This design comes from an exercise in tuning for small area on the open sky130 flow, not from production work. At most, simulation tests tie the RTL to the original design; equivalence was not proved. Not every run is shown, and edits may drop behaviour that the tests do not exercise. For runs 5 and 8, only the layout was checked, not whether the RTL still works.

==> flow/design.v <==
module myModule(readerClockActive, C, D, V, clock, rst, three, faultLED, rstLED, doneLED);
        output reg rstLED;
        input wire clock;
        input wire rst;
        input wire D;
        output reg V;
        output wire readerClockActive;
        output reg C;
        output reg three;
        output reg faultLED;
        output reg doneLED;
        reg [4:0] rc;
        reg [6:0] q;
        reg       pol;
        reg [2:0] cnt;
        reg [1:0] nOne, nZero;
        reg       A;
        reg [2:0] n;
        reg       hBA, firstTime, prevRST;
        reg [11:0] K;
        reg [11:0] hi;
        reg [9:0]  lo;
        reg        past;
        assign readerClockActive = A;
        wire rcEnd  = (rc == 5'd25);
        wire winEnd = (q == 7'd38 && rc == 5'd12) || (q == 7'd76 && rcEnd);
        wire blk    = (cnt == 3'd4);
        wire active = (nOne == 2'd3) && (nZero == 2'd3);
        wire tc3    = A && (n == 3'd3);
        wire td5    = !A && (n == 3'd5);
        wire inWin  = !past && (hi == K) && (lo <= 10'd100);
        wire cNorm  = (rc >= 5'd10 && rc <= 5'd14) || rc >= 5'd23 || rc <= 5'd1;
        wire cFast  = (rc == 2) || (rc == 3) || (rc == 5) || (rc == 6) || (rc == 8) || (rc == 9) ||
                      (rc == 12) || (rc == 13) || (rc == 15) || (rc == 16) || (rc == 18) || (rc == 19) ||
                      (rc == 21) || (rc == 22) || (rc == 24) || (rc == 25);
        always @(posedge clock)
        if (rst) begin
                rc <= 0; q <= 0; pol <= 0; cnt <= 0; nOne <= 0; nZero <= 0;
                A <= 0; n <= 0; hBA <= 0; firstTime <= 0; prevRST <= 0;
                K <= 12'd5; hi <= 0; lo <= 0; past <= 0;
                rstLED <= 0; V <= 0; C <= 0; three <= 0; faultLED <= 0; doneLED <= 0;
        end else begin
                V <= 1;
                rc <= rcEnd ? 5'd0 : rc + 5'd1;
                if (rcEnd) q <= (q == 7'd76) ? 7'd0 : q + 7'd1;
                pol <= D;
                cnt <= blk ? 3'd0 : (D == pol) ? cnt + 3'd1 : 3'd1;
                if (winEnd) begin
                        nOne <= 0; nZero <= 0;
                        A <= active;
                        if (active) n <= !A ? 3'd1 : (n == 3'd3) ? n : n + 3'd1;
                        else        n <=  A ? 3'd1 : (n == 3'd5) ? n : n + 3'd1;
                end else if (blk) begin
                        if (pol && nOne != 2'd3) nOne <= nOne + 2'd1;
                        if (!pol && nZero != 2'd3) nZero <= nZero + 2'd1;
                end
                three <= tc3;
                if (td5) hBA <= 0; else if (tc3) hBA <= 1;
                if (tc3) firstTime <= 1;
                faultLED <= inWin;
                C <= inWin ? cFast : cNorm;
                if (td5) rstLED <= 1; else if (inWin) rstLED <= 0;
                prevRST <= rstLED;
                if (!prevRST && rstLED && firstTime) K <= K + 12'd1;
                doneLED <= (K > 12'd25);
                if (!hBA) begin
                        hi <= 0; lo <= 0; past <= 0;
                end else begin
                        lo <= (lo == 10'd999) ? 10'd0 : lo + 10'd1;
                        if (lo == 10'd999) hi <= hi + 12'd1;
                        if (hi == K && lo == 10'd100) past <= 1;
                end
        end
endmodule
==> flow/run.sh <==
#!/bin/bash
# synth_recipe.tcl (not shown) runs the flow's synth.tcl, then flattens the netlist and writes it again
# the make line also repeats each setting of config.mk as NAME=value (left out here)
make -C /OpenROAD-flow-scripts/flow DESIGN_CONFIG=/design/flow/config.mk WORK_HOME=/design/flow/orfs CLKGATE_MAP_FILE= SYNTH_SCRIPT=/design/flow/synth_recipe.tcl finish
==> flow/config.mk <==
export PLATFORM = sky130hd
export DESIGN_NAME = myModule
export DESIGN_NICKNAME = myModule
export VERILOG_FILES = /design/flow/design.v
export SDC_FILE = /design/flow/constraint.sdc
export NUM_CORES = 4
export LEC_CHECK = 0
export CAP_MARGIN = 20
export CORE_MARGIN = 2
export CORE_UTILIZATION = 40
export SLEW_MARGIN = 20
==> flow/constraint.sdc <==
create_clock -name core_clock -period 5.0 [get_ports {clock}]
set_input_delay 1.0000 -clock core_clock [delete_from_list [all_inputs] [get_ports {clock}]]
set_output_delay 1.0000 -clock core_clock [all_outputs]
set_load 0.01 [all_outputs]
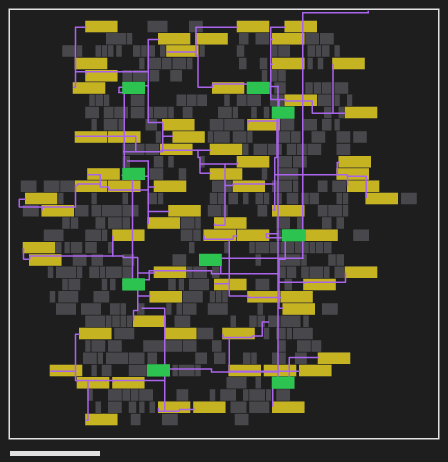
run_1/clock_map.png
The bar under the picture is 20 microns long.
- purple: clock wires (length 951 microns)
- yellow: flip-flops (count 68)
- green: cells driving clock nets (count 9)
- routed clock nets: 10

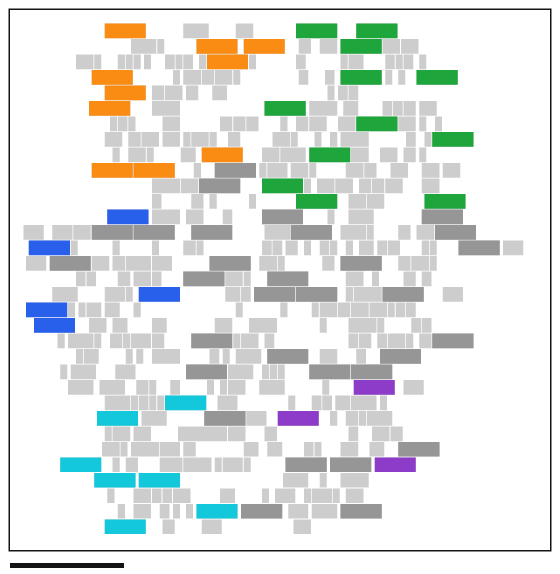
run_1/registers.png
The bar under the picture is 20 microns long.
- purple: `cnt` (placed flops 3)
- green: `hi` (placed flops 12)
- cyan: `q` (placed flops 7; where lower left)
- orange: `lo` (placed flops 10; where upper left)
- blue: `rc` (placed flops 5; where middle left)
- not colored: 31

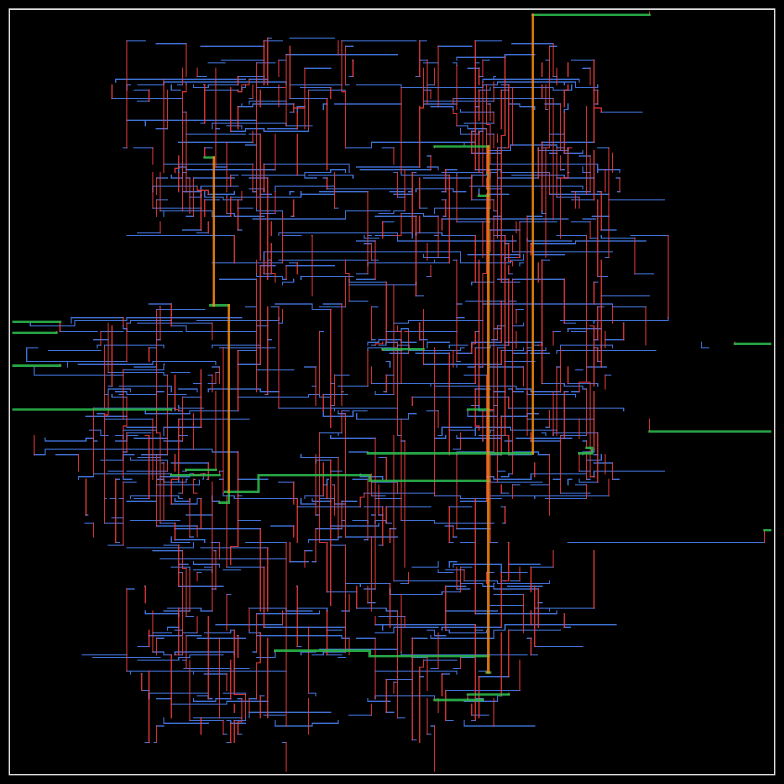
run_1/metal_stack.png
- green: met3 (wire length 198 microns)
- red: met2 (wire length 2540 microns)
- orange: met4 (wire length 161 microns)
- blue: met1 (wire length 2990 microns)

==> results.yml, run 1 <==
setup_path:
  slowest_delay_ns: 0.50
  required_ns: 5.30
  cp_cell_sequence: "clkdlybuf4s50_1 -> buf_4 -> inv_2 -> nand2_1 -> or2_2 -> nor2_1"
  worst_setup_path_end_kind: "register"
  path_max_fanout: 24
  critPathKind: "primary input to register"
  startpoint_type: "primary input"
place:
  hpwl_mm: 4.15
  numPortBuffers: 9
  placed_cells: 471
  place_area_sq_um: 3460
finish:
  final_cells: 486
  final_net_count: 401
  stdcell_area_sq_um: 3640
  layout-drive-gt1-share: 0.0709
cts:
  clock_latency_ns: 0.35
  clockRootBuffer: "clkbuf_8"
  cts.clk_slew.worst_paths_ns: 0.07
  clock_sinks: 68
  cts_hold_buf: 0
logic_synthesis:
  synthCells: 367
  seq_area_frac_synth: 0.413
  synth_most_common_cell: "dfxtp_1"
  synthArstFlopShare: 0
  synth_cell_type_count: 47
  synth_seq_cells: 68
  ys_top_cells_by_area: "dfxtp_1 (41%), ha_1 (8.0%), xnor2_1 (7.4%)"
  synth_top_area_frac: 0.413
sta:
  fin_crit_ns: 2.47
  worst_pin_slew_ns: 0.554
  slew_viol_final: 0
  clock.fmax_ghz: 0.404
  finalSetupTns_ns: 0
  slew_headroom: 0.630
  setup_violations: 0
global_routing:
  overflow: 0
  antenna_found_initial: 0
  grt_max_degree: 25
route:
  drc_errors: 0
  dr.pass1.iters: 4
  drt-total-wl_mm: 5.90
  wire_per_inst_microns: 12.1
  postRouteAntennaNets: 0
die:
  fp.dieW_microns: 94.8
  die-height_microns: 94.8
  initial_core_util: 0.407
  rows: 33
  io_pins: 10
status:
  outcome: "timing/DRC/antenna clean"
min_path:
  min_path_type: "register to register"
run 1: metrics by stage:
step	hold WS, ns	setup WS (ns)
2_1_floorplan	0.418	3.15
3_3_place_gp	0.431	2.13
3_5_place_dp	0.440	2.14
4_1_cts	0.456	2.50
5_1_grt	0.489	2.39
6_report	0.452	2.53
run 1: critical path: cells and delay by family:
family	cells	cell delay [ns]
simple gates	3	0.98
buf+inv	3	0.77
run 1: state kept, by name, indices dropped and copies added, names as in the netlist, 2 cells and up:
name / count
n: 3
q: 7
nOne: 2
nZero: 2
K: 12
hi: 12
lo: 10
cnt: 3
rc: 5
run 1: placed cells by master (no fill, tap or decap), types with 2 or more instances in the layout:
cell type / netlist / routed
nand4b_1: 2 / 2
a21boi_0: 2 / 2
o311ai_0: 2 / 2
a21oi_1: 14 / 14
nor4_1: 4 / 4
or3_1: 4 / 4
clkinvlp_4: 0 / 2
dfxtp_1: 68 / 68
nand3_1: 10 / 10
a31oi_1: 2 / 2
or4_1: 2 / 2
clkdlybuf4s50_1: 0 / 9
nand4_1: 12 / 12
and3_1: 5 / 5
xor2_1: 20 / 20
inv_1: 21 / 21
nor2b_1: 5 / 5
clkinv_2: 0 / 2
xnor2_1: 28 / 28
mux2i_1: 6 / 6
or2_2: 3 / 3
or3b_1: 2 / 2
and4_1: 5 / 5
and2_1: 2 / 2
o21ai_0: 6 / 6
ha_1: 21 / 21
nand2_1: 23 / 23
clkbuf_8: 0 / 11
nor3_1: 10 / 10
nor2_1: 56 / 56
o31ai_1: 3 / 3
run 1: final cells by class:
class / instances / area, sq um
clock buffers: 11 / 151
well taps: 105 / 131
clock inverters: 4 / 25.0
flip-flops and latches: 68 / 1360
multi-input cells: 266 / 1790
fillers: 811 / 4450
repair buffers: 10 / 97.6
inverters: 22 / 82.6
run 1: path summary, 6_finish.rpt:
kind	startpoint	to	slack (ns)	cells past startpoint
setup reg to reg	rc[1]	n[1]	2.97	7
setup / recovery	rst	lo[5]	2.53	6
hold reg to reg	firstTime	firstTime	0.45	1
hold / removal	firstTime	firstTime	0.45	1
run 1: routing by layer:
layer	up-vias	routed length, microns	global-route usage
li1	1266	-	-
met1	1111	2990	0.183
met2	30	2540	0.226
met3	12	198	0.0311
met4	0	161	0.0966
met5	-	0	0
run 1: cells by family (layout without fill, tap and decap cells):
| logic type | after synthesis | after routing | synth area share |
|---|---|---|---|
| and+or+nand+nor | 155 | 155 | 0.248 |
| DFF | 68 | 68 | 0.413 |
| xor gates and xnor gates | 48 | 48 | 0.128 |
| AOI/OAI and AO/OA | 36 | 36 | 0.0691 |
| buffers and inverters | 33 | 47 | 0.0444 |
| adders and majority gates | 21 | 21 | 0.0797 |
| muxes | 6 | 6 | 0.0182 |
run_1/met1.png
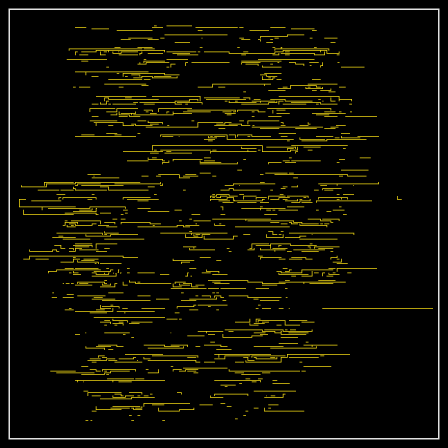

## Run 2: what changed since run 1
==> flow/design.v (replaced) <==
module myModule(readerClockActive, C, D, V, clock, rst, three, faultLED, rstLED, doneLED);
        output reg rstLED;
        input wire clock;
        input wire rst;
        input wire D;
        output reg V;
        output wire readerClockActive;
        output wire C;
        output reg three;
        output reg faultLED;
        output reg doneLED;
        reg        p;
        reg [3:0]  m;
        reg [2:0]  a;
        reg [3:0]  b;
        reg        pol;
        reg [2:0]  cnt;
        reg [1:0]  nOne, nZero;
        reg        A;
        reg [2:0]  n;
        reg        hBA, firstTime, prevRST;
        reg [11:0] K;
        reg [11:0] hd;
        reg [9:0]  lo;
        reg        P;
        assign readerClockActive = A;
        wire winEnd = (m == 4'b1111) && (a[0] & a[2]) && (!b[1] & !b[2]);
        wire same   = (D == pol);
        wire blk    = cnt[0] & cnt[2];
        wire active = nOne[1] & !nOne[0] & nZero[1] & !nZero[0];
        wire tc3    = A & n[2] & n[0];
        wire td5    = !A & n[2] & !n[1];
        wire nsat   = A ? (n[2] & n[0]) : (n[2] & !n[1]);
        wire hdE    = (hd == 12'b0);
        wire inWin  = hdE && (faultLED ? !(!lo[0] & lo[1] & !lo[4] & lo[7] & lo[9]) : !P);
        wire wrap   = (lo == 10'b1010110010);
        wire inc    = !prevRST && rstLED && firstTime;
        assign C = V & (faultLED ? ((!m[2] & !m[3]) | (!m[0] & m[2]) | (!m[1] & m[2] & !p) | (m[1] & m[2] & m[3] & p))
                                 : ((m[0] & m[2]) | (m[1] & m[3])));
        always @(posedge clock) begin
                if (rst) begin
                        p <= 0; m <= 4'd14; a <= 3'd2; b <= 4'd3;
                end else begin
                        p <= !p;
                        m <= {m[2:0], (m[0] & !m[3]) | (!m[0] & m[3]) | (m[0] & !m[1] & m[2])};
                        a <= {a[1:0], (!a[1] & !a[2]) | (a[1] & a[2])};
                        b <= {b[2:0], (b[0] & !b[3]) | (!b[1] & !b[2]) | (!b[0] & b[3])};
                end
                pol <= D;
                if (rst) cnt <= 3'b001;
                else cnt <= {!(blk | (cnt[0] & cnt[1] & same) | (cnt[2] & same)), !blk, blk | (!cnt[0] & same)};
                if (rst || winEnd) begin
                        nOne <= 0; nZero <= 0;
                end else if (blk) begin
                        if (pol) nOne <= {nOne[1] | nOne[0], !nOne[1]};
                        else nZero <= {nZero[1] | nZero[0], !nZero[1]};
                end
                if (rst) begin
                        A <= 0; n <= 0;
                end else if (winEnd) begin
                        A <= active;
                        if (active != A) n <= 3'b001;
                        else if (!nsat) n <= {n[1:0], !n[2]};
                end
                three     <= !rst && tc3;
                hBA       <= !rst && !td5 && (tc3 || hBA);
                firstTime <= !rst && (firstTime || tc3);
                faultLED  <= !rst && inWin;
                rstLED    <= !rst && (td5 || (rstLED && !inWin));
                prevRST   <= rstLED;
                V         <= !rst;
                if (rst) K <= 12'b000000010100;
                else if (inc) K <= {K[10:0], ~(K[11] ^ K[0] ^ K[3] ^ K[5])};
                doneLED   <= !rst && (doneLED || (!K[1] & !K[4] & K[6]));
                P         <= rst || (hBA && (P || faultLED));
                if (!hBA) begin
                        lo <= 0;
                        hd <= K;
                end else begin
                        lo <= wrap ? 10'd0 : {lo[8:0], ~(lo[9] ^ lo[6])};
                        if (wrap) hd <= {~(hd[0] ^ hd[1] ^ hd[4] ^ hd[6]), hd[11:1]};
                end
        end
endmodule
==> flow/flow/run.sh (new file) <==
#!/bin/bash
# Standard ORFS layout (standard.sh, unchanged synthesis) with:
#  - port buffers of the smallest buffer cell,
#  - a clock tree of few large buffers without dummy loads,
#  - power recovery (downsizing of non-critical gates) after global routing.
set -o pipefail
bash standard.sh finish \
  BUFFER_PORTS_ARGS="-buffer_cell sky130_fd_sc_hd__buf_1" \
  CTS_ARGS="-sink_clustering_enable -sink_clustering_size 100 -sink_clustering_max_diameter 1000 -buf_list sky130_fd_sc_hd__clkbuf_16 -root_buf sky130_fd_sc_hd__clkbuf_16 -dont_use_dummy_load -repair_clock_nets" \
  RECOVER_POWER=100 \
  > standard.log 2>&1
==> flow/standard.sh (new file) <==
#!/bin/bash
# synth_recipe.tcl (not shown) runs the flow's synth.tcl, then flattens the netlist and writes it again
# the make line also repeats each setting of config.mk as NAME=value (left out here)
make -C /OpenROAD-flow-scripts/flow DESIGN_CONFIG=/design/flow/config.mk WORK_HOME=/design/flow/orfs CLKGATE_MAP_FILE= SYNTH_SCRIPT=/design/flow/synth_recipe.tcl "${@:-finish}"
removed: flow/run.sh
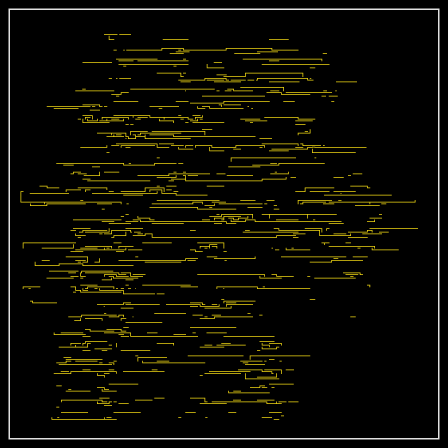
run_2/met1.png
- share of all routed wire: 51%
- main direction: horizontal
- wire length on this layer: 2110 microns
- nets with wire on the layer: 233
- longest straight run: 23.9 microns

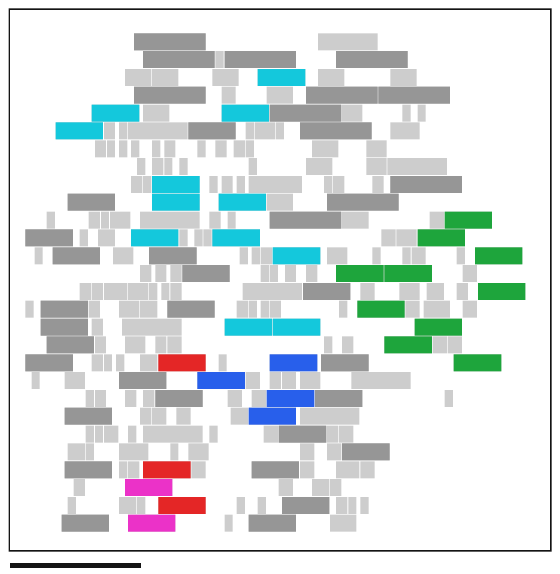
run_2/registers.png
The bar under the picture is 20 microns long.
- magenta: `nOne` (placed flops 2)
- red: `a` (placed flops 3)
- blue: `b` (placed flops 4)
- green: `lo` (placed flops 10; where middle right)
- cyan: `K` (placed flops 12)
- not colored: 36

==> results.yml, run 2 <==
die:
  initial_core_util: 0.415
  io_pins: 10
  fp.dieW_microns: 82.4
  die-height_microns: 82.4
  rows: 28
sta:
  slew_viol_final: 0
  slew_headroom: 0.145
  worst_pin_slew_ns: 1.28
  fin_crit_ns: 2.71
  clock.fmax_ghz: 0.370
  finalSetupTns_ns: 0
logic_synthesis:
  synth_seq_cells: 67
  synthArstFlopShare: 0
  synth_top_area_frac: 0.448
  synth_most_common_cell: "dfxtp_1"
  synth_cell_type_count: 44
  yosysWarnings: 1
  seq_area_frac_synth: 0.595
  ys_top_cells_by_area: "dfxtp_1 (45%), edfxtp_1 (15%), mux2_2 (5.0%)"
  synthCells: 234
finish:
  multi_input_area_sq_um: 933
  final_net_count: 251
  top_regs: "K: 12 flops, hd: 12 flops, lo: 10 flops"
  layout-drive-gt1-share: 0.110
  regArea_sq_um: 1460
  layout_commonest_cell: "dfxtp_1"
  final_cell_mix: "dfxtp_1 (55), nand2_1 (30), a21oi_1 (20)"
place:
  hpwl_mm: 2.74
  numPortBuffers: 9
setup_path:
  path_max_fanout: 32
  startpoint_type: "primary input"
  critPathKind: "primary input to register"
min_path:
  min_path_type: "register to register"
cts:
  clock_latency_ns: 0.32
  cts_hold_buf: 0
  cts.clk_slew.worst_paths_ns: 0.05
  clockRootBuffer: "clkbuf_16"
  clock_sinks: 67
global_routing:
  antenna_found_initial: 0
  grt_max_degree: 33
  overflow: 0
status:
  outcome: "timing/DRC/antenna clean"
route:
  drc_errors: 0
  drt-total-wl_mm: 4.15
  postRouteAntennaNets: 0
  wire_per_inst_microns: 13.0
-- run 2: cell count changes after synthesis, sizes merged, moves of 8 or more --
cell / change
dfxtp: -13
edfxtp: +12
ha: -20
inv: -15
mux2: +11
nand4: -11
nor2: -42
nor3: -8
xnor2: -23
xor2: -17
-- run 2: cell type report --
type,count,area share
Sequential cell,67,0.525
Multi-Input combinational cell,151,0.336
Clock buffer,9,0.0810
Tap cell,75,0.0337
Timing Repair Buffer,10,0.0135
Inverter,8,0.0108
-- run 2: critical path, cell delays in order --
cell and delay [ns]:
buf_1 0.06, clkbuf_1 0.93, clkinv_1 0.57, nand2_1 0.28, a211oi_1 0.06
-- run 2: through the flow --
stage / std cells / setup WS [ns] / hold WS [ns] / instance area [sq um]
global route: 320 / 1.93 / 0.433 / 2780
CTS: 320 / 2.57 / 0.419 / 2790
finish: 320 / 2.29 / 0.419 / 2780
detailed placement: 311 / 2.90 / 0.410 / 2560
floorplan: 234 / 3.10 / 0.410 / 2460
global placement: 311 / 2.94 / 0.399 / 2560
-- run 2: final timing paths --
check	from	end	slack [ns]	cells after the start
hold / removal	rstLED	prevRST	0.42	0
hold reg to reg	rstLED	prevRST	0.42	0
setup / recovery	rst	nZero[0]	2.29	5
setup reg to reg	hBA	hd[1]	3.22	2
-- run 2: cell families (layout without fill, tap and decap cells) --
kind of cell / after synthesis / in the layout / synth area share
compound gates: 41 / 41 / 0.0983
buf+inv: 16 / 27 / 0.0250
xor+xnor: 9 / 9 / 0.0377
simple gates: 88 / 88 / 0.184
mux: 12 / 12 / 0.0545
fa+ha+maj: 1 / 1 / 0.00509
flops: 67 / 67 / 0.595
-- run 2: metal layers --
layer,share of wire,up-vias,global-route usage
li1,-,829,-
met1,0.51,736,0.186
met2,0.42,23,0.199
met3,0.035,13,0.0402
met4,0.033,0,0.100
met5,0,-,0
run_2/clock_map.png
The bar under the picture is 20 microns long.
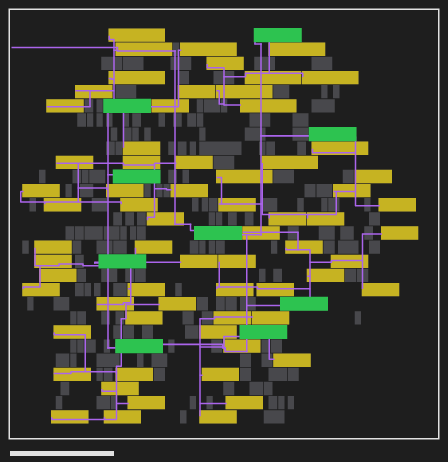

## Run 3: what changed since run 2
==> flow/run.sh (new file) <==
#!/bin/bash
# synth_recipe.tcl (not shown) runs the flow's synth.tcl, then flattens the netlist and writes it again
# the make line also repeats each setting of config.mk as NAME=value (left out here)
make -C /OpenROAD-flow-scripts/flow DESIGN_CONFIG=/design/flow/config.mk WORK_HOME=/design/flow/orfs CLKGATE_MAP_FILE= SYNTH_SCRIPT=/design/flow/synth_recipe.tcl finish
removed: flow/flow/run.sh
removed: flow/standard.sh
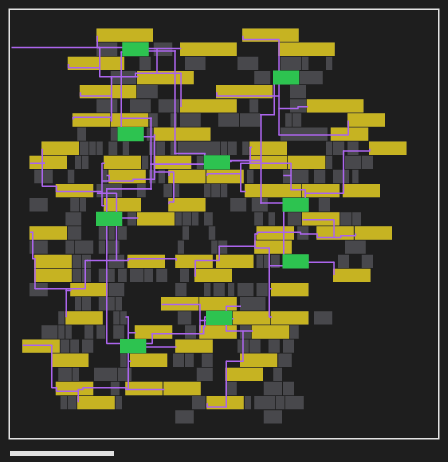
run_3/clock_map.png
The bar under the picture is 20 microns long.
- purple: clock wires (length 762 microns)
- green: cells driving clock nets (count 9)
- yellow: flip-flops (count 67)
- flops lie: spread over the die

==> results.yml, run 3 <==
setup_path:
  worst_setup_path_end_kind: "output port"
  startpoint: "m[3]"
  cp_cell_sequence: "nand3_1 -> o2111a_1 -> o21ai_0 -> and3_1 -> clkdlybuf4s50_1"
  cp_num_buf_inv: 1
  path_depth: 5
  path_max_fanout: 6
  rrSetupSlack_ns: 3.19
place:
  hpwl_mm: 2.82
  placed_cells: 311
  numPortBuffers: 9
route:
  met3_length_microns: 129
  drc_errors: 0
  postRouteAntennaNets: 0
  wl_met2_mm: 1.82
  dr.pass1.iters: 4
finish:
  final_cells: 327
  top_regs: "K: 12 flops, hd: 12 flops, lo: 10 flops"
  stdcell_area_sq_um: 2830
status:
  outcome: "timing/DRC/antenna clean"
logic_synthesis:
  ys_top_cells_by_area: "dfxtp_1 (45%), edfxtp_1 (15%), mux2_2 (5.0%)"
  synthArstFlopShare: 0
  synthCells: 234
cts:
  cts_hold_buf: 0
  cts.clk_slew.worst_paths_ns: 0.06
  clock_latency_ns: 0.33
  clockRootBuffer: "clkbuf_8"
  clock_sinks: 67
sta:
  slew_viol_final: 0
  finalSetupTns_ns: 0
  worst_pin_slew_ns: 0.812
global_routing:
  overflow: 0
die:
  fp.dieW_microns: 82.4
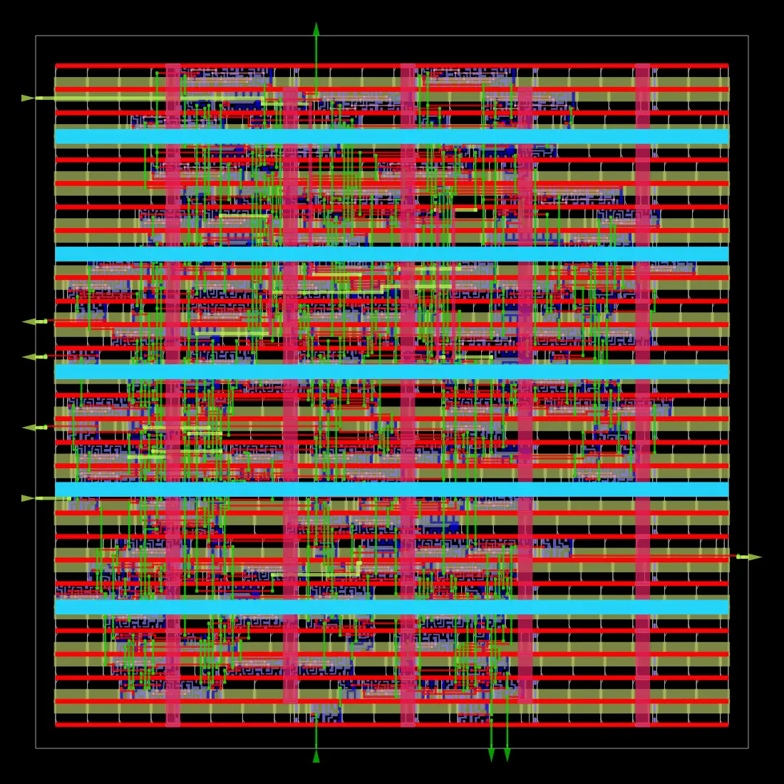
run_3/final_all.png
Die Height: 82.4 microns
io pins: 10
row count: 28

run 3: changes by cell type in the layout (fill, tap and decap cells not counted), sizes merged:
| cell | before | now |
|---|---|---|
| buf | 9 | 1 |
| clkbuf | 10 | 16 |
| clkdlybuf4s50 | 0 | 9 |
run 3: stage by stage:
step | setup WS, ns | utilization | hold slack, ns
final | 2.20 | 0.478 | 0.417
after global routing | 2.08 | 0.478 | 0.442
after CTS | 2.18 | 0.478 | 0.417
after detailed placement | 2.52 | 0.442 | 0.407
after global placement | 2.55 | 0.442 | 0.410
after floorplan | 3.10 | - | 0.410
run 3: layout make-up:
type,count,area [sq um]
multi-input combinational,151,933
clock buffer,16,211
inverter,8,30.0
sequential,67,1460
fill,556,3090
timing repair buffer,10,97.6
tap,75,93.8
run 3: kinds of logic (layout without fill, tap and decap cells):
family / after synthesis / in the layout / share of synthesized area
buffers and inverters: 16 / 34 / 0.0250
xor gates and xnor gates: 9 / 9 / 0.0377
adders and majority gates: 1 / 1 / 0.00509
and+or+nand+nor: 88 / 88 / 0.184
DFF: 67 / 67 / 0.595
muxes: 12 / 12 / 0.0545
AOI/OAI and AO/OA: 41 / 41 / 0.0983
run 3: worst min-delay path by stage:
stage,startpoint,to,slack (ns),depth (start not counted)
after floorplan,rstLED,prevRST,0.41,0
after global placement,rstLED,prevRST,0.41,0
after detailed placement,rstLED,prevRST,0.41,0
after CTS,rstLED,prevRST,0.42,0
after global routing,rstLED,prevRST,0.44,0
final,rstLED,prevRST,0.42,0
run 3: worst reg2reg max path, cell delays in order (launching register included):
cell	delay (ns)
dfxtp_1	0.85
o41a_1	0.35
inv_1	0.27
run 3: routing by layer:
| layer | up-vias | track usage |
|---|---|---|
| met3 | 10 | 0.0457 |
| met1 | 751 | 0.210 |
| met4 | 0 | 0.0767 |
| li1 | 833 | - |
| met5 | - | 0 |
| met2 | 25 | 0.211 |
run_3/met1.png
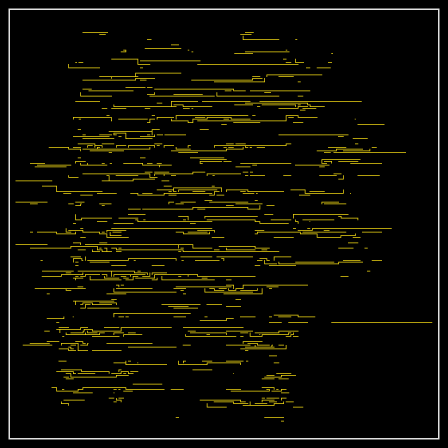

## Run 4: what changed since run 3
==> flow/flow/run.sh (new file) <==
#!/bin/bash
# Standard ORFS layout (standard.sh, unchanged synthesis) with:
#  - port buffers of the smallest buffer cell,
#  - a clock tree of small clock buffers without dummy loads,
#  - power recovery (downsizing of non-critical gates) after global routing.
# The whole make output goes to standard.log; ORFS's per-step logs stay under orfs/logs.
set -o pipefail
bash standard.sh finish \
  BUFFER_PORTS_ARGS="-buffer_cell sky130_fd_sc_hd__buf_1" \
  CTS_ARGS="-sink_clustering_enable -buf_list sky130_fd_sc_hd__clkbuf_4 -root_buf sky130_fd_sc_hd__clkbuf_4 -tree_buf sky130_fd_sc_hd__clkbuf_4 -sink_clustering_buffer sky130_fd_sc_hd__clkbuf_4 -dont_use_dummy_load -repair_clock_nets" \
  RECOVER_POWER=100 \
  > standard.log 2>&1
==> flow/standard.sh (new file) <==
#!/bin/bash
# synth_recipe.tcl (not shown) runs the flow's synth.tcl, then flattens the netlist and writes it again
# the make line also repeats each setting of config.mk as NAME=value (left out here)
make -C /OpenROAD-flow-scripts/flow DESIGN_CONFIG=/design/flow/config.mk WORK_HOME=/design/flow/orfs CLKGATE_MAP_FILE= SYNTH_SCRIPT=/design/flow/synth_recipe.tcl "${@:-finish}"
removed: flow/run.sh
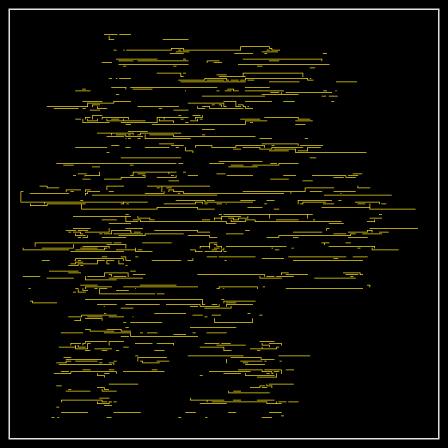
run_4/met1.png
- wire length on this layer: 2110 microns
- share of all routed wire: 52%
- nets with wire on the layer: 233

==> results.yml, run 4 <==
status:
  outcome: "timing/DRC/antenna clean"
cts:
  cts.clk_slew.worst_paths_ns: 0.09
  cts_hold_buf: 0
  clock_latency_ns: 0.41
  clockRootBuffer: "clkbuf_4"
setup_path:
  path_depth: 5
  ff2ff_path_depth: 2
  cp_cell_sequence: "buf_1 -> clkbuf_1 -> clkinv_1 -> nand2_1 -> a211oi_1"
  cp_slowest_cell: "clkbuf_1"
  critPathKind: "primary input to register"
  crit_family: "buffers and inverters"
  startpoint_type: "primary input"
  crit_end: "nZero[0]"
  worst_setup_path_end_kind: "register"
  rr_endpoint: "hd[1]"
  rrSetupSlack_ns: 3.20
  r2r_start: "hBA"
  required_ns: 5.30
  slowest_delay_ns: 0.94
sta:
  slew_headroom: 0.139
  fin_crit_ns: 2.60
  worst_pin_slew_ns: 1.29
  setup_violations: 0
  slew_viol_final: 0
logic_synthesis:
  synth_most_common_cell: "dfxtp_1"
  synth_seq_cells: 67
  yosysWarnings: 1
  synthCells: 234
  ys_top_cells_by_area: "dfxtp_1 (45%), edfxtp_1 (15%), mux2_2 (5.0%)"
  synth_top_area_frac: 0.448
  synth_cell_type_count: 44
  seq_area_frac_synth: 0.595
place:
  hpwl_mm: 2.74
route:
  drt-total-wl_mm: 4.06
  drc_errors: 0
  postRouteAntennaNets: 0
finish:
  fin_util: 0.443
  final_cell_mix: "dfxtp_1 (55), nand2_1 (30), a21oi_1 (20)"
  layout-drive-gt1-share: 0.110
  top_regs: "K: 12 flops, hd: 12 flops, lo: 10 flops"
  layout_commonest_cell: "dfxtp_1"
die:
  fp.dieW_microns: 82.4
  rows: 28
  die-height_microns: 82.4
  initial_core_util: 0.415
  io_pins: 10
global_routing:
  overflow: 0
min_path:
  min_path_type: "register to register"
  hold_start: "rstLED"
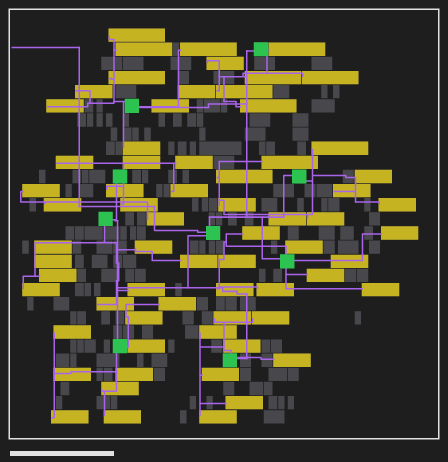
run_4/clock_map.png
The bar under the picture is 20 microns long.
- green: cells driving clock nets (count 9)
- yellow: flip-flops (count 67)
- purple: clock wires (length 784 microns)
- flops lie: spread over the die

==> run 4: cell families (layout without fill, tap and decap cells) <==
kind of cell,after synthesis,after routing,share of synthesized area
compound gates,41,41,0.0983
xor+xnor,9,9,0.0377
fa+ha+maj,1,1,0.00509
buf+inv,16,27,0.0250
flops,67,67,0.595
mux,12,12,0.0545
simple gates,88,88,0.184
==> run 4: routing by layer <==
layer	track usage	up-vias	wire, microns
li1	-	831	-
met1	0.189	735	2110
met2	0.189	27	1680
met3	0.0500	10	172
met4	0.0900	0	98
met5	0	-	0
==> run 4: how the worst min path moves through the flow <==
stage              end  slack [ns]  cells after the start
3_5_place_dp   prevRST        0.41                      0
6_report       prevRST        0.42                      0
2_1_floorplan  prevRST        0.41                      0
4_1_cts        prevRST        0.43                      0
3_3_place_gp   prevRST        0.40                      0
5_1_grt        prevRST        0.44                      0
==> run 4: area by class of cell <==
type / instances / area [sq um]
clock buffers: 9 / 67.6
inverters: 8 / 30.0
flip-flops and latches: 67 / 1460
well taps: 75 / 93.8
multi-input cells: 151 / 933
repair buffers: 10 / 37.5
fillers: 580 / 3300
==> run 4: per-stage QoR <==
stage	instances	setup slack, ns	hold slack [ns]	instance area [sq um]
2_1_floorplan	234	3.10	0.410	2460
3_3_place_gp	311	2.94	0.399	2560
3_5_place_dp	311	2.90	0.410	2560
4_1_cts	320	2.47	0.425	2630
5_1_grt	320	2.05	0.441	2620
6_report	320	2.40	0.424	2620
run_4/final_all.png
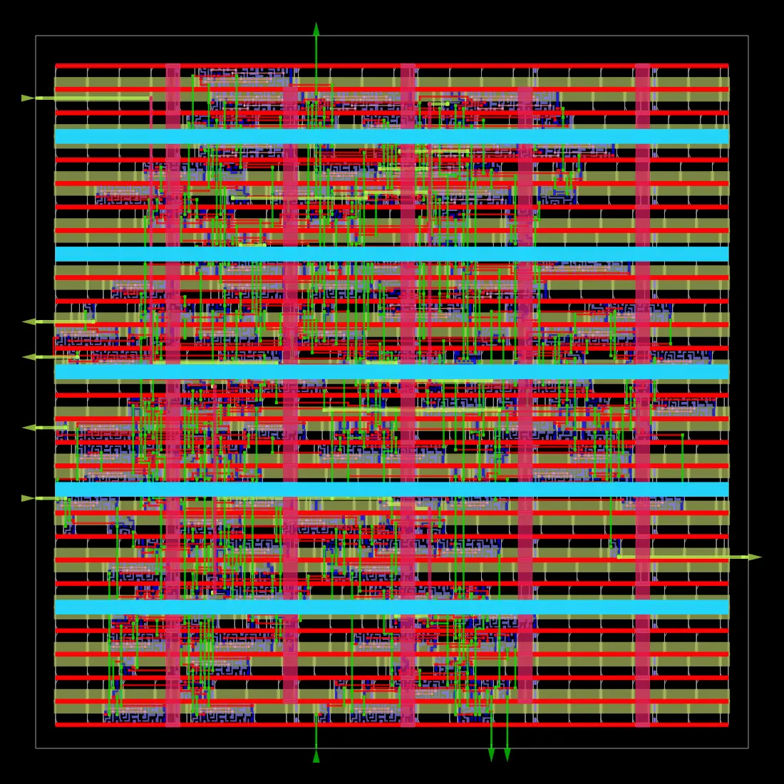

## Run 5: what changed since run 4
--- a/flow/design.v
+++ b/flow/design.v
@@ -5,3 +5,3 @@
         input wire D;
-        output reg V;
+        output wire V;
         output wire readerClockActive;
@@ -30,5 +30,5 @@
         wire active = nOne[1] & !nOne[0] & nZero[1] & !nZero[0];
-        wire tc3    = A & n[2] & n[0];
-        wire td5    = !A & n[2] & !n[1];
-        wire nsat   = A ? (n[2] & n[0]) : (n[2] & !n[1]);
+        wire tc3    = A & !n[0] & !n[2];
+        wire td5    = n[0] & n[1] & n[2];
+        assign V    = !(n[2] & !n[1]);
         wire hdE    = (hd == 12'b0);
@@ -58,8 +58,9 @@
                 if (rst) begin
-                        A <= 0; n <= 0;
+                        A <= 0; n <= 3'b101;
                 end else if (winEnd) begin
                         A <= active;
-                        if (active != A) n <= 3'b001;
-                        else if (!nsat) n <= {n[1:0], !n[2]};
-                end
+                        n <= {(n[0] & !A & !active) | (n[0] & A & active),
+                              !((!n[0] & !n[1]) | (A & !active) | (!A & active)),
+                              (!n[0] & !n[2] & !A) | (n[0] & n[1]) | (A & !active) | (!A & active)};
+                end else if (!V) n <= 3'b000;
                 three     <= !rst && tc3;
@@ -70,3 +71,2 @@
                 prevRST   <= rstLED;
-                V         <= !rst;
                 if (rst) K <= 12'b000000010100;
==> flow/flow/run.sh (replaced) <==
#!/bin/bash
# Layout flow: the standard ORFS flow (standard.sh) with these changes:
#  - synthesis: the standard script, except that the final ABC technology
#    mapping uses an area-oriented script (flow/area.abc) instead of ORFS's
#    speed script; every step before it, so every register, is unchanged;
#  - port buffers use the smallest buffer cell;
#  - a clock tree of clkbuf_4 buffers, without dummy loads;
#  - power recovery (downsizing of non-critical gates) after global routing.
# make's full output goes to standard.log; ORFS's per-step logs are under orfs/logs.
set -o pipefail
HERE=$(pwd)
{
  echo 'proc abc {args} { set i [lsearch -exact $args -script]; if {$i >= 0} { lset args [expr {$i+1}] $::env(MY_ABC_SCRIPT) }; yosys abc {*}$args }'
  cat synth_recipe.tcl
} > my_synth.tcl
export MY_ABC_SCRIPT=$HERE/flow/area.abc
bash standard.sh finish \
  SYNTH_SCRIPT=$HERE/my_synth.tcl \
  BUFFER_PORTS_ARGS="-buffer_cell sky130_fd_sc_hd__buf_1" \
  CTS_ARGS="-sink_clustering_enable -buf_list sky130_fd_sc_hd__clkbuf_4 -root_buf sky130_fd_sc_hd__clkbuf_4 -tree_buf sky130_fd_sc_hd__clkbuf_4 -sink_clustering_buffer sky130_fd_sc_hd__clkbuf_4 -dont_use_dummy_load -repair_clock_nets" \
  RECOVER_POWER=100 \
  > standard.log 2>&1
==> flow/flow/area.abc (new file) <==
&get -n
&st
&syn2
&dch -f
&nf -a -R 1000
&put
strash
dch -f
amap
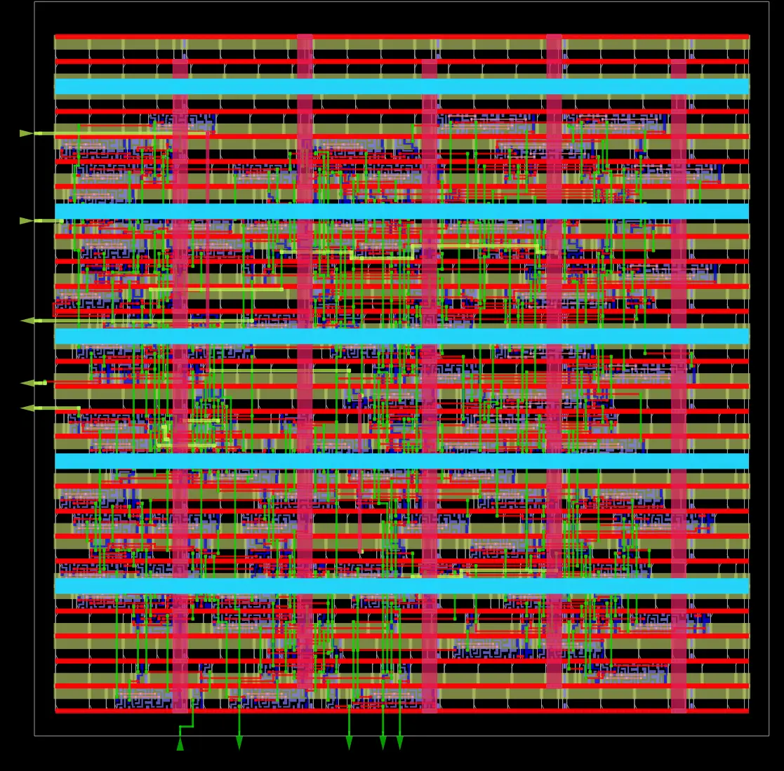
run_5/final_all.png
row count: 27
final WL: 4.04 mm

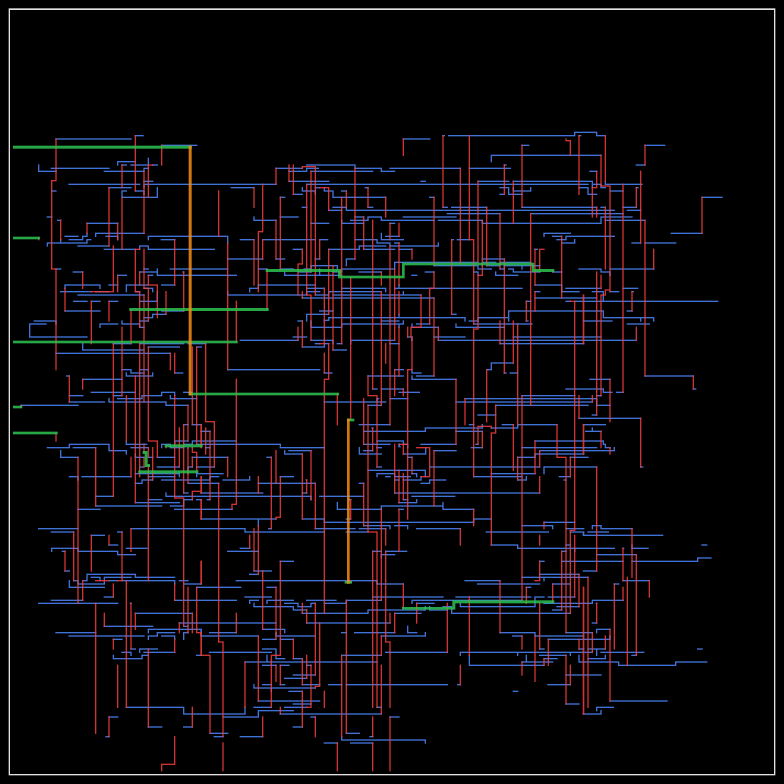
run_5/metal_stack.png
- orange: met4 (wire length 42.8 microns)
- green: met3 (wire length 140 microns)
- red: met2 (wire length 1790 microns)
- blue: met1 (wire length 2070 microns)

==> results.yml, run 5 <==
setup_path:
  r2r_start: "rstLED"
  critPathKind: "primary input to register"
  required_ns: 5.31
  ff2ff_path_depth: 5
  startpoint_type: "primary input"
  startpoint: "rst"
  path_max_fanout: 25
sta:
  fin_crit_ns: 2.73
  slew_viol_final: 0
  worst_pin_slew_ns: 1.05
  slew_headroom: 0.298
  clock.fmax_ghz: 0.366
  setup_violations: 0
  finalSetupTns_ns: 0
  timing.final.ws_setup_ns: 2.27
min_path:
  hold_depth: 0
  hold_start: "rstLED"
  min_path_type: "register to register"
logic_synthesis:
  synthArstFlopShare: 0
  synthCells: 237
  synth_top_area_frac: 0.468
  ys_top_cells_by_area: "dfxtp_1 (47%), edfxtp_1 (16%), nor2_1 (6.2%)"
  yosysWarnings: 1
  synth_seq_cells: 66
  seq_area_frac_synth: 0.624
  synth_cell_type_count: 29
status:
  outcome: "timing/DRC/antenna clean"
cts:
  clock_latency_ns: 0.39
  cts.clk_slew.worst_paths_ns: 0.10
  cts_buffer_depth: 2
  clockRootBuffer: "clkbuf_4"
  clock_sinks: 66
place:
  hpwl_mm: 2.77
  place_area_sq_um: 2440
  numPortBuffers: 9
die:
  initial_core_util: 0.417
  fp.dieW_microns: 80.0
  die-height_microns: 80.0
finish:
  top_regs: "K: 12 flops, hd: 12 flops, lo: 10 flops"
  final_net_count: 262
  stdcell_area_sq_um: 2500
  layout-drive-gt1-share: 0.0352
  fin_util: 0.452
  n_fill_cell: 554
  layout_commonest_cell: "dfxtp_1"
  final_cell_mix: "dfxtp_1 (54), nor2_1 (38), clkinv_1 (35)"
  antenna_cells: 0
route:
  wire_per_inst_microns: 12.3
  postRouteAntennaNets: 0
  drt_iter0_drc: 61
global_routing:
  antenna_found_initial: 0
## run 5: routing by layer
layer | share of wire | vias up | global-route usage
li1 | - | 879 | -
met1 | 0.51 | 754 | 0.188
met2 | 0.44 | 21 | 0.209
met3 | 0.034 | 4 | 0.0588
met4 | 0.010 | 0 | 0.0729
met5 | 0 | - | 0
## run 5: kinds of logic after synthesis
group                    Yosys count  share of synthesized area
adder cells (fa/ha/maj)            1                    0.00542
buffers and inverters             35                     0.0569
AO/OA/AOI/OAI                     61                      0.172
flip-flops                        66                      0.624
AND/OR/NAND/NOR                   74                      0.141
## run 5: stage by stage
| step | hold slack, ns | std cells |
|---|---|---|
| 5_1_grt | 0.421 | 328 |
| 4_1_cts | 0.400 | 328 |
| 3_3_place_gp | 0.383 | 319 |
| 6_report | 0.394 | 328 |
| 2_1_floorplan | 0.397 | 237 |
| 3_5_place_dp | 0.385 | 319 |
## run 5: worst max-delay path: stages
cell and delay [ns]:
buf_1 0.06, clkbuf_1 0.78, clkinv_1 0.59, nand2_1 0.35
a21oi_1 0.08, a41oi_1 0.15
## run 5: worst paths after layout
check                           endpoint  slack [ns]
worst max-delay path                n[0]        2.27
worst min-delay path             prevRST        0.39
worst max register to register      K[0]        3.02
worst min register to register   prevRST        0.39
## run 5: final cells by class
type / instances / area [sq um] / area share
flip-flops and latches: 66 / 1440 / 0.576
multi-input cells: 136 / 736 / 0.294
inverters: 35 / 131 / 0.0525
well taps: 72 / 90.1 / 0.0360
clock buffers: 9 / 67.6 / 0.0270
repair buffers: 10 / 37.5 / 0.0150
run_5/registers.png
The bar under the picture is 20 microns long.
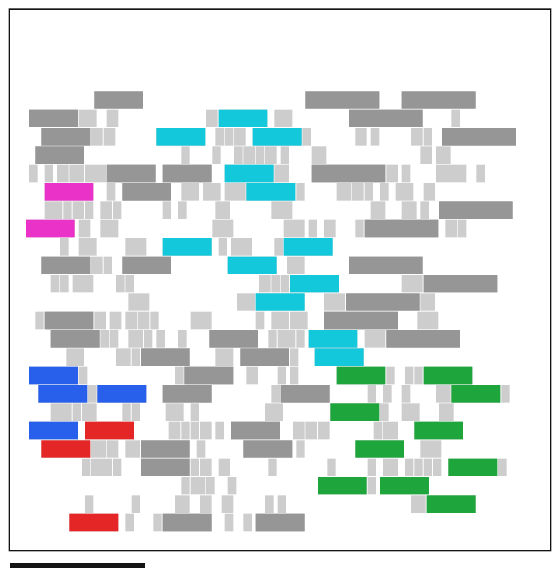

## Run 6: what changed since run 5
--- a/flow/design.v
+++ b/flow/design.v
@@ -25,2 +25,8 @@
         reg        P;
+        localparam [11:0] K_INV  = 12'b101010101010;
+        localparam [11:0] HD_INV = 12'b010101010101;
+        localparam [9:0]  LO_INV = 10'b1010101010;
+        wire [11:0] KT  = K ^ K_INV;
+        wire [11:0] hdT = hd ^ HD_INV;
+        wire [9:0]  loT = lo ^ LO_INV;
         assign readerClockActive = A;
@@ -33,5 +39,5 @@
         assign V    = !(n[2] & !n[1]);
-        wire hdE    = (hd == 12'b0);
-        wire inWin  = hdE && (faultLED ? !(!lo[0] & lo[1] & !lo[4] & lo[7] & lo[9]) : !P);
-        wire wrap   = (lo == 10'b1010110010);
+        wire hdE    = (hdT == 12'b0);
+        wire inWin  = hdE && (faultLED ? !(!loT[0] & loT[1] & !loT[4] & loT[7] & loT[9]) : !P);
+        wire wrap   = (loT == 10'b1010110010);
         wire inc    = !prevRST && rstLED && firstTime;
@@ -71,12 +77,12 @@
                 prevRST   <= rstLED;
-                if (rst) K <= 12'b000000010100;
-                else if (inc) K <= {K[10:0], ~(K[11] ^ K[0] ^ K[3] ^ K[5])};
-                doneLED   <= !rst && (doneLED || (!K[1] & !K[4] & K[6]));
+                if (rst) K <= 12'b000000010100 ^ K_INV;
+                else if (inc) K <= {KT[10:0], ~(KT[11] ^ KT[0] ^ KT[3] ^ KT[5])} ^ K_INV;
+                doneLED   <= !rst && (doneLED || (!KT[1] & !KT[4] & KT[6]));
                 P         <= rst || (hBA && (P || faultLED));
                 if (!hBA) begin
-                        lo <= 0;
-                        hd <= K;
+                        lo <= LO_INV;
+                        hd <= KT ^ HD_INV;
                 end else begin
-                        lo <= wrap ? 10'd0 : {lo[8:0], ~(lo[9] ^ lo[6])};
-                        if (wrap) hd <= {~(hd[0] ^ hd[1] ^ hd[4] ^ hd[6]), hd[11:1]};
+                        lo <= (wrap ? 10'd0 : {loT[8:0], ~(loT[9] ^ loT[6])}) ^ LO_INV;
+                        if (wrap) hd <= {~(hdT[0] ^ hdT[1] ^ hdT[4] ^ hdT[6]), hdT[11:1]} ^ HD_INV;
                 end
--- a/flow/config.mk
+++ b/flow/config.mk
@@ -9,3 +9,3 @@
 export CORE_MARGIN = 2
-export CORE_UTILIZATION = 40
+export CORE_UTILIZATION = 70
 export SLEW_MARGIN = 20
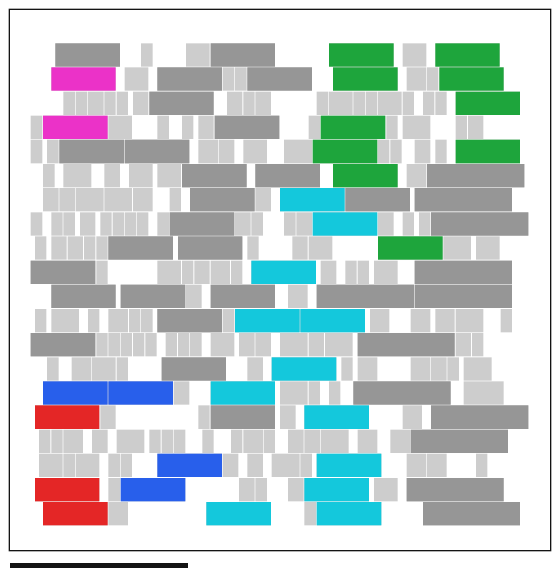
run_6/registers.png
The bar under the picture is 20 microns long.
- red: `a` (placed flops 3)
- cyan: `K` (placed flops 12)
- blue: `b` (placed flops 4; where lower left)
- magenta: `nOne` (placed flops 2)
- green: `lo` (placed flops 10)
- not colored: 35

==> results.yml, run 6 <==
sta:
  timing.final.ws_setup_ns: 2.39
  fin_crit_ns: 2.61
  worst_pin_slew_ns: 0.879
  slew_viol_final: 0
  slew_headroom: 0.407
  fin_hold_ws_ns: 0.397
  clock.fmax_ghz: 0.384
logic_synthesis:
  synthCells: 226
  synth_most_common_cell: "dfxtp_1"
  synth_top_family_by_area: "compound AO/OA/AOI/OAI gates"
  synthAdderAreaFrac: 0.00554
  yosys-top-cells-count: "dfxtp_1 (54), clkinv_1 (30), nor2_1 (27), nand2_1 (19), a21oi_1 (16)"
  synthMuxAreaShare: 0
  ys_top_cells_by_area: "dfxtp_1 (48%), edfxtp_1 (16%), clkinv_1 (5.0%)"
  yosysWarnings: 1
  synth_xor_area_frac: 0.00388
  synthSimpleGateAreaFrac: 0.119
  synth_compound_area_frac: 0.184
  synth_cell_type_count: 31
  synthArstFlopShare: 0
min_path:
  min_path_type: "register to register"
  hold_start: "rstLED"
cts:
  cts.clk_slew.worst_paths_ns: 0.09
  clock_latency_ns: 0.40
  cts_hold_buf: 0
  clockRootBuffer: "clkbuf_4"
  clock_sinks: 66
  htreeDepth: 3
setup_path:
  worst_setup_path_end_kind: "output port"
  startpoint: "m[3]"
  r2r_start: "lo[7]"
  startpoint_type: "register"
  required_ns: 4.00
  path_max_fanout: 4
  critPathKind: "register to output port"
finish:
  top_regs: "K: 12 flops, hd: 12 flops, lo: 10 flops"
  final_net_count: 252
  final_cells: 290
  final_cell_mix: "dfxtp_1 (54), clkinv_1 (30), nor2_1 (27)"
  antenna_cells: 0
  layout-drive-gt1-share: 0.0366
  layout_commonest_cell: "dfxtp_1"
die:
  fp.dieW_microns: 60.8
  io_pins: 10
  die-height_microns: 60.8
status:
  outcome: "timing/DRC/antenna clean"
route:
  drt_iter0_drc: 112
  wire_per_inst_microns: 14.5
  postRouteAntennaNets: 0
  drt-total-wl_mm: 4.20
global_routing:
  grt_max_degree: 20
  overflow: 0
place:
  hpwl_mm: 3.00
  placed_cells: 281
  numPortBuffers: 9
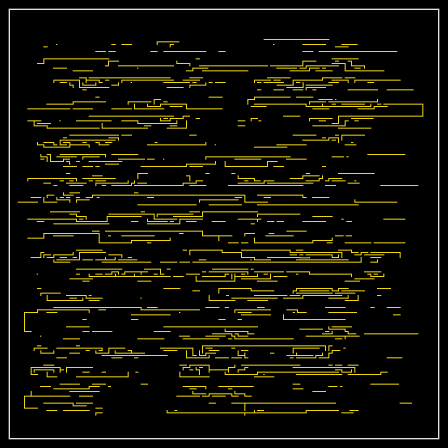
run_6/met1.png
- share of all routed wire: 43%
- longest straight run: 23.9 microns
- nets with wire on the layer: 240

[run 6: worst max-delay path, stage by stage, from the launching register on]
cell and delay, ns:
dfxtp_1 0.38, nand2_1 0.11, a22oi_1 0.16, o21ai_0 0.11
a221oi_1 0.28, buf_1 0.18
[run 6: layout make-up]
cell class / count / area [sq um]
clock buffers: 9 / 67.6
fillers: 223 / 629
inverters: 30 / 113
multi-input cells: 130 / 706
flip-flops and latches: 66 / 1440
well taps: 44 / 55.1
repair buffers: 11 / 41.3
[run 6: logic make-up (layout without fill, tap and decap cells)]
group | Yosys count | after routing
flops | 66 | 66
simple gates | 62 | 62
buf+inv | 30 | 50
xor+xnor | 1 | 1
fa+ha+maj | 1 | 1
compound gates | 66 | 66
[run 6: final timing paths]
path | cells past startpoint | to | slack (ns)
worst max-delay path | 5 | C | 2.39
worst min-delay path | 0 | prevRST | 0.40
worst max register to register | 3 | hd[11] | 2.41
worst min register to register | 0 | prevRST | 0.40
[run 6: layer usage]
metal | vias to the layer above | GRT usage | share of wire
met5 | - | 0 | 0
met4 | 0 | 0.130 | 0.028
met3 | 13 | 0.0917 | 0.053
met2 | 57 | 0.432 | 0.48
met1 | 762 | 0.319 | 0.43
li1 | 860 | - | -
[run 6: per-stage QoR]
step                      utilization  cell area, sq um
after floorplan                     -              2260
after global placement          0.777              2370
after detailed placement        0.777              2370
after CTS                       0.799              2440
after global routing            0.794              2420
final                           0.794              2420
run_6/clock_map.png
The bar under the picture is 20 microns long.
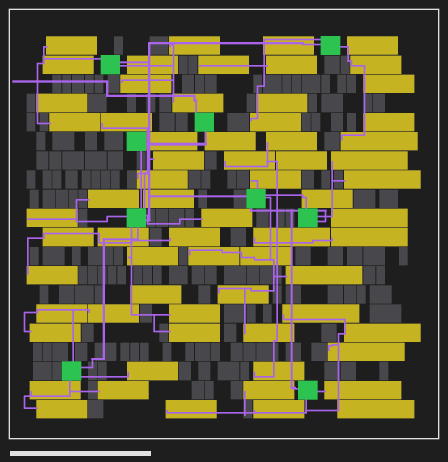

## Run 7: what changed since run 6
--- a/flow/config.mk
+++ b/flow/config.mk
@@ -9,3 +9,3 @@
 export CORE_MARGIN = 2
-export CORE_UTILIZATION = 70
+export CORE_UTILIZATION = 40
 export SLEW_MARGIN = 20
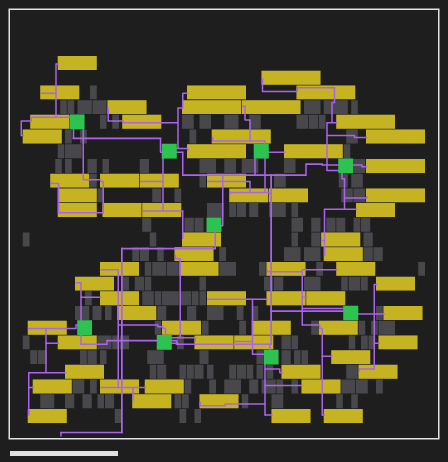
run_7/clock_map.png
The bar under the picture is 20 microns long.
- green: cells driving clock nets (count 9)
- yellow: flip-flops (count 66)
- purple: clock wires (length 748 microns)
- flops lie: spread over the die
- routed clock nets: 10

==> results.yml, run 7 <==
logic_synthesis:
  yosysWarnings: 1
  synth_most_common_cell: "dfxtp_1"
  seq_area_frac_synth: 0.638
  synth_compound_area_frac: 0.184
  synthMuxAreaShare: 0
  synth_seq_cells: 66
  synthCells: 226
  synth_top_area_frac: 0.478
  synthArstFlopShare: 0
finish:
  antenna_cells: 0
  final_net_count: 252
  final_cell_mix: "dfxtp_1 (54), clkinv_1 (30), nor2_1 (27)"
  layout-drive-gt1-share: 0.0366
  regArea_sq_um: 1440
setup_path:
  slowest_delay_ns: 0.70
  critPathKind: "register to register"
  required_ns: 5.01
  path_max_fanout: 14
  startpoint: "lo[7]"
  ff2ff_path_depth: 3
  startpoint_type: "register"
sta:
  worst_pin_slew_ns: 0.806
  clock.fmax_ghz: 0.387
  slew_viol_final: 0
global_routing:
  antenna_found_initial: 0
  overflow: 0
cts:
  htreeDepth: 3
  clock_latency_ns: 0.40
place:
  numPortBuffers: 9
die:
  fp.dieW_microns: 79.2
  initial_core_util: 0.413
  io_pins: 10
route:
  drt_iter0_drc: 99
  dr.max_layer_used: "met4"
  drc_errors: 0
status:
  outcome: "timing/DRC/antenna clean"
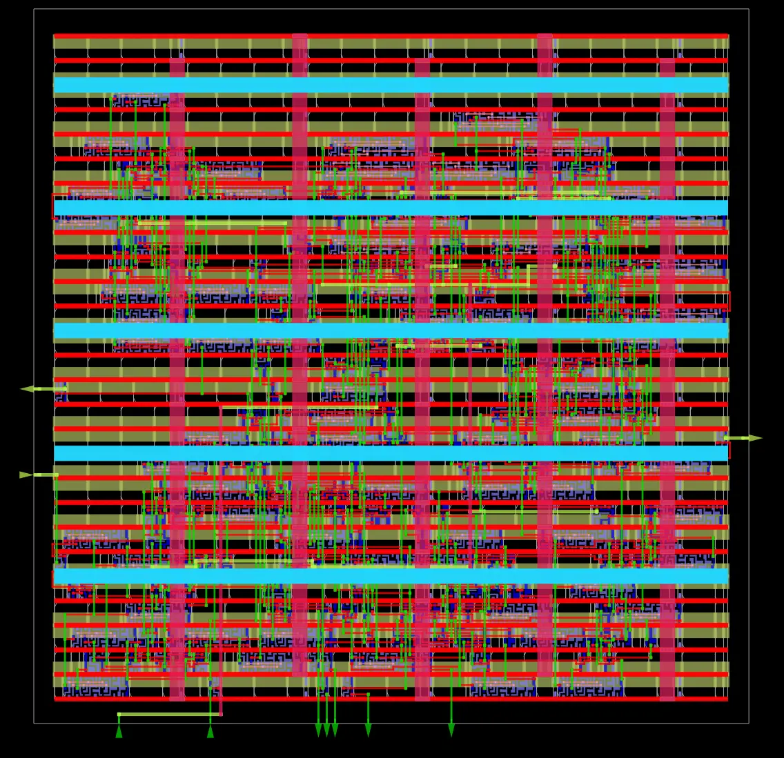
run_7/final_all.png
Final Non-Filler Cells: 318
Die Height: 79.2 microns
final WL: 4.08 mm

## run 7: worst max-delay path: cells and delay by family (launching register included)
family / cells / cell delay, ns
compound gates: 1 / 0.70
flops: 1 / 0.32
simple gates: 1 / 0.55
buf+inv: 1 / 0.63
## run 7: area by class of cell
type	instances	area share
Multi-Input combinational cell	130	0.287
Timing Repair Buffer	11	0.0168
Clock buffer	9	0.0275
Tap cell	72	0.0366
Sequential cell	66	0.586
Inverter	30	0.0458
## run 7: worst min-delay path by stage
stage,endpoint,slack (ns),cells past startpoint
finish,lo[1],0.39,1
global route,prevRST,0.41,0
CTS,lo[1],0.39,1
detailed placement,lo[1],0.37,1
global placement,prevRST,0.36,0
floorplan,lo[1],0.35,1
## run 7: per-layer routing
| layer | vias up | track usage |
|---|---|---|
| met4 | 0 | 0.0569 |
| li1 | 852 | - |
| met2 | 24 | 0.211 |
| met5 | - | 0 |
| met1 | 734 | 0.186 |
| met3 | 5 | 0.0682 |
## run 7: metrics by stage
step	area [sq um]	hold slack [ns]	cells
finish	2460	0.386	318
global route	2460	0.410	318
CTS	2470	0.391	318
detailed placement	2410	0.369	309
global placement	2410	0.361	309
floorplan	2260	0.353	226
## run 7: cells by family (layout without fill, tap and decap cells)
family	after synthesis	in the layout
AO/OA/AOI/OAI	66	66
XOR/XNOR	1	1
adder cells (fa/ha/maj)	1	1
buffers and inverters	30	50
flip-flops	66	66
AND/OR/NAND/NOR	62	62
run_7/met1.png
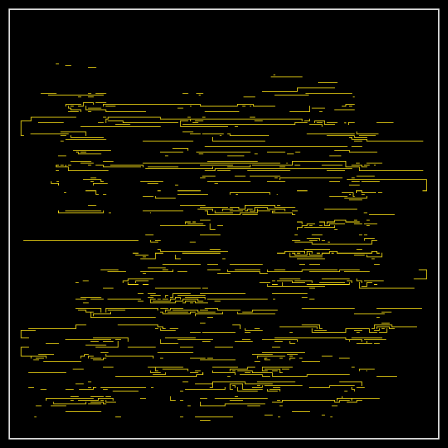

## Run 8: what changed since run 7
==> flow/design.v (replaced) <==
module myModule(readerClockActive, C, D, V, clock, rst, three, faultLED, rstLED, doneLED);
        output reg rstLED;
        input wire clock;
        input wire rst;
        input wire D;
        output reg V;
        output reg readerClockActive;
        output reg C;
        output reg three;
        output reg faultLED;
        output reg doneLED;
        localparam integer WINDOW      = 1000;   
        localparam integer LOW_START   = 5000;   
        localparam integer HIGH_START  = 5100;   
        localparam integer STEP        = 1000;   
        localparam integer DOWN_LIMIT  = 5;      
        localparam integer DONE_COUNT  = 20;     
        integer regClockCounter;
        integer prevOneCount;
        integer numOneBlocks;
        integer prevZeroCount;
        integer numZeroBlocks;
        integer numFPGAClocks;
        integer threeConsecutive;
        integer timeUp;
        integer timeDown;
        reg firstTime;
        integer incrementCount;
        reg hasBeenActive;
        reg prevRST;
        integer lowVal;
        integer highVal;
        always @ (posedge clock)
        if (rst)
        begin
                regClockCounter <= 0;
                prevOneCount <= 0;
                numOneBlocks <= 0;
                prevZeroCount <= 0;
                numZeroBlocks <= 0;
                numFPGAClocks <= 0;
                threeConsecutive <= 0;
                timeUp <= 0;
                timeDown <= 0;
                firstTime <= 0;
                incrementCount <= 0;
                hasBeenActive <= 0;
                prevRST <= 0;
                lowVal <= LOW_START;
                highVal <= HIGH_START;
                rstLED <= 0;
                V <= 0;
                readerClockActive <= 0;
                C <= 0;
                three <= 0;
                faultLED <= 0;
                doneLED <= 0;
        end else
        begin
                V<=1;
                if(timeUp<lowVal || timeUp>highVal)
                begin
                        faultLED <= 0;
                        if((regClockCounter>=10 && regClockCounter<=14) || (regClockCounter>=23 || regClockCounter<=1))
                        begin
                                C <= 1;
                        end else
                        begin
                                C <= 0;
                        end    
                end
                if(timeUp>=lowVal && timeUp<=highVal)
                begin
                        faultLED <= 1;
                        rstLED <= 0;
                        if((regClockCounter>=2 && regClockCounter<=3) || (regClockCounter>=5 && regClockCounter<=6) ||
                           (regClockCounter>=8 && regClockCounter<=9) || (regClockCounter>=12 && regClockCounter <=13) ||
                           (regClockCounter>=15 && regClockCounter<=16) || (regClockCounter>=18 && regClockCounter<=19) ||
                           (regClockCounter>=21 && regClockCounter<=22) || (regClockCounter>=24 && regClockCounter<=25))
                        begin
                                C <= 1;
                        end else
                        begin
                                C <= 0;
                        end    
                end
                if(regClockCounter<25)
                begin
                        regClockCounter <= regClockCounter + 1;
                end else
                begin
                        regClockCounter <= 0;
                end
                if(D==0)
                begin
                        prevZeroCount <= prevZeroCount + 1;
                        prevOneCount <= 0;
                end
                if(D==1)
                begin
                        prevOneCount <= prevOneCount + 1;
                        prevZeroCount <= 0;
                end
                if(prevOneCount > 3)
                begin
                        prevOneCount <= 0;
                        prevZeroCount <= 0;
                        numOneBlocks <= numOneBlocks + 1;
                end
                if(prevZeroCount > 3)
                begin
                        prevZeroCount <= 0;
                        prevOneCount <= 0;
                        numZeroBlocks <= numZeroBlocks + 1;
                end
                if(numFPGAClocks < WINDOW)
                begin
                        numFPGAClocks <= numFPGAClocks + 1;
                end
                if(numFPGAClocks == WINDOW && (numOneBlocks < 3 || numZeroBlocks < 3))
                begin
                        readerClockActive <= 0;
                        numOneBlocks <= 0;
                        numZeroBlocks <= 0;
                        numFPGAClocks <= 0;
                        threeConsecutive <= 0;
                        timeDown <= timeDown + 1;
                end
                if(numFPGAClocks == WINDOW && numOneBlocks > 2 && numZeroBlocks > 2)
                begin
                        readerClockActive <= 1;
                        numOneBlocks <= 0;
                        numZeroBlocks <= 0;
                        numFPGAClocks <= 0;
                        threeConsecutive <= threeConsecutive + 1;
                        timeDown <= 0;
                end
                if(threeConsecutive >= 3)
                begin
                        three <= 1;
                        hasBeenActive <= 1;
                        if(firstTime==0)
                        begin
                                firstTime <= 1;
                        end
                end else
                begin
                        three <= 0;
                end
                if(timeDown >= DOWN_LIMIT)
                begin
                        rstLED <= 1;
                        hasBeenActive <= 0;
                        timeUp <= 0;
                end
                if(prevRST==0 && rstLED==1 && firstTime!=0)
                begin
                        lowVal <= lowVal + STEP;
                        highVal <= highVal + STEP;
                        incrementCount <= incrementCount + 1;
                end
                if(rstLED==0)
                begin
                        prevRST <= 0;
                end else
                begin
                        prevRST <= 1;
                end
                if(incrementCount>DONE_COUNT)
                begin
                        doneLED <= 1;
                end else
                begin
                        doneLED <= 0;
                end
                if(hasBeenActive == 1)
                begin
                        timeUp <= timeUp + 1;
                end else
                begin
                        timeUp <= 0;
                end
        end
endmodule
==> flow/run.sh (new file) <==
#!/bin/bash
# synth_recipe.tcl (not shown) runs the flow's synth.tcl, then flattens the netlist and writes it again
# the make line also repeats each setting of config.mk as NAME=value (left out here)
make -C /OpenROAD-flow-scripts/flow DESIGN_CONFIG=/design/flow/config.mk WORK_HOME=/design/flow/orfs CLKGATE_MAP_FILE= SYNTH_SCRIPT=/design/flow/synth_recipe.tcl finish
removed: flow/flow/run.sh
removed: flow/flow/area.abc
removed: flow/standard.sh
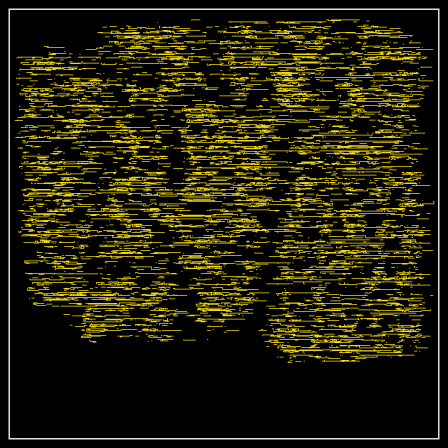
run_8/met1.png
- nets with wire on the layer: 2263
- longest straight run: 41.2 microns

==> results.yml, run 8 <==
setup_path:
  path_max_fanout: 56
  worst_setup_path_end_kind: "register"
  cp_cell_sequence: "nor4_1 -> nand4_1 -> o31ai_1 -> o21a_1 -> or3_2 -> buf_4 -> nor2_1"
  cp_num_buf_inv: 1
sta:
  fin_hold_ws_ns: 0.448
  fin_crit_ns: 3.42
  slew_viol_final: 0
  clock.fmax_ghz: 0.293
  finalSetupTns_ns: 0
cts:
  clock_latency_ns: 0.54
finish:
  antenna_cells: 0
  regArea_sq_um: 7770
  layout_commonest_cell: "dfxtp_1"
logic_synthesis:
  synthArstFlopShare: 0
  synthCells: 2303
  yosys-top-cells-count: "dfxtp_1 (388), nor2_1 (379), nand2_1 (167), xnor2_1 (153), xor2_1 (137)"
  synth_cell_type_count: 65
global_routing:
  grt_max_degree: 64
die:
  fp.dieW_microns: 222
  die-height_microns: 222
route:
  dr.pass1.iters: 5
  drt_iter0_drc: 719
  postRouteAntennaNets: 0
place:
  numPortBuffers: 9
status:
  outcome: "timing/DRC/antenna clean"
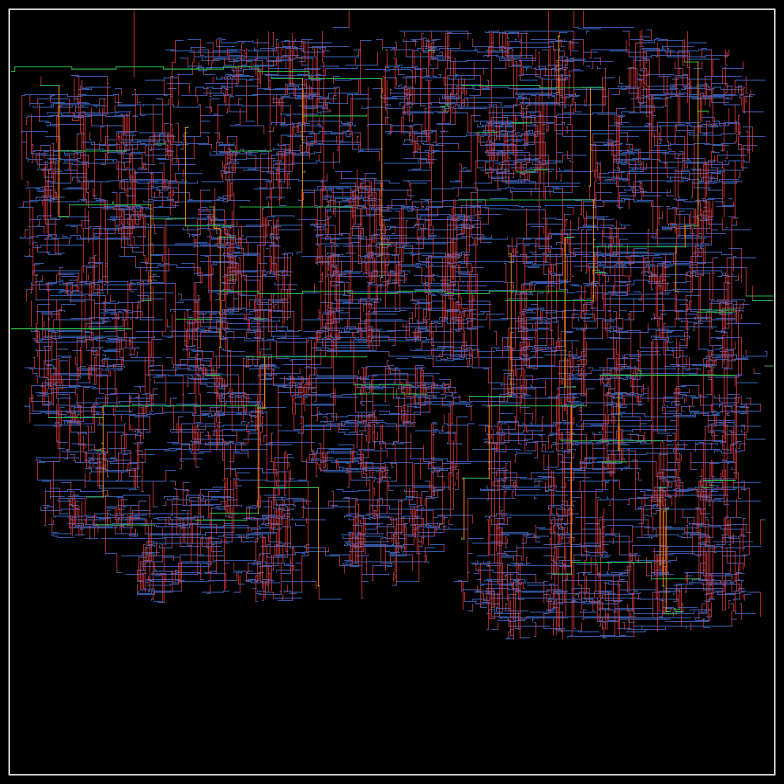
run_8/metal_stack.png
- blue: met1 (wire length 19300 microns)
- green: met3 (wire length 1060 microns)
- red: met2 (wire length 17400 microns)
- orange: met4 (wire length 737 microns)

run 8: cell types whose count changed after synthesis, sizes merged, moves of 57 or more:
cell and delta:
inv +121, nand2 +148, a21oi +93, nand4 +82, nor4 +83, dfxtp +334
xor2 +136, nor2 +352, ha +80, xnor2 +153, nor3 +57, nand3 +120
run 8: logic make-up (layout without fill, tap and decap cells):
family	after synthesis	after routing	share of synthesized area
xor+xnor	290	290	0.133
buf+inv	193	220	0.0396
mux	3	3	0.00158
fa+ha+maj	81	81	0.0532
compound gates	243	243	0.0751
flops	388	388	0.408
simple gates	1105	1105	0.289
run 8: final cells by class:
cell class / instances / area share
tap: 607 / 0.0359
clock inverter: 16 / 0.00898
multi-input combinational: 1722 / 0.499
inverter: 122 / 0.0216
sequential: 388 / 0.367
clock buffer: 59 / 0.0584
timing repair buffer: 23 / 0.00946
run 8: routing by layer:
metal / track usage / vias up / wire length, microns
li1: - / 7969 / -
met1: 0.207 / 7178 / 19300
met2: 0.258 / 139 / 17400
met3: 0.0233 / 64 / 1060
met4: 0.0397 / 0 / 736
met5: 0 / - / 0
run 8: path summary, 6_finish.rpt:
kind	from	end	slack (ns)	cells past startpoint
min	lowVal[26]	lowVal[26]	0.45	2
max reg2reg	numZeroBlocks[2]	numFPGAClocks[26]	1.58	7
min reg2reg	lowVal[26]	lowVal[26]	0.45	2
max	numZeroBlocks[2]	numFPGAClocks[26]	1.58	7
run 8: worst register-to-register path: stages, from the launching register on:
cell,delay (ns)
dfxtp_1,0.35
nor4_1,0.35
nand4_1,0.20
o31ai_1,0.62
o21a_1,0.36
or3_2,0.84
buf_4,0.46
nor2_1,0.11
run 8: per-stage QoR:
stage                     area [sq um]  setup WS [ns]  std cells   util
after CTS                        21100           1.53       2936  0.452
after global placement           19700           1.70       2861  0.422
after global routing             21200           1.14       2937  0.453
after detailed placement         19700           1.54       2861  0.422
after floorplan                  19000           2.56       2303      -
final                            21200           1.58       2937  0.453
run_8/clock_map.png
The bar under the picture is 50 microns long.
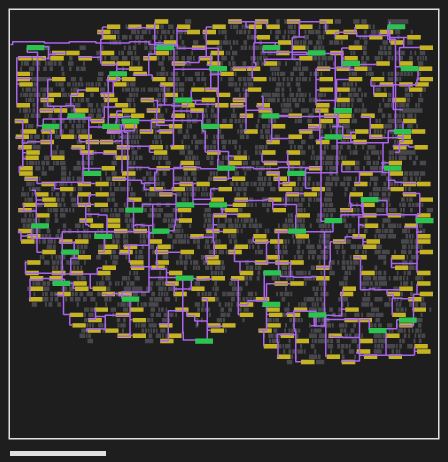

## Run 9: files that changed since run 8, shown whole
removed: flow/run.sh
==> flow/design.v <==
module myModule(readerClockActive, C, D, V, clock, rst, three, faultLED, rstLED, doneLED);
        output wire rstLED;
        input wire clock;
        input wire rst;
        input wire D;
        output wire V;
        output wire readerClockActive;
        output wire C;
        output wire three;
        output wire faultLED;
        output wire doneLED;
        localparam [3:0]  M_INV  = 4'b1010;
        localparam [2:0]  A3_INV = 3'b010;
        localparam [3:0]  B_INV  = 4'b0000;
        localparam [2:0]  CNT_INV = 3'b000;
        localparam [1:0]  N1_INV = 2'b00;
        localparam [1:0]  N0_INV = 2'b00;
        localparam [2:0]  N_INV  = 3'b000;
        localparam [11:0] K_INV  = 12'b101010101010;
        localparam [11:0] HD_INV = 12'b010101010101;
        localparam [9:0]  LO_INV = 10'b1010101010;
        localparam [12:0] F_INV  = 13'b0000000010000;    
        reg [3:0]  m;
        reg [2:0]  a;
        reg [3:0]  b;
        reg [2:0]  cnt;
        reg [1:0]  nOne, nZero;
        reg [2:0]  n;
        reg [11:0] K;
        reg [11:0] hd;
        reg [9:0]  lo;
        reg [10:0] f;
        wire [3:0]  mT = m ^ M_INV;
        wire [2:0]  aT = a ^ A3_INV;
        wire [3:0]  bT = b ^ B_INV;
        wire [2:0]  cntT = cnt ^ CNT_INV;
        wire [1:0]  nOneT = nOne ^ N1_INV;
        wire [1:0]  nZeroT = nZero ^ N0_INV;
        wire [2:0]  nT = n ^ N_INV;
        wire [11:0] KT  = K ^ K_INV;
        wire [11:0] hdT = hd ^ HD_INV;
        wire [9:0]  loT = lo ^ LO_INV;
        wire [10:0] fT = f ^ F_INV[10:0];
        wire p = fT[0], pol = fT[1], A = fT[2], threeT = fT[3], hBA = fT[4], firstTime = fT[5];
        wire prevRST = fT[6], rstLEDT = fT[7], faultLEDT = fT[8], doneLEDT = fT[9], P = fT[10];
        assign readerClockActive = A;
        assign three = threeT;
        assign rstLED = rstLEDT;
        assign faultLED = faultLEDT;
        assign doneLED = doneLEDT;
        wire winEnd = (mT == 4'b1111) && (aT[0] & aT[2]) && (!bT[1] & !bT[2]);
        wire same   = (D == pol);
        wire blk    = cntT[0] & cntT[2];
        wire active = nOneT[1] & !nOneT[0] & nZeroT[1] & !nZeroT[0];
        wire tc3    = A & !nT[0] & !nT[2];
        wire td5    = nT[0] & nT[1] & nT[2];
        assign V    = !(nT[2] & !nT[1]);
        wire hdE    = (hdT == 12'b0);
        wire inWin  = hdE && (faultLEDT ? !(!loT[0] & loT[1] & !loT[4] & loT[7] & loT[9]) : !P);
        wire wrap   = (loT == 10'b1010110010);
        wire inc    = !prevRST && rstLEDT && firstTime;
        assign C = V & (faultLEDT ? ((!mT[2] & !mT[3]) | (!mT[0] & mT[2]) | (!mT[1] & mT[2] & !p) | (mT[1] & mT[2] & mT[3] & p))
                                  : ((mT[0] & mT[2]) | (mT[1] & mT[3])));
        wire [3:0] mN = rst ? 4'd14 : {mT[2:0], (mT[0] & !mT[3]) | (!mT[0] & mT[3]) | (mT[0] & !mT[1] & mT[2])};
        wire [2:0] aN = rst ? 3'd2 : {aT[1:0], (!aT[1] & !aT[2]) | (aT[1] & aT[2])};
        wire [3:0] bN = rst ? 4'd3 : {bT[2:0], (bT[0] & !bT[3]) | (!bT[1] & !bT[2]) | (!bT[0] & bT[3])};
        wire [2:0] cntN = rst ? 3'b001 : {!(blk | (cntT[0] & cntT[1] & same) | (cntT[2] & same)), !blk, blk | (!cntT[0] & same)};
        wire [1:0] nOneN = (rst || winEnd) ? 2'b00 : (blk & pol) ? {nOneT[1] | nOneT[0], !nOneT[1]} : nOneT;
        wire [1:0] nZeroN = (rst || winEnd) ? 2'b00 : (blk & !pol) ? {nZeroT[1] | nZeroT[0], !nZeroT[1]} : nZeroT;
        wire AN = rst ? 1'b0 : winEnd ? active : A;
        wire [2:0] nN = rst ? 3'b101 :
                        winEnd ? {(nT[0] & !A & !active) | (nT[0] & A & active),
                                  !((!nT[0] & !nT[1]) | (A & !active) | (!A & active)),
                                  (!nT[0] & !nT[2] & !A) | (nT[0] & nT[1]) | (A & !active) | (!A & active)} :
                        !V ? 3'b000 : nT;
        wire [11:0] KN = rst ? 12'b000000010100 : inc ? {KT[10:0], ~(KT[11] ^ KT[0] ^ KT[3] ^ KT[5])} : KT;
        wire [9:0] loN = (!hBA || wrap) ? 10'd0 : {loT[8:0], ~(loT[9] ^ loT[6])};
        wire [10:0] fN;
        assign fN[0]  = !rst && !p;
        assign fN[1]  = D;
        assign fN[2]  = AN;
        assign fN[3]  = !rst && tc3;
        assign fN[4]  = !rst && !td5 && (tc3 || hBA);
        assign fN[5]  = !rst && (firstTime || tc3);
        assign fN[6]  = rstLEDT;
        assign fN[7]  = !rst && (td5 || (rstLEDT && !inWin));
        assign fN[8]  = !rst && inWin;
        assign fN[9]  = !rst && (doneLEDT || (!KT[1] & !KT[4] & KT[6]));
        assign fN[10] = rst || (hBA && (P || faultLEDT));
        always @(posedge clock) begin
                m <= mN ^ M_INV;
                a <= aN ^ A3_INV;
                b <= bN ^ B_INV;
                cnt <= cntN ^ CNT_INV;
                nOne <= nOneN ^ N1_INV;
                nZero <= nZeroN ^ N0_INV;
                n <= nN ^ N_INV;
                K <= KN ^ K_INV;
                if (!hBA) hd <= KT ^ HD_INV;
                else if (wrap) hd <= {~(hdT[0] ^ hdT[1] ^ hdT[4] ^ hdT[6]), hdT[11:1]} ^ HD_INV;
                lo <= loN ^ LO_INV;
                f <= fN ^ F_INV[10:0];
        end
endmodule
==> flow/flow/run.sh <==
#!/bin/bash
# Layout flow: the standard ORFS flow (standard.sh) with these changes:
#  - synthesis: the standard script, except that the final ABC technology
#    mapping uses an area-oriented script (flow/area.abc) instead of ORFS's
#    speed script; every step before it, so every register, is unchanged;
#  - port buffers use the smallest buffer cell;
#  - a clock tree of clkbuf_4 buffers, without dummy loads;
#  - power recovery (downsizing of non-critical gates) after global routing.
# make's full output goes to standard.log; ORFS's per-step logs are under orfs/logs.
set -o pipefail
HERE=$(pwd)
{
  echo 'proc abc {args} { set i [lsearch -exact $args -script]; if {$i >= 0} { lset args [expr {$i+1}] $::env(MY_ABC_SCRIPT) }; yosys abc {*}$args }'
  cat synth_recipe.tcl
} > my_synth.tcl
export MY_ABC_SCRIPT=$HERE/flow/area.abc
bash standard.sh finish \
  SYNTH_SCRIPT=$HERE/my_synth.tcl \
  BUFFER_PORTS_ARGS="-buffer_cell sky130_fd_sc_hd__buf_1" \
  CTS_ARGS="-sink_clustering_enable -buf_list sky130_fd_sc_hd__clkbuf_4 -root_buf sky130_fd_sc_hd__clkbuf_4 -tree_buf sky130_fd_sc_hd__clkbuf_4 -sink_clustering_buffer sky130_fd_sc_hd__clkbuf_4 -dont_use_dummy_load -repair_clock_nets" \
  RECOVER_POWER=100 \
  > standard.log 2>&1
==> flow/flow/area.abc <==
&get -n
&st
&syn2
&dch -f
&nf -a -R 1000
&put
strash
dch -f
amap
==> flow/standard.sh <==
#!/bin/bash
# synth_recipe.tcl (not shown) runs the flow's synth.tcl, then flattens the netlist and writes it again
# the make line also repeats each setting of config.mk as NAME=value (left out here)
make -C /OpenROAD-flow-scripts/flow DESIGN_CONFIG=/design/flow/config.mk WORK_HOME=/design/flow/orfs CLKGATE_MAP_FILE= SYNTH_SCRIPT=/design/flow/synth_recipe.tcl "${@:-finish}"
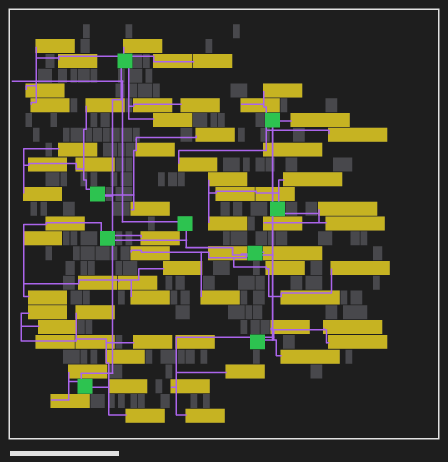
run_9/clock_map.png
The bar under the picture is 20 microns long.
- green: cells driving clock nets (count 9)
- yellow: flip-flops (count 66)
- purple: clock wires (length 723 microns)
- routed clock nets: 10

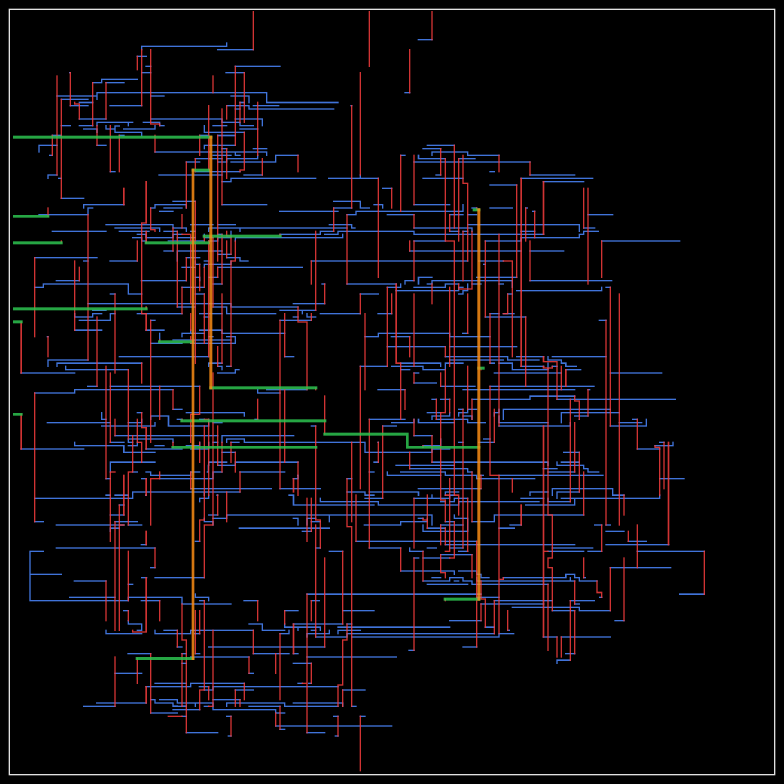
run_9/metal_stack.png
- blue: met1 (wire length 2000 microns)
- orange: met4 (wire length 116 microns)
- red: met2 (wire length 1590 microns)
- green: met3 (wire length 130 microns)

==> results.yml, run 9 <==
status:
  outcome: "timing/DRC/antenna clean"
logic_synthesis:
  synth_cell_type_count: 27
  synth_top_area_frac: 0.484
  synthCells: 218
  ys_top_cells_by_area: "dfxtp_1 (48%), edfxtp_1 (16%), nor2_1 (5.5%)"
  yosysWarnings: 1
  yosys-top-cells-count: "dfxtp_1 (54), nor2_1 (33), clkinv_1 (21), nand2_1 (17), a21oi_1 (15)"
  synthArstFlopShare: 0
  synth_most_common_cell: "dfxtp_1"
setup_path:
  slowest_delay_ns: 0.72
  cp_slowest_cell: "clkbuf_1"
  path_max_fanout: 17
  startpoint_type: "register"
  crit_family: "buffers and inverters"
  cp_common_cell: "clkinv_1"
  cp_num_buf_inv: 3
  required_ns: 5.34
  critPathKind: "register to register"
  worst_setup_path_end_kind: "register"
route:
  postRouteAntennaNets: 0
  drc_errors: 0
  drt_iter0_drc: 51
finish:
  antenna_cells: 0
  fin_util: 0.447
  final_net_count: 243
  final_cell_mix: "dfxtp_1 (54), nor2_1 (33), clkinv_1 (21)"
  n_fill_cell: 534
  layout_commonest_cell: "dfxtp_1"
  top_regs: "K: 12 flops, hd: 12 flops, f: 11 flops"
  multi_input_area_sq_um: 713
die:
  rows: 27
  die-height_microns: 78.7
  initial_core_util: 0.411
  fp.dieW_microns: 78.7
place:
  post-place-ws_ns: 2.11
  numPortBuffers: 9
  place_area_sq_um: 2360
cts:
  clock_latency_ns: 0.39
  clockRootBuffer: "clkbuf_4"
  cts_buffer_depth: 2
  clock_sinks: 66
  htreeDepth: 3
  cts.clk_slew.worst_paths_ns: 0.10
global_routing:
  grt_max_degree: 22
  overflow: 0
sta:
  timing.final.ws_setup_ns: 2.31
  slew_viol_final: 0
  worst_pin_slew_ns: 0.936
  clock.fmax_ghz: 0.372
min_path:
  min_path_type: "register to register"
[run 9: through the flow]
step	hold WS (ns)
after floorplan	0.353
after global placement	0.360
after detailed placement	0.362
after CTS	0.377
after global routing	0.378
final	0.363
[run 9: cells by family after synthesis]
family,share of synthesized area
flops,0.645
compound gates,0.182
simple gates,0.132
buf+inv,0.0353
fa+ha+maj,0.00560
[run 9: path summary, 6_finish.rpt]
kind / from / slack [ns] / to / cells after the start
setup / recovery: f[4] / 2.31 / lo[9] / 5
setup reg to reg: f[4] / 2.31 / lo[9] / 5
hold / removal: f[7] / 0.36 / f[6] / 0
hold reg to reg: f[7] / 0.36 / f[6] / 0
[run 9: area by class of cell]
cell class	instances	share of cell area
Multi-Input combinational cell	131	0.294
Clock buffer	9	0.0278
Timing Repair Buffer	10	0.0155
Tap cell	72	0.0371
Inverter	21	0.0325
Sequential cell	66	0.594
[run 9: metal layers]
metal  routed length (microns)  vias to the layer above  GRT usage  part of all wire
met4                       116                        0     0.0947             0.030
li1                          -                      841          -                 -
met5                         0                        -          0                 0
met3                       129                       10     0.0364             0.034
met1                      2000                      696      0.184              0.52
met2                      1590                       22      0.201              0.42
run_9/registers.png
The bar under the picture is 20 microns long.
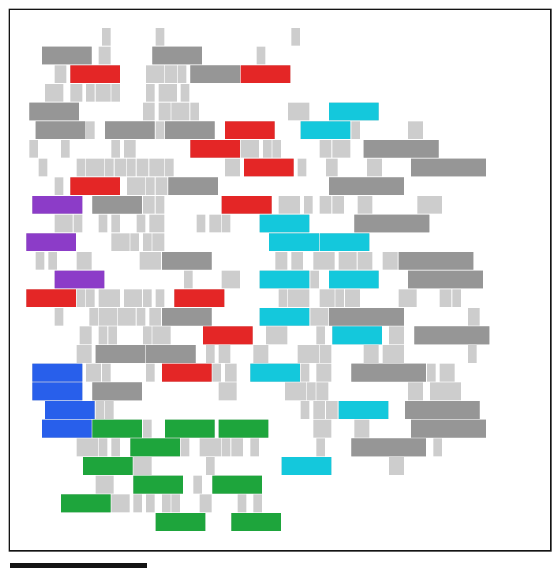

## Run 10: what changed since run 9
--- a/flow/design.v
+++ b/flow/design.v
@@ -54,5 +54,5 @@
         wire active = nOneT[1] & !nOneT[0] & nZeroT[1] & !nZeroT[0];
-        wire tc3    = A & !nT[0] & !nT[2];
-        wire td5    = nT[0] & nT[1] & nT[2];
-        assign V    = !(nT[2] & !nT[1]);
+        wire tc3    = (nT[2] & A);
+        wire td5    = (!nT[0] & !nT[1] & !nT[2]);
+        assign V    = !((!nT[0] & nT[2]));
         wire hdE    = (hdT == 12'b0);
@@ -70,7 +70,3 @@
         wire AN = rst ? 1'b0 : winEnd ? active : A;
-        wire [2:0] nN = rst ? 3'b101 :
-                        winEnd ? {(nT[0] & !A & !active) | (nT[0] & A & active),
-                                  !((!nT[0] & !nT[1]) | (A & !active) | (!A & active)),
-                                  (!nT[0] & !nT[2] & !A) | (nT[0] & nT[1]) | (A & !active) | (!A & active)} :
-                        !V ? 3'b000 : nT;
+        wire [2:0] nN = rst ? 3'd4 : winEnd ? {(nT[0] & nT[1] & !A & !active) | (nT[0] & A & active), !((!nT[0] & !nT[1] & !active) | (nT[2] & !A & !active)), (nT[1] & !A & !active) | (A & active)} : !V ? 3'd1 : nT;
         wire [11:0] KN = rst ? 12'b000000010100 : inc ? {KT[10:0], ~(KT[11] ^ KT[0] ^ KT[3] ^ KT[5])} : KT;
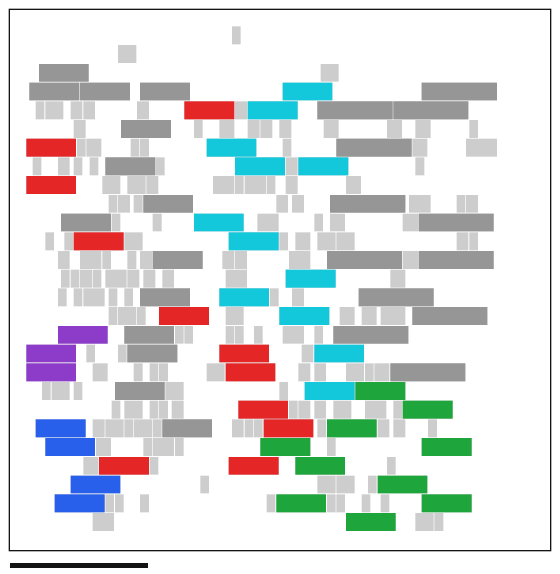
run_10/registers.png
The bar under the picture is 20 microns long.
- red: `f` (placed flops 11)
- cyan: `K` (placed flops 12)
- blue: `b` (placed flops 4; where lower left)
- green: `lo` (placed flops 10)
- purple: `a` (placed flops 3)
- not colored: 26

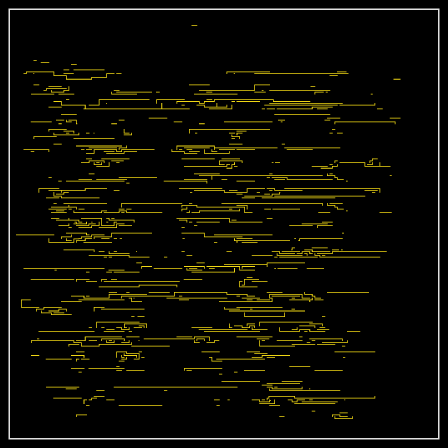
run_10/met1.png
- nets with wire on the layer: 232
- share of all routed wire: 50%
- wire length on this layer: 1970 microns
- main direction: horizontal
- longest straight run: 22.5 microns

==> results.yml, run 10 <==
logic_synthesis:
  ys_top_cells_by_area: "dfxtp_1 (49%), edfxtp_1 (16%), nor2_1 (6.3%)"
  synth_most_common_cell: "dfxtp_1"
  yosys-top-cells-count: "dfxtp_1 (54), nor2_1 (37), clkinv_1 (18), a21oi_1 (15)"
  yosysWarnings: 1
die:
  die-height_microns: 78.5
  fp.dieW_microns: 78.5
  io_pins: 10
  rows: 27
  initial_core_util: 0.408
cts:
  cts_buffer_depth: 2
  cts.clk_slew.worst_paths_ns: 0.10
  cts_hold_buf: 0
sta:
  slew_viol_final: 0
  fin_hold_ws_ns: 0.391
  finalSetupTns_ns: 0
  setup_violations: 0
status:
  outcome: "timing/DRC/antenna clean"
finish:
  final_net_count: 241
  antenna_cells: 0
  final_cell_mix: "dfxtp_1 (54), nor2_1 (37), clkinv_1 (18)"
  regArea_sq_um: 1440
  n_fill_cell: 525
global_routing:
  overflow: 0
  antenna_found_initial: 0
  grt_max_degree: 22
setup_path:
  startpoint_type: "register"
  required_ns: 4.00
  ff2ff_path_depth: 5
min_path:
  hold_depth: 1
  whs_endpoint: "lo[3]"
route:
  dr.pass1.iters: 4
run 10: changes by cell type in the layout (fill, tap and decap cells not counted), moves of 2 or more:
cell      previous run  this run
a31oi_1              3         1
nor2_1              33        37
o21ai_0              9        14
clkinv_1            21        18
nand2_1             17        14
a211oi_1             7         5
run 10: how the worst max path moves through the flow:
| stage | from | endpoint | slack (ns) |
|---|---|---|---|
| floorplan | lo[1] | lo[1] | 2.38 |
| global placement | rst | nZero[0] | 2.16 |
| detailed placement | rst | nZero[0] | 2.11 |
| CTS | m[3] | C | 2.32 |
| global route | f[4] | lo[7] | 2.06 |
| finish | m[1] | C | 2.34 |
run 10: area by class of cell:
type	count	share of cell area
Sequential cell	66	0.597
Tap cell	72	0.0373
Clock buffer	9	0.0280
Multi-Input combinational cell	132	0.294
Inverter	18	0.0280
Timing Repair Buffer	10	0.0155
run 10: per-layer routing:
layer | track usage | vias up | part of all wire
met5 | 0 | - | 0
met4 | 0.111 | 0 | 0.035
met3 | 0.0310 | 11 | 0.029
met2 | 0.213 | 22 | 0.44
met1 | 0.192 | 721 | 0.50
li1 | - | 824 | -
run 10: worst register-to-register path, delay by kind of cell, from the launching register on:
kind	cells	cell delay, ns
buffers and inverters	3	1.50
DFF	1	0.65
AOI/OAI and AO/OA	1	0.31
and+or+nand+nor	1	0.15
run 10: cell families after synthesis:
| group | count (synthesis) | synth area share |
|---|---|---|
| compound gates | 64 | 0.183 |
| fa+ha+maj | 1 | 0.00564 |
| buf+inv | 18 | 0.0304 |
| flops | 66 | 0.649 |
| simple gates | 67 | 0.132 |
run 10: through the flow:
| stage | cells | worst slack (ns) | utilization |
|---|---|---|---|
| after global routing | 307 | 2.06 | 0.444 |
| final | 307 | 2.34 | 0.444 |
| after CTS | 307 | 2.32 | 0.445 |
| after detailed placement | 298 | 2.11 | 0.432 |
| after floorplan | 216 | 2.38 | - |
| after global placement | 298 | 2.16 | 0.432 |
run_10/clock_map.png
The bar under the picture is 20 microns long.
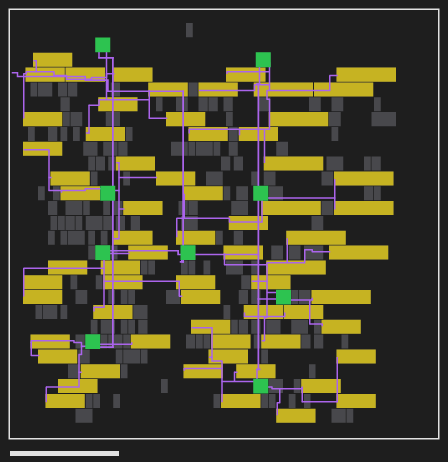

## Run 11: what changed since run 10
--- a/flow/design.v
+++ b/flow/design.v
@@ -21,3 +21,3 @@
         localparam [9:0]  LO_INV = 10'b1010101010;
-        localparam [12:0] F_INV  = 13'b0000000010000;    
+        localparam [9:0]  F_INV  = 10'b0000000000;    
         reg [3:0]  m;
@@ -31,3 +31,3 @@
         reg [9:0]  lo;
-        reg [10:0] f;
+        reg [9:0]  f;
         wire [3:0]  mT = m ^ M_INV;
@@ -42,5 +42,5 @@
         wire [9:0]  loT = lo ^ LO_INV;
-        wire [10:0] fT = f ^ F_INV[10:0];
+        wire [9:0]  fT = f ^ F_INV;
         wire p = fT[0], pol = fT[1], A = fT[2], threeT = fT[3], hBA = fT[4], firstTime = fT[5];
-        wire prevRST = fT[6], rstLEDT = fT[7], faultLEDT = fT[8], doneLEDT = fT[9], P = fT[10];
+        wire rstLEDT = fT[6], faultLEDT = fT[7], doneLEDT = fT[8], P = fT[9];
         assign readerClockActive = A;
@@ -60,3 +60,3 @@
         wire wrap   = (loT == 10'b1010110010);
-        wire inc    = !prevRST && rstLEDT && firstTime;
+        wire inc    = td5 && !rstLEDT && firstTime;
         assign C = V & (faultLEDT ? ((!mT[2] & !mT[3]) | (!mT[0] & mT[2]) | (!mT[1] & mT[2] & !p) | (mT[1] & mT[2] & mT[3] & p))
@@ -73,3 +73,3 @@
         wire [9:0] loN = (!hBA || wrap) ? 10'd0 : {loT[8:0], ~(loT[9] ^ loT[6])};
-        wire [10:0] fN;
+        wire [9:0]  fN;
         assign fN[0]  = !rst && !p;
@@ -80,7 +80,6 @@
         assign fN[5]  = !rst && (firstTime || tc3);
-        assign fN[6]  = rstLEDT;
-        assign fN[7]  = !rst && (td5 || (rstLEDT && !inWin));
-        assign fN[8]  = !rst && inWin;
-        assign fN[9]  = !rst && (doneLEDT || (!KT[1] & !KT[4] & KT[6]));
-        assign fN[10] = rst || (hBA && (P || faultLEDT));
+        assign fN[6]  = !rst && (td5 || (rstLEDT && !inWin));
+        assign fN[7]  = !rst && inWin;
+        assign fN[8]  = !rst && (doneLEDT || (!hdT[1] & !hdT[4] & hdT[6] & !P));
+        assign fN[9]  = rst || (hBA && (P || faultLEDT));
         always @(posedge clock) begin
@@ -97,3 +96,3 @@
                 lo <= loN ^ LO_INV;
-                f <= fN ^ F_INV[10:0];
+                f <= fN ^ F_INV;
         end
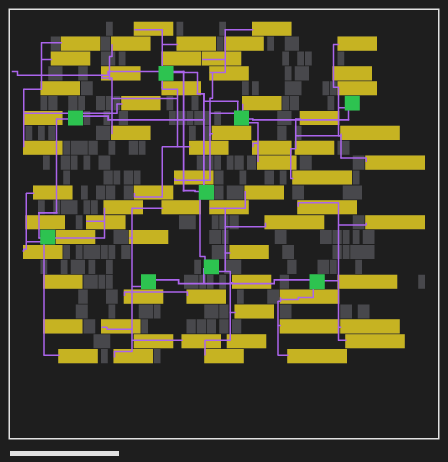
run_11/clock_map.png
The bar under the picture is 20 microns long.
- green: cells driving clock nets (count 9)
- yellow: flip-flops (count 65)
- purple: clock wires (length 724 microns)
- routed clock nets: 10
- flops lie: spread over the die

==> results.yml, run 11 <==
status:
  outcome: "timing/DRC/antenna clean"
route:
  drt_iter0_drc: 75
  wire_per_inst_microns: 12.8
  drt-total-wl_mm: 3.99
  dr.pass1.iters: 4
  postRouteAntennaNets: 0
finish:
  final_cells: 311
  n_fill_cell: 535
  final_net_count: 245
  antenna_cells: 0
  top_regs: "K: 12 flops, hd: 12 flops"
  layout_commonest_cell: "dfxtp_1"
  layout-drive-gt1-share: 0.0377
logic_synthesis:
  yosysWarnings: 1
  synth_cell_type_count: 26
  synthArstFlopShare: 0
  ys_top_cells_by_area: "dfxtp_1 (48%), edfxtp_1 (16%), nor2_1 (6.6%)"
  synth_top_area_frac: 0.482
  seq_area_frac_synth: 0.645
  yosys-top-cells-count: "dfxtp_1 (53), nor2_1 (39), clkinv_1 (18)"
  synth_seq_cells: 65
  synthCells: 218
sta:
  fin_hold_ws_ns: 0.393
  fin_crit_ns: 2.72
  worst_pin_slew_ns: 1.04
  finalSetupTns_ns: 0
  slew_viol_final: 0
  slew_headroom: 0.298
  setup_violations: 0
cts:
  clock_latency_ns: 0.39
  cts_hold_buf: 0
  clock_sinks: 65
  htreeDepth: 3
  clockRootBuffer: "clkbuf_4"
  cts_buffer_depth: 2
place:
  hpwl_mm: 2.75
  numPortBuffers: 9
  placed_cells: 302
  post-place-ws_ns: 2.83
setup_path:
  cp_cell_sequence: "or4_1 -> o41ai_1 -> clkbuf_1"
  startpoint_type: "register"
  worst_setup_path_end_kind: "register"
  cp_slowest_cell: "o41ai_1"
  critPathKind: "register to register"
  crit_family: "compound AO/OA/AOI/OAI gates"
  required_ns: 5.02
  cp_num_buf_inv: 1
global_routing:
  antenna_found_initial: 0
  overflow: 0
die:
  io_pins: 10
  initial_core_util: 0.408
min_path:
  min_path_type: "register to register"
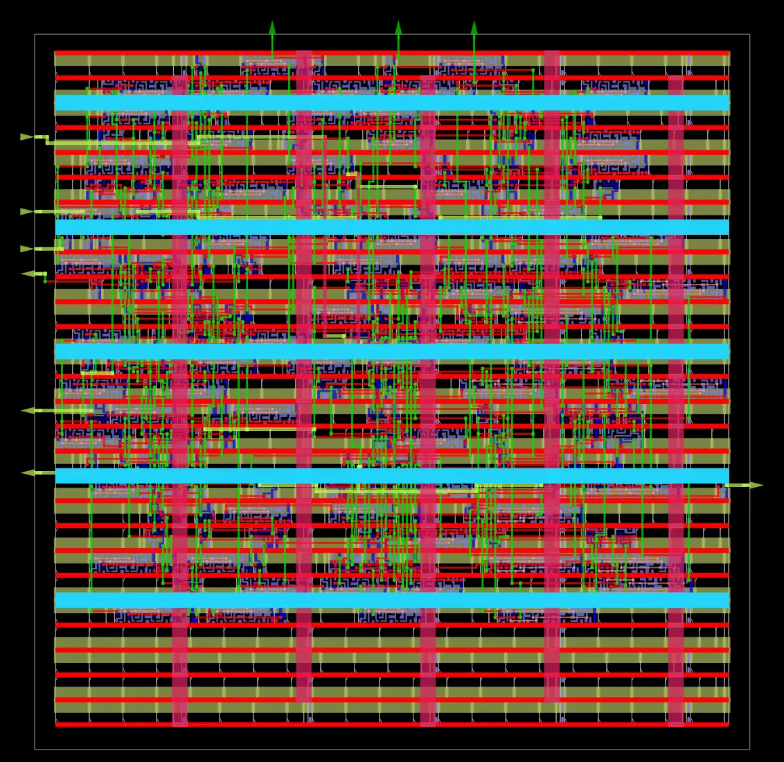
run_11/final_all.png
die width: 78.2 microns
post-route cell area: 2410 sq um
die area: 6120 sq um

## run 11: final timing paths
check | start | to | slack (ns) | cells after the start
worst max-delay path | lo[1] | hd[10] | 2.28 | 3
worst min-delay path | lo[2] | lo[3] | 0.39 | 1
worst max register to register | lo[1] | hd[10] | 2.28 | 3
worst min register to register | lo[2] | lo[3] | 0.39 | 1
## run 11: cell families after synthesis
| logic type | count (synthesis) | share of synthesized area |
|---|---|---|
| buf+inv | 18 | 0.0307 |
| flops | 65 | 0.645 |
| compound gates | 63 | 0.181 |
| fa+ha+maj | 1 | 0.00568 |
| simple gates | 71 | 0.138 |
## run 11: per-stage QoR
| step | utilization | cell area (sq um) |
|---|---|---|
| 2_1_floorplan | - | 2200 |
| 3_3_place_gp | 0.436 | 2360 |
| 3_5_place_dp | 0.436 | 2360 |
| 4_1_cts | 0.449 | 2420 |
| 5_1_grt | 0.445 | 2410 |
| 6_report | 0.445 | 2410 |
## run 11: per-layer routing
layer  GRT usage  up-vias  routed length [microns]
met1       0.187      723                     1970
met5           0        -                        0
met2       0.222       21                     1820
li1            -      830                        -
met4      0.0632        0                       40
met3      0.0586        5                      158
## run 11: cell type report
class | instances | area [sq um] | area share
flip-flops and latches | 65 | 1420 | 0.591
clock buffers | 9 | 67.6 | 0.0281
well taps | 72 | 90.1 | 0.0374
repair buffers | 12 | 45.0 | 0.0187
inverters | 18 | 67.6 | 0.0281
multi-input cells | 135 | 714 | 0.297
## run 11: worst register-to-register path: cells and delay by family (launching register included)
kind            cells  cell delay [ns]
compound gates      1             0.91
buf+inv             1             0.58
flops               1             0.32
simple gates        1             0.55

what the ideal ports hide:
The results above use ideal ports. As a check the final layouts listed here were re-extracted and re-timed, cells and wires unchanged. Step 1, drivers: a clkbuf_16 drives clock and a buf_2 each remaining input, both assumed. Step 2 adds t to the input delays and takes it off the output delays; t is the mean of the earliest and latest rising clock arrival at the registers after step 1. Input paths then give back, and output paths get back, about the clock's delay inside the block. Slacks: no drivers / after step 1 / after step 2; pairs: no drivers / after step 1.
| run | t (ns) | slack for setup (ns) | hold slack, ns | latest minus earliest clock arrival (ns) | slew at the worst register clock pin (ns) |
|---|---|---|---|---|---|
| run 1 | 0.382 | 2.527 / 2.539 / 2.158 | 0.452 / 0.452 / 0.452 | 0.011 / 0.011 | 0.08 / 0.08 |
| run 2 | 0.350 | 2.295 / 2.307 / 1.957 | 0.419 / 0.419 / 0.419 | 0.011 / 0.011 | 0.05 / 0.05 |
| run 3 | 0.355 | 2.197 / 2.171 / 2.526 | 0.417 / 0.417 / 0.417 | 0.005 / 0.005 | 0.07 / 0.07 |
| run 4 | 0.423 | 2.396 / 2.400 / 1.977 | 0.424 / 0.424 / 0.424 | 0.022 / 0.021 | 0.10 / 0.10 |
| run 5 | 0.405 | 2.271 / 2.273 / 1.867 | 0.394 / 0.394 / 0.394 | 0.019 / 0.019 | 0.10 / 0.10 |
| run 6 | 0.407 | 2.393 / 2.374 / 2.055 | 0.397 / 0.397 / 0.397 | 0.015 / 0.014 | 0.09 / 0.09 |
| run 7 | 0.409 | 2.418 / 2.394 / 2.062 | 0.386 / 0.386 / 0.386 | 0.026 / 0.026 | 0.10 / 0.10 |
| run 8 | 0.585 | 1.583 / 1.583 / 1.583 | 0.448 / 0.448 / 0.448 | 0.012 / 0.013 | 0.06 / 0.06 |
| run 9 | 0.408 | 2.309 / 2.309 / 2.120 | 0.363 / 0.363 / 0.363 | 0.024 / 0.024 | 0.10 / 0.10 |
| run 10 | 0.415 | 2.344 / 2.316 / 2.129 | 0.391 / 0.391 / 0.391 | 0.028 / 0.028 | 0.10 / 0.10 |
| run 11 | 0.405 | 2.282 / 2.282 / 2.098 | 0.393 / 0.393 / 0.393 | 0.024 / 0.023 | 0.10 / 0.10 |
After both steps every run listed still meets setup and hold. The setup slack of run 4, which loses most, moves by +0.004 ns with the drivers and by -0.419 ns with both steps.
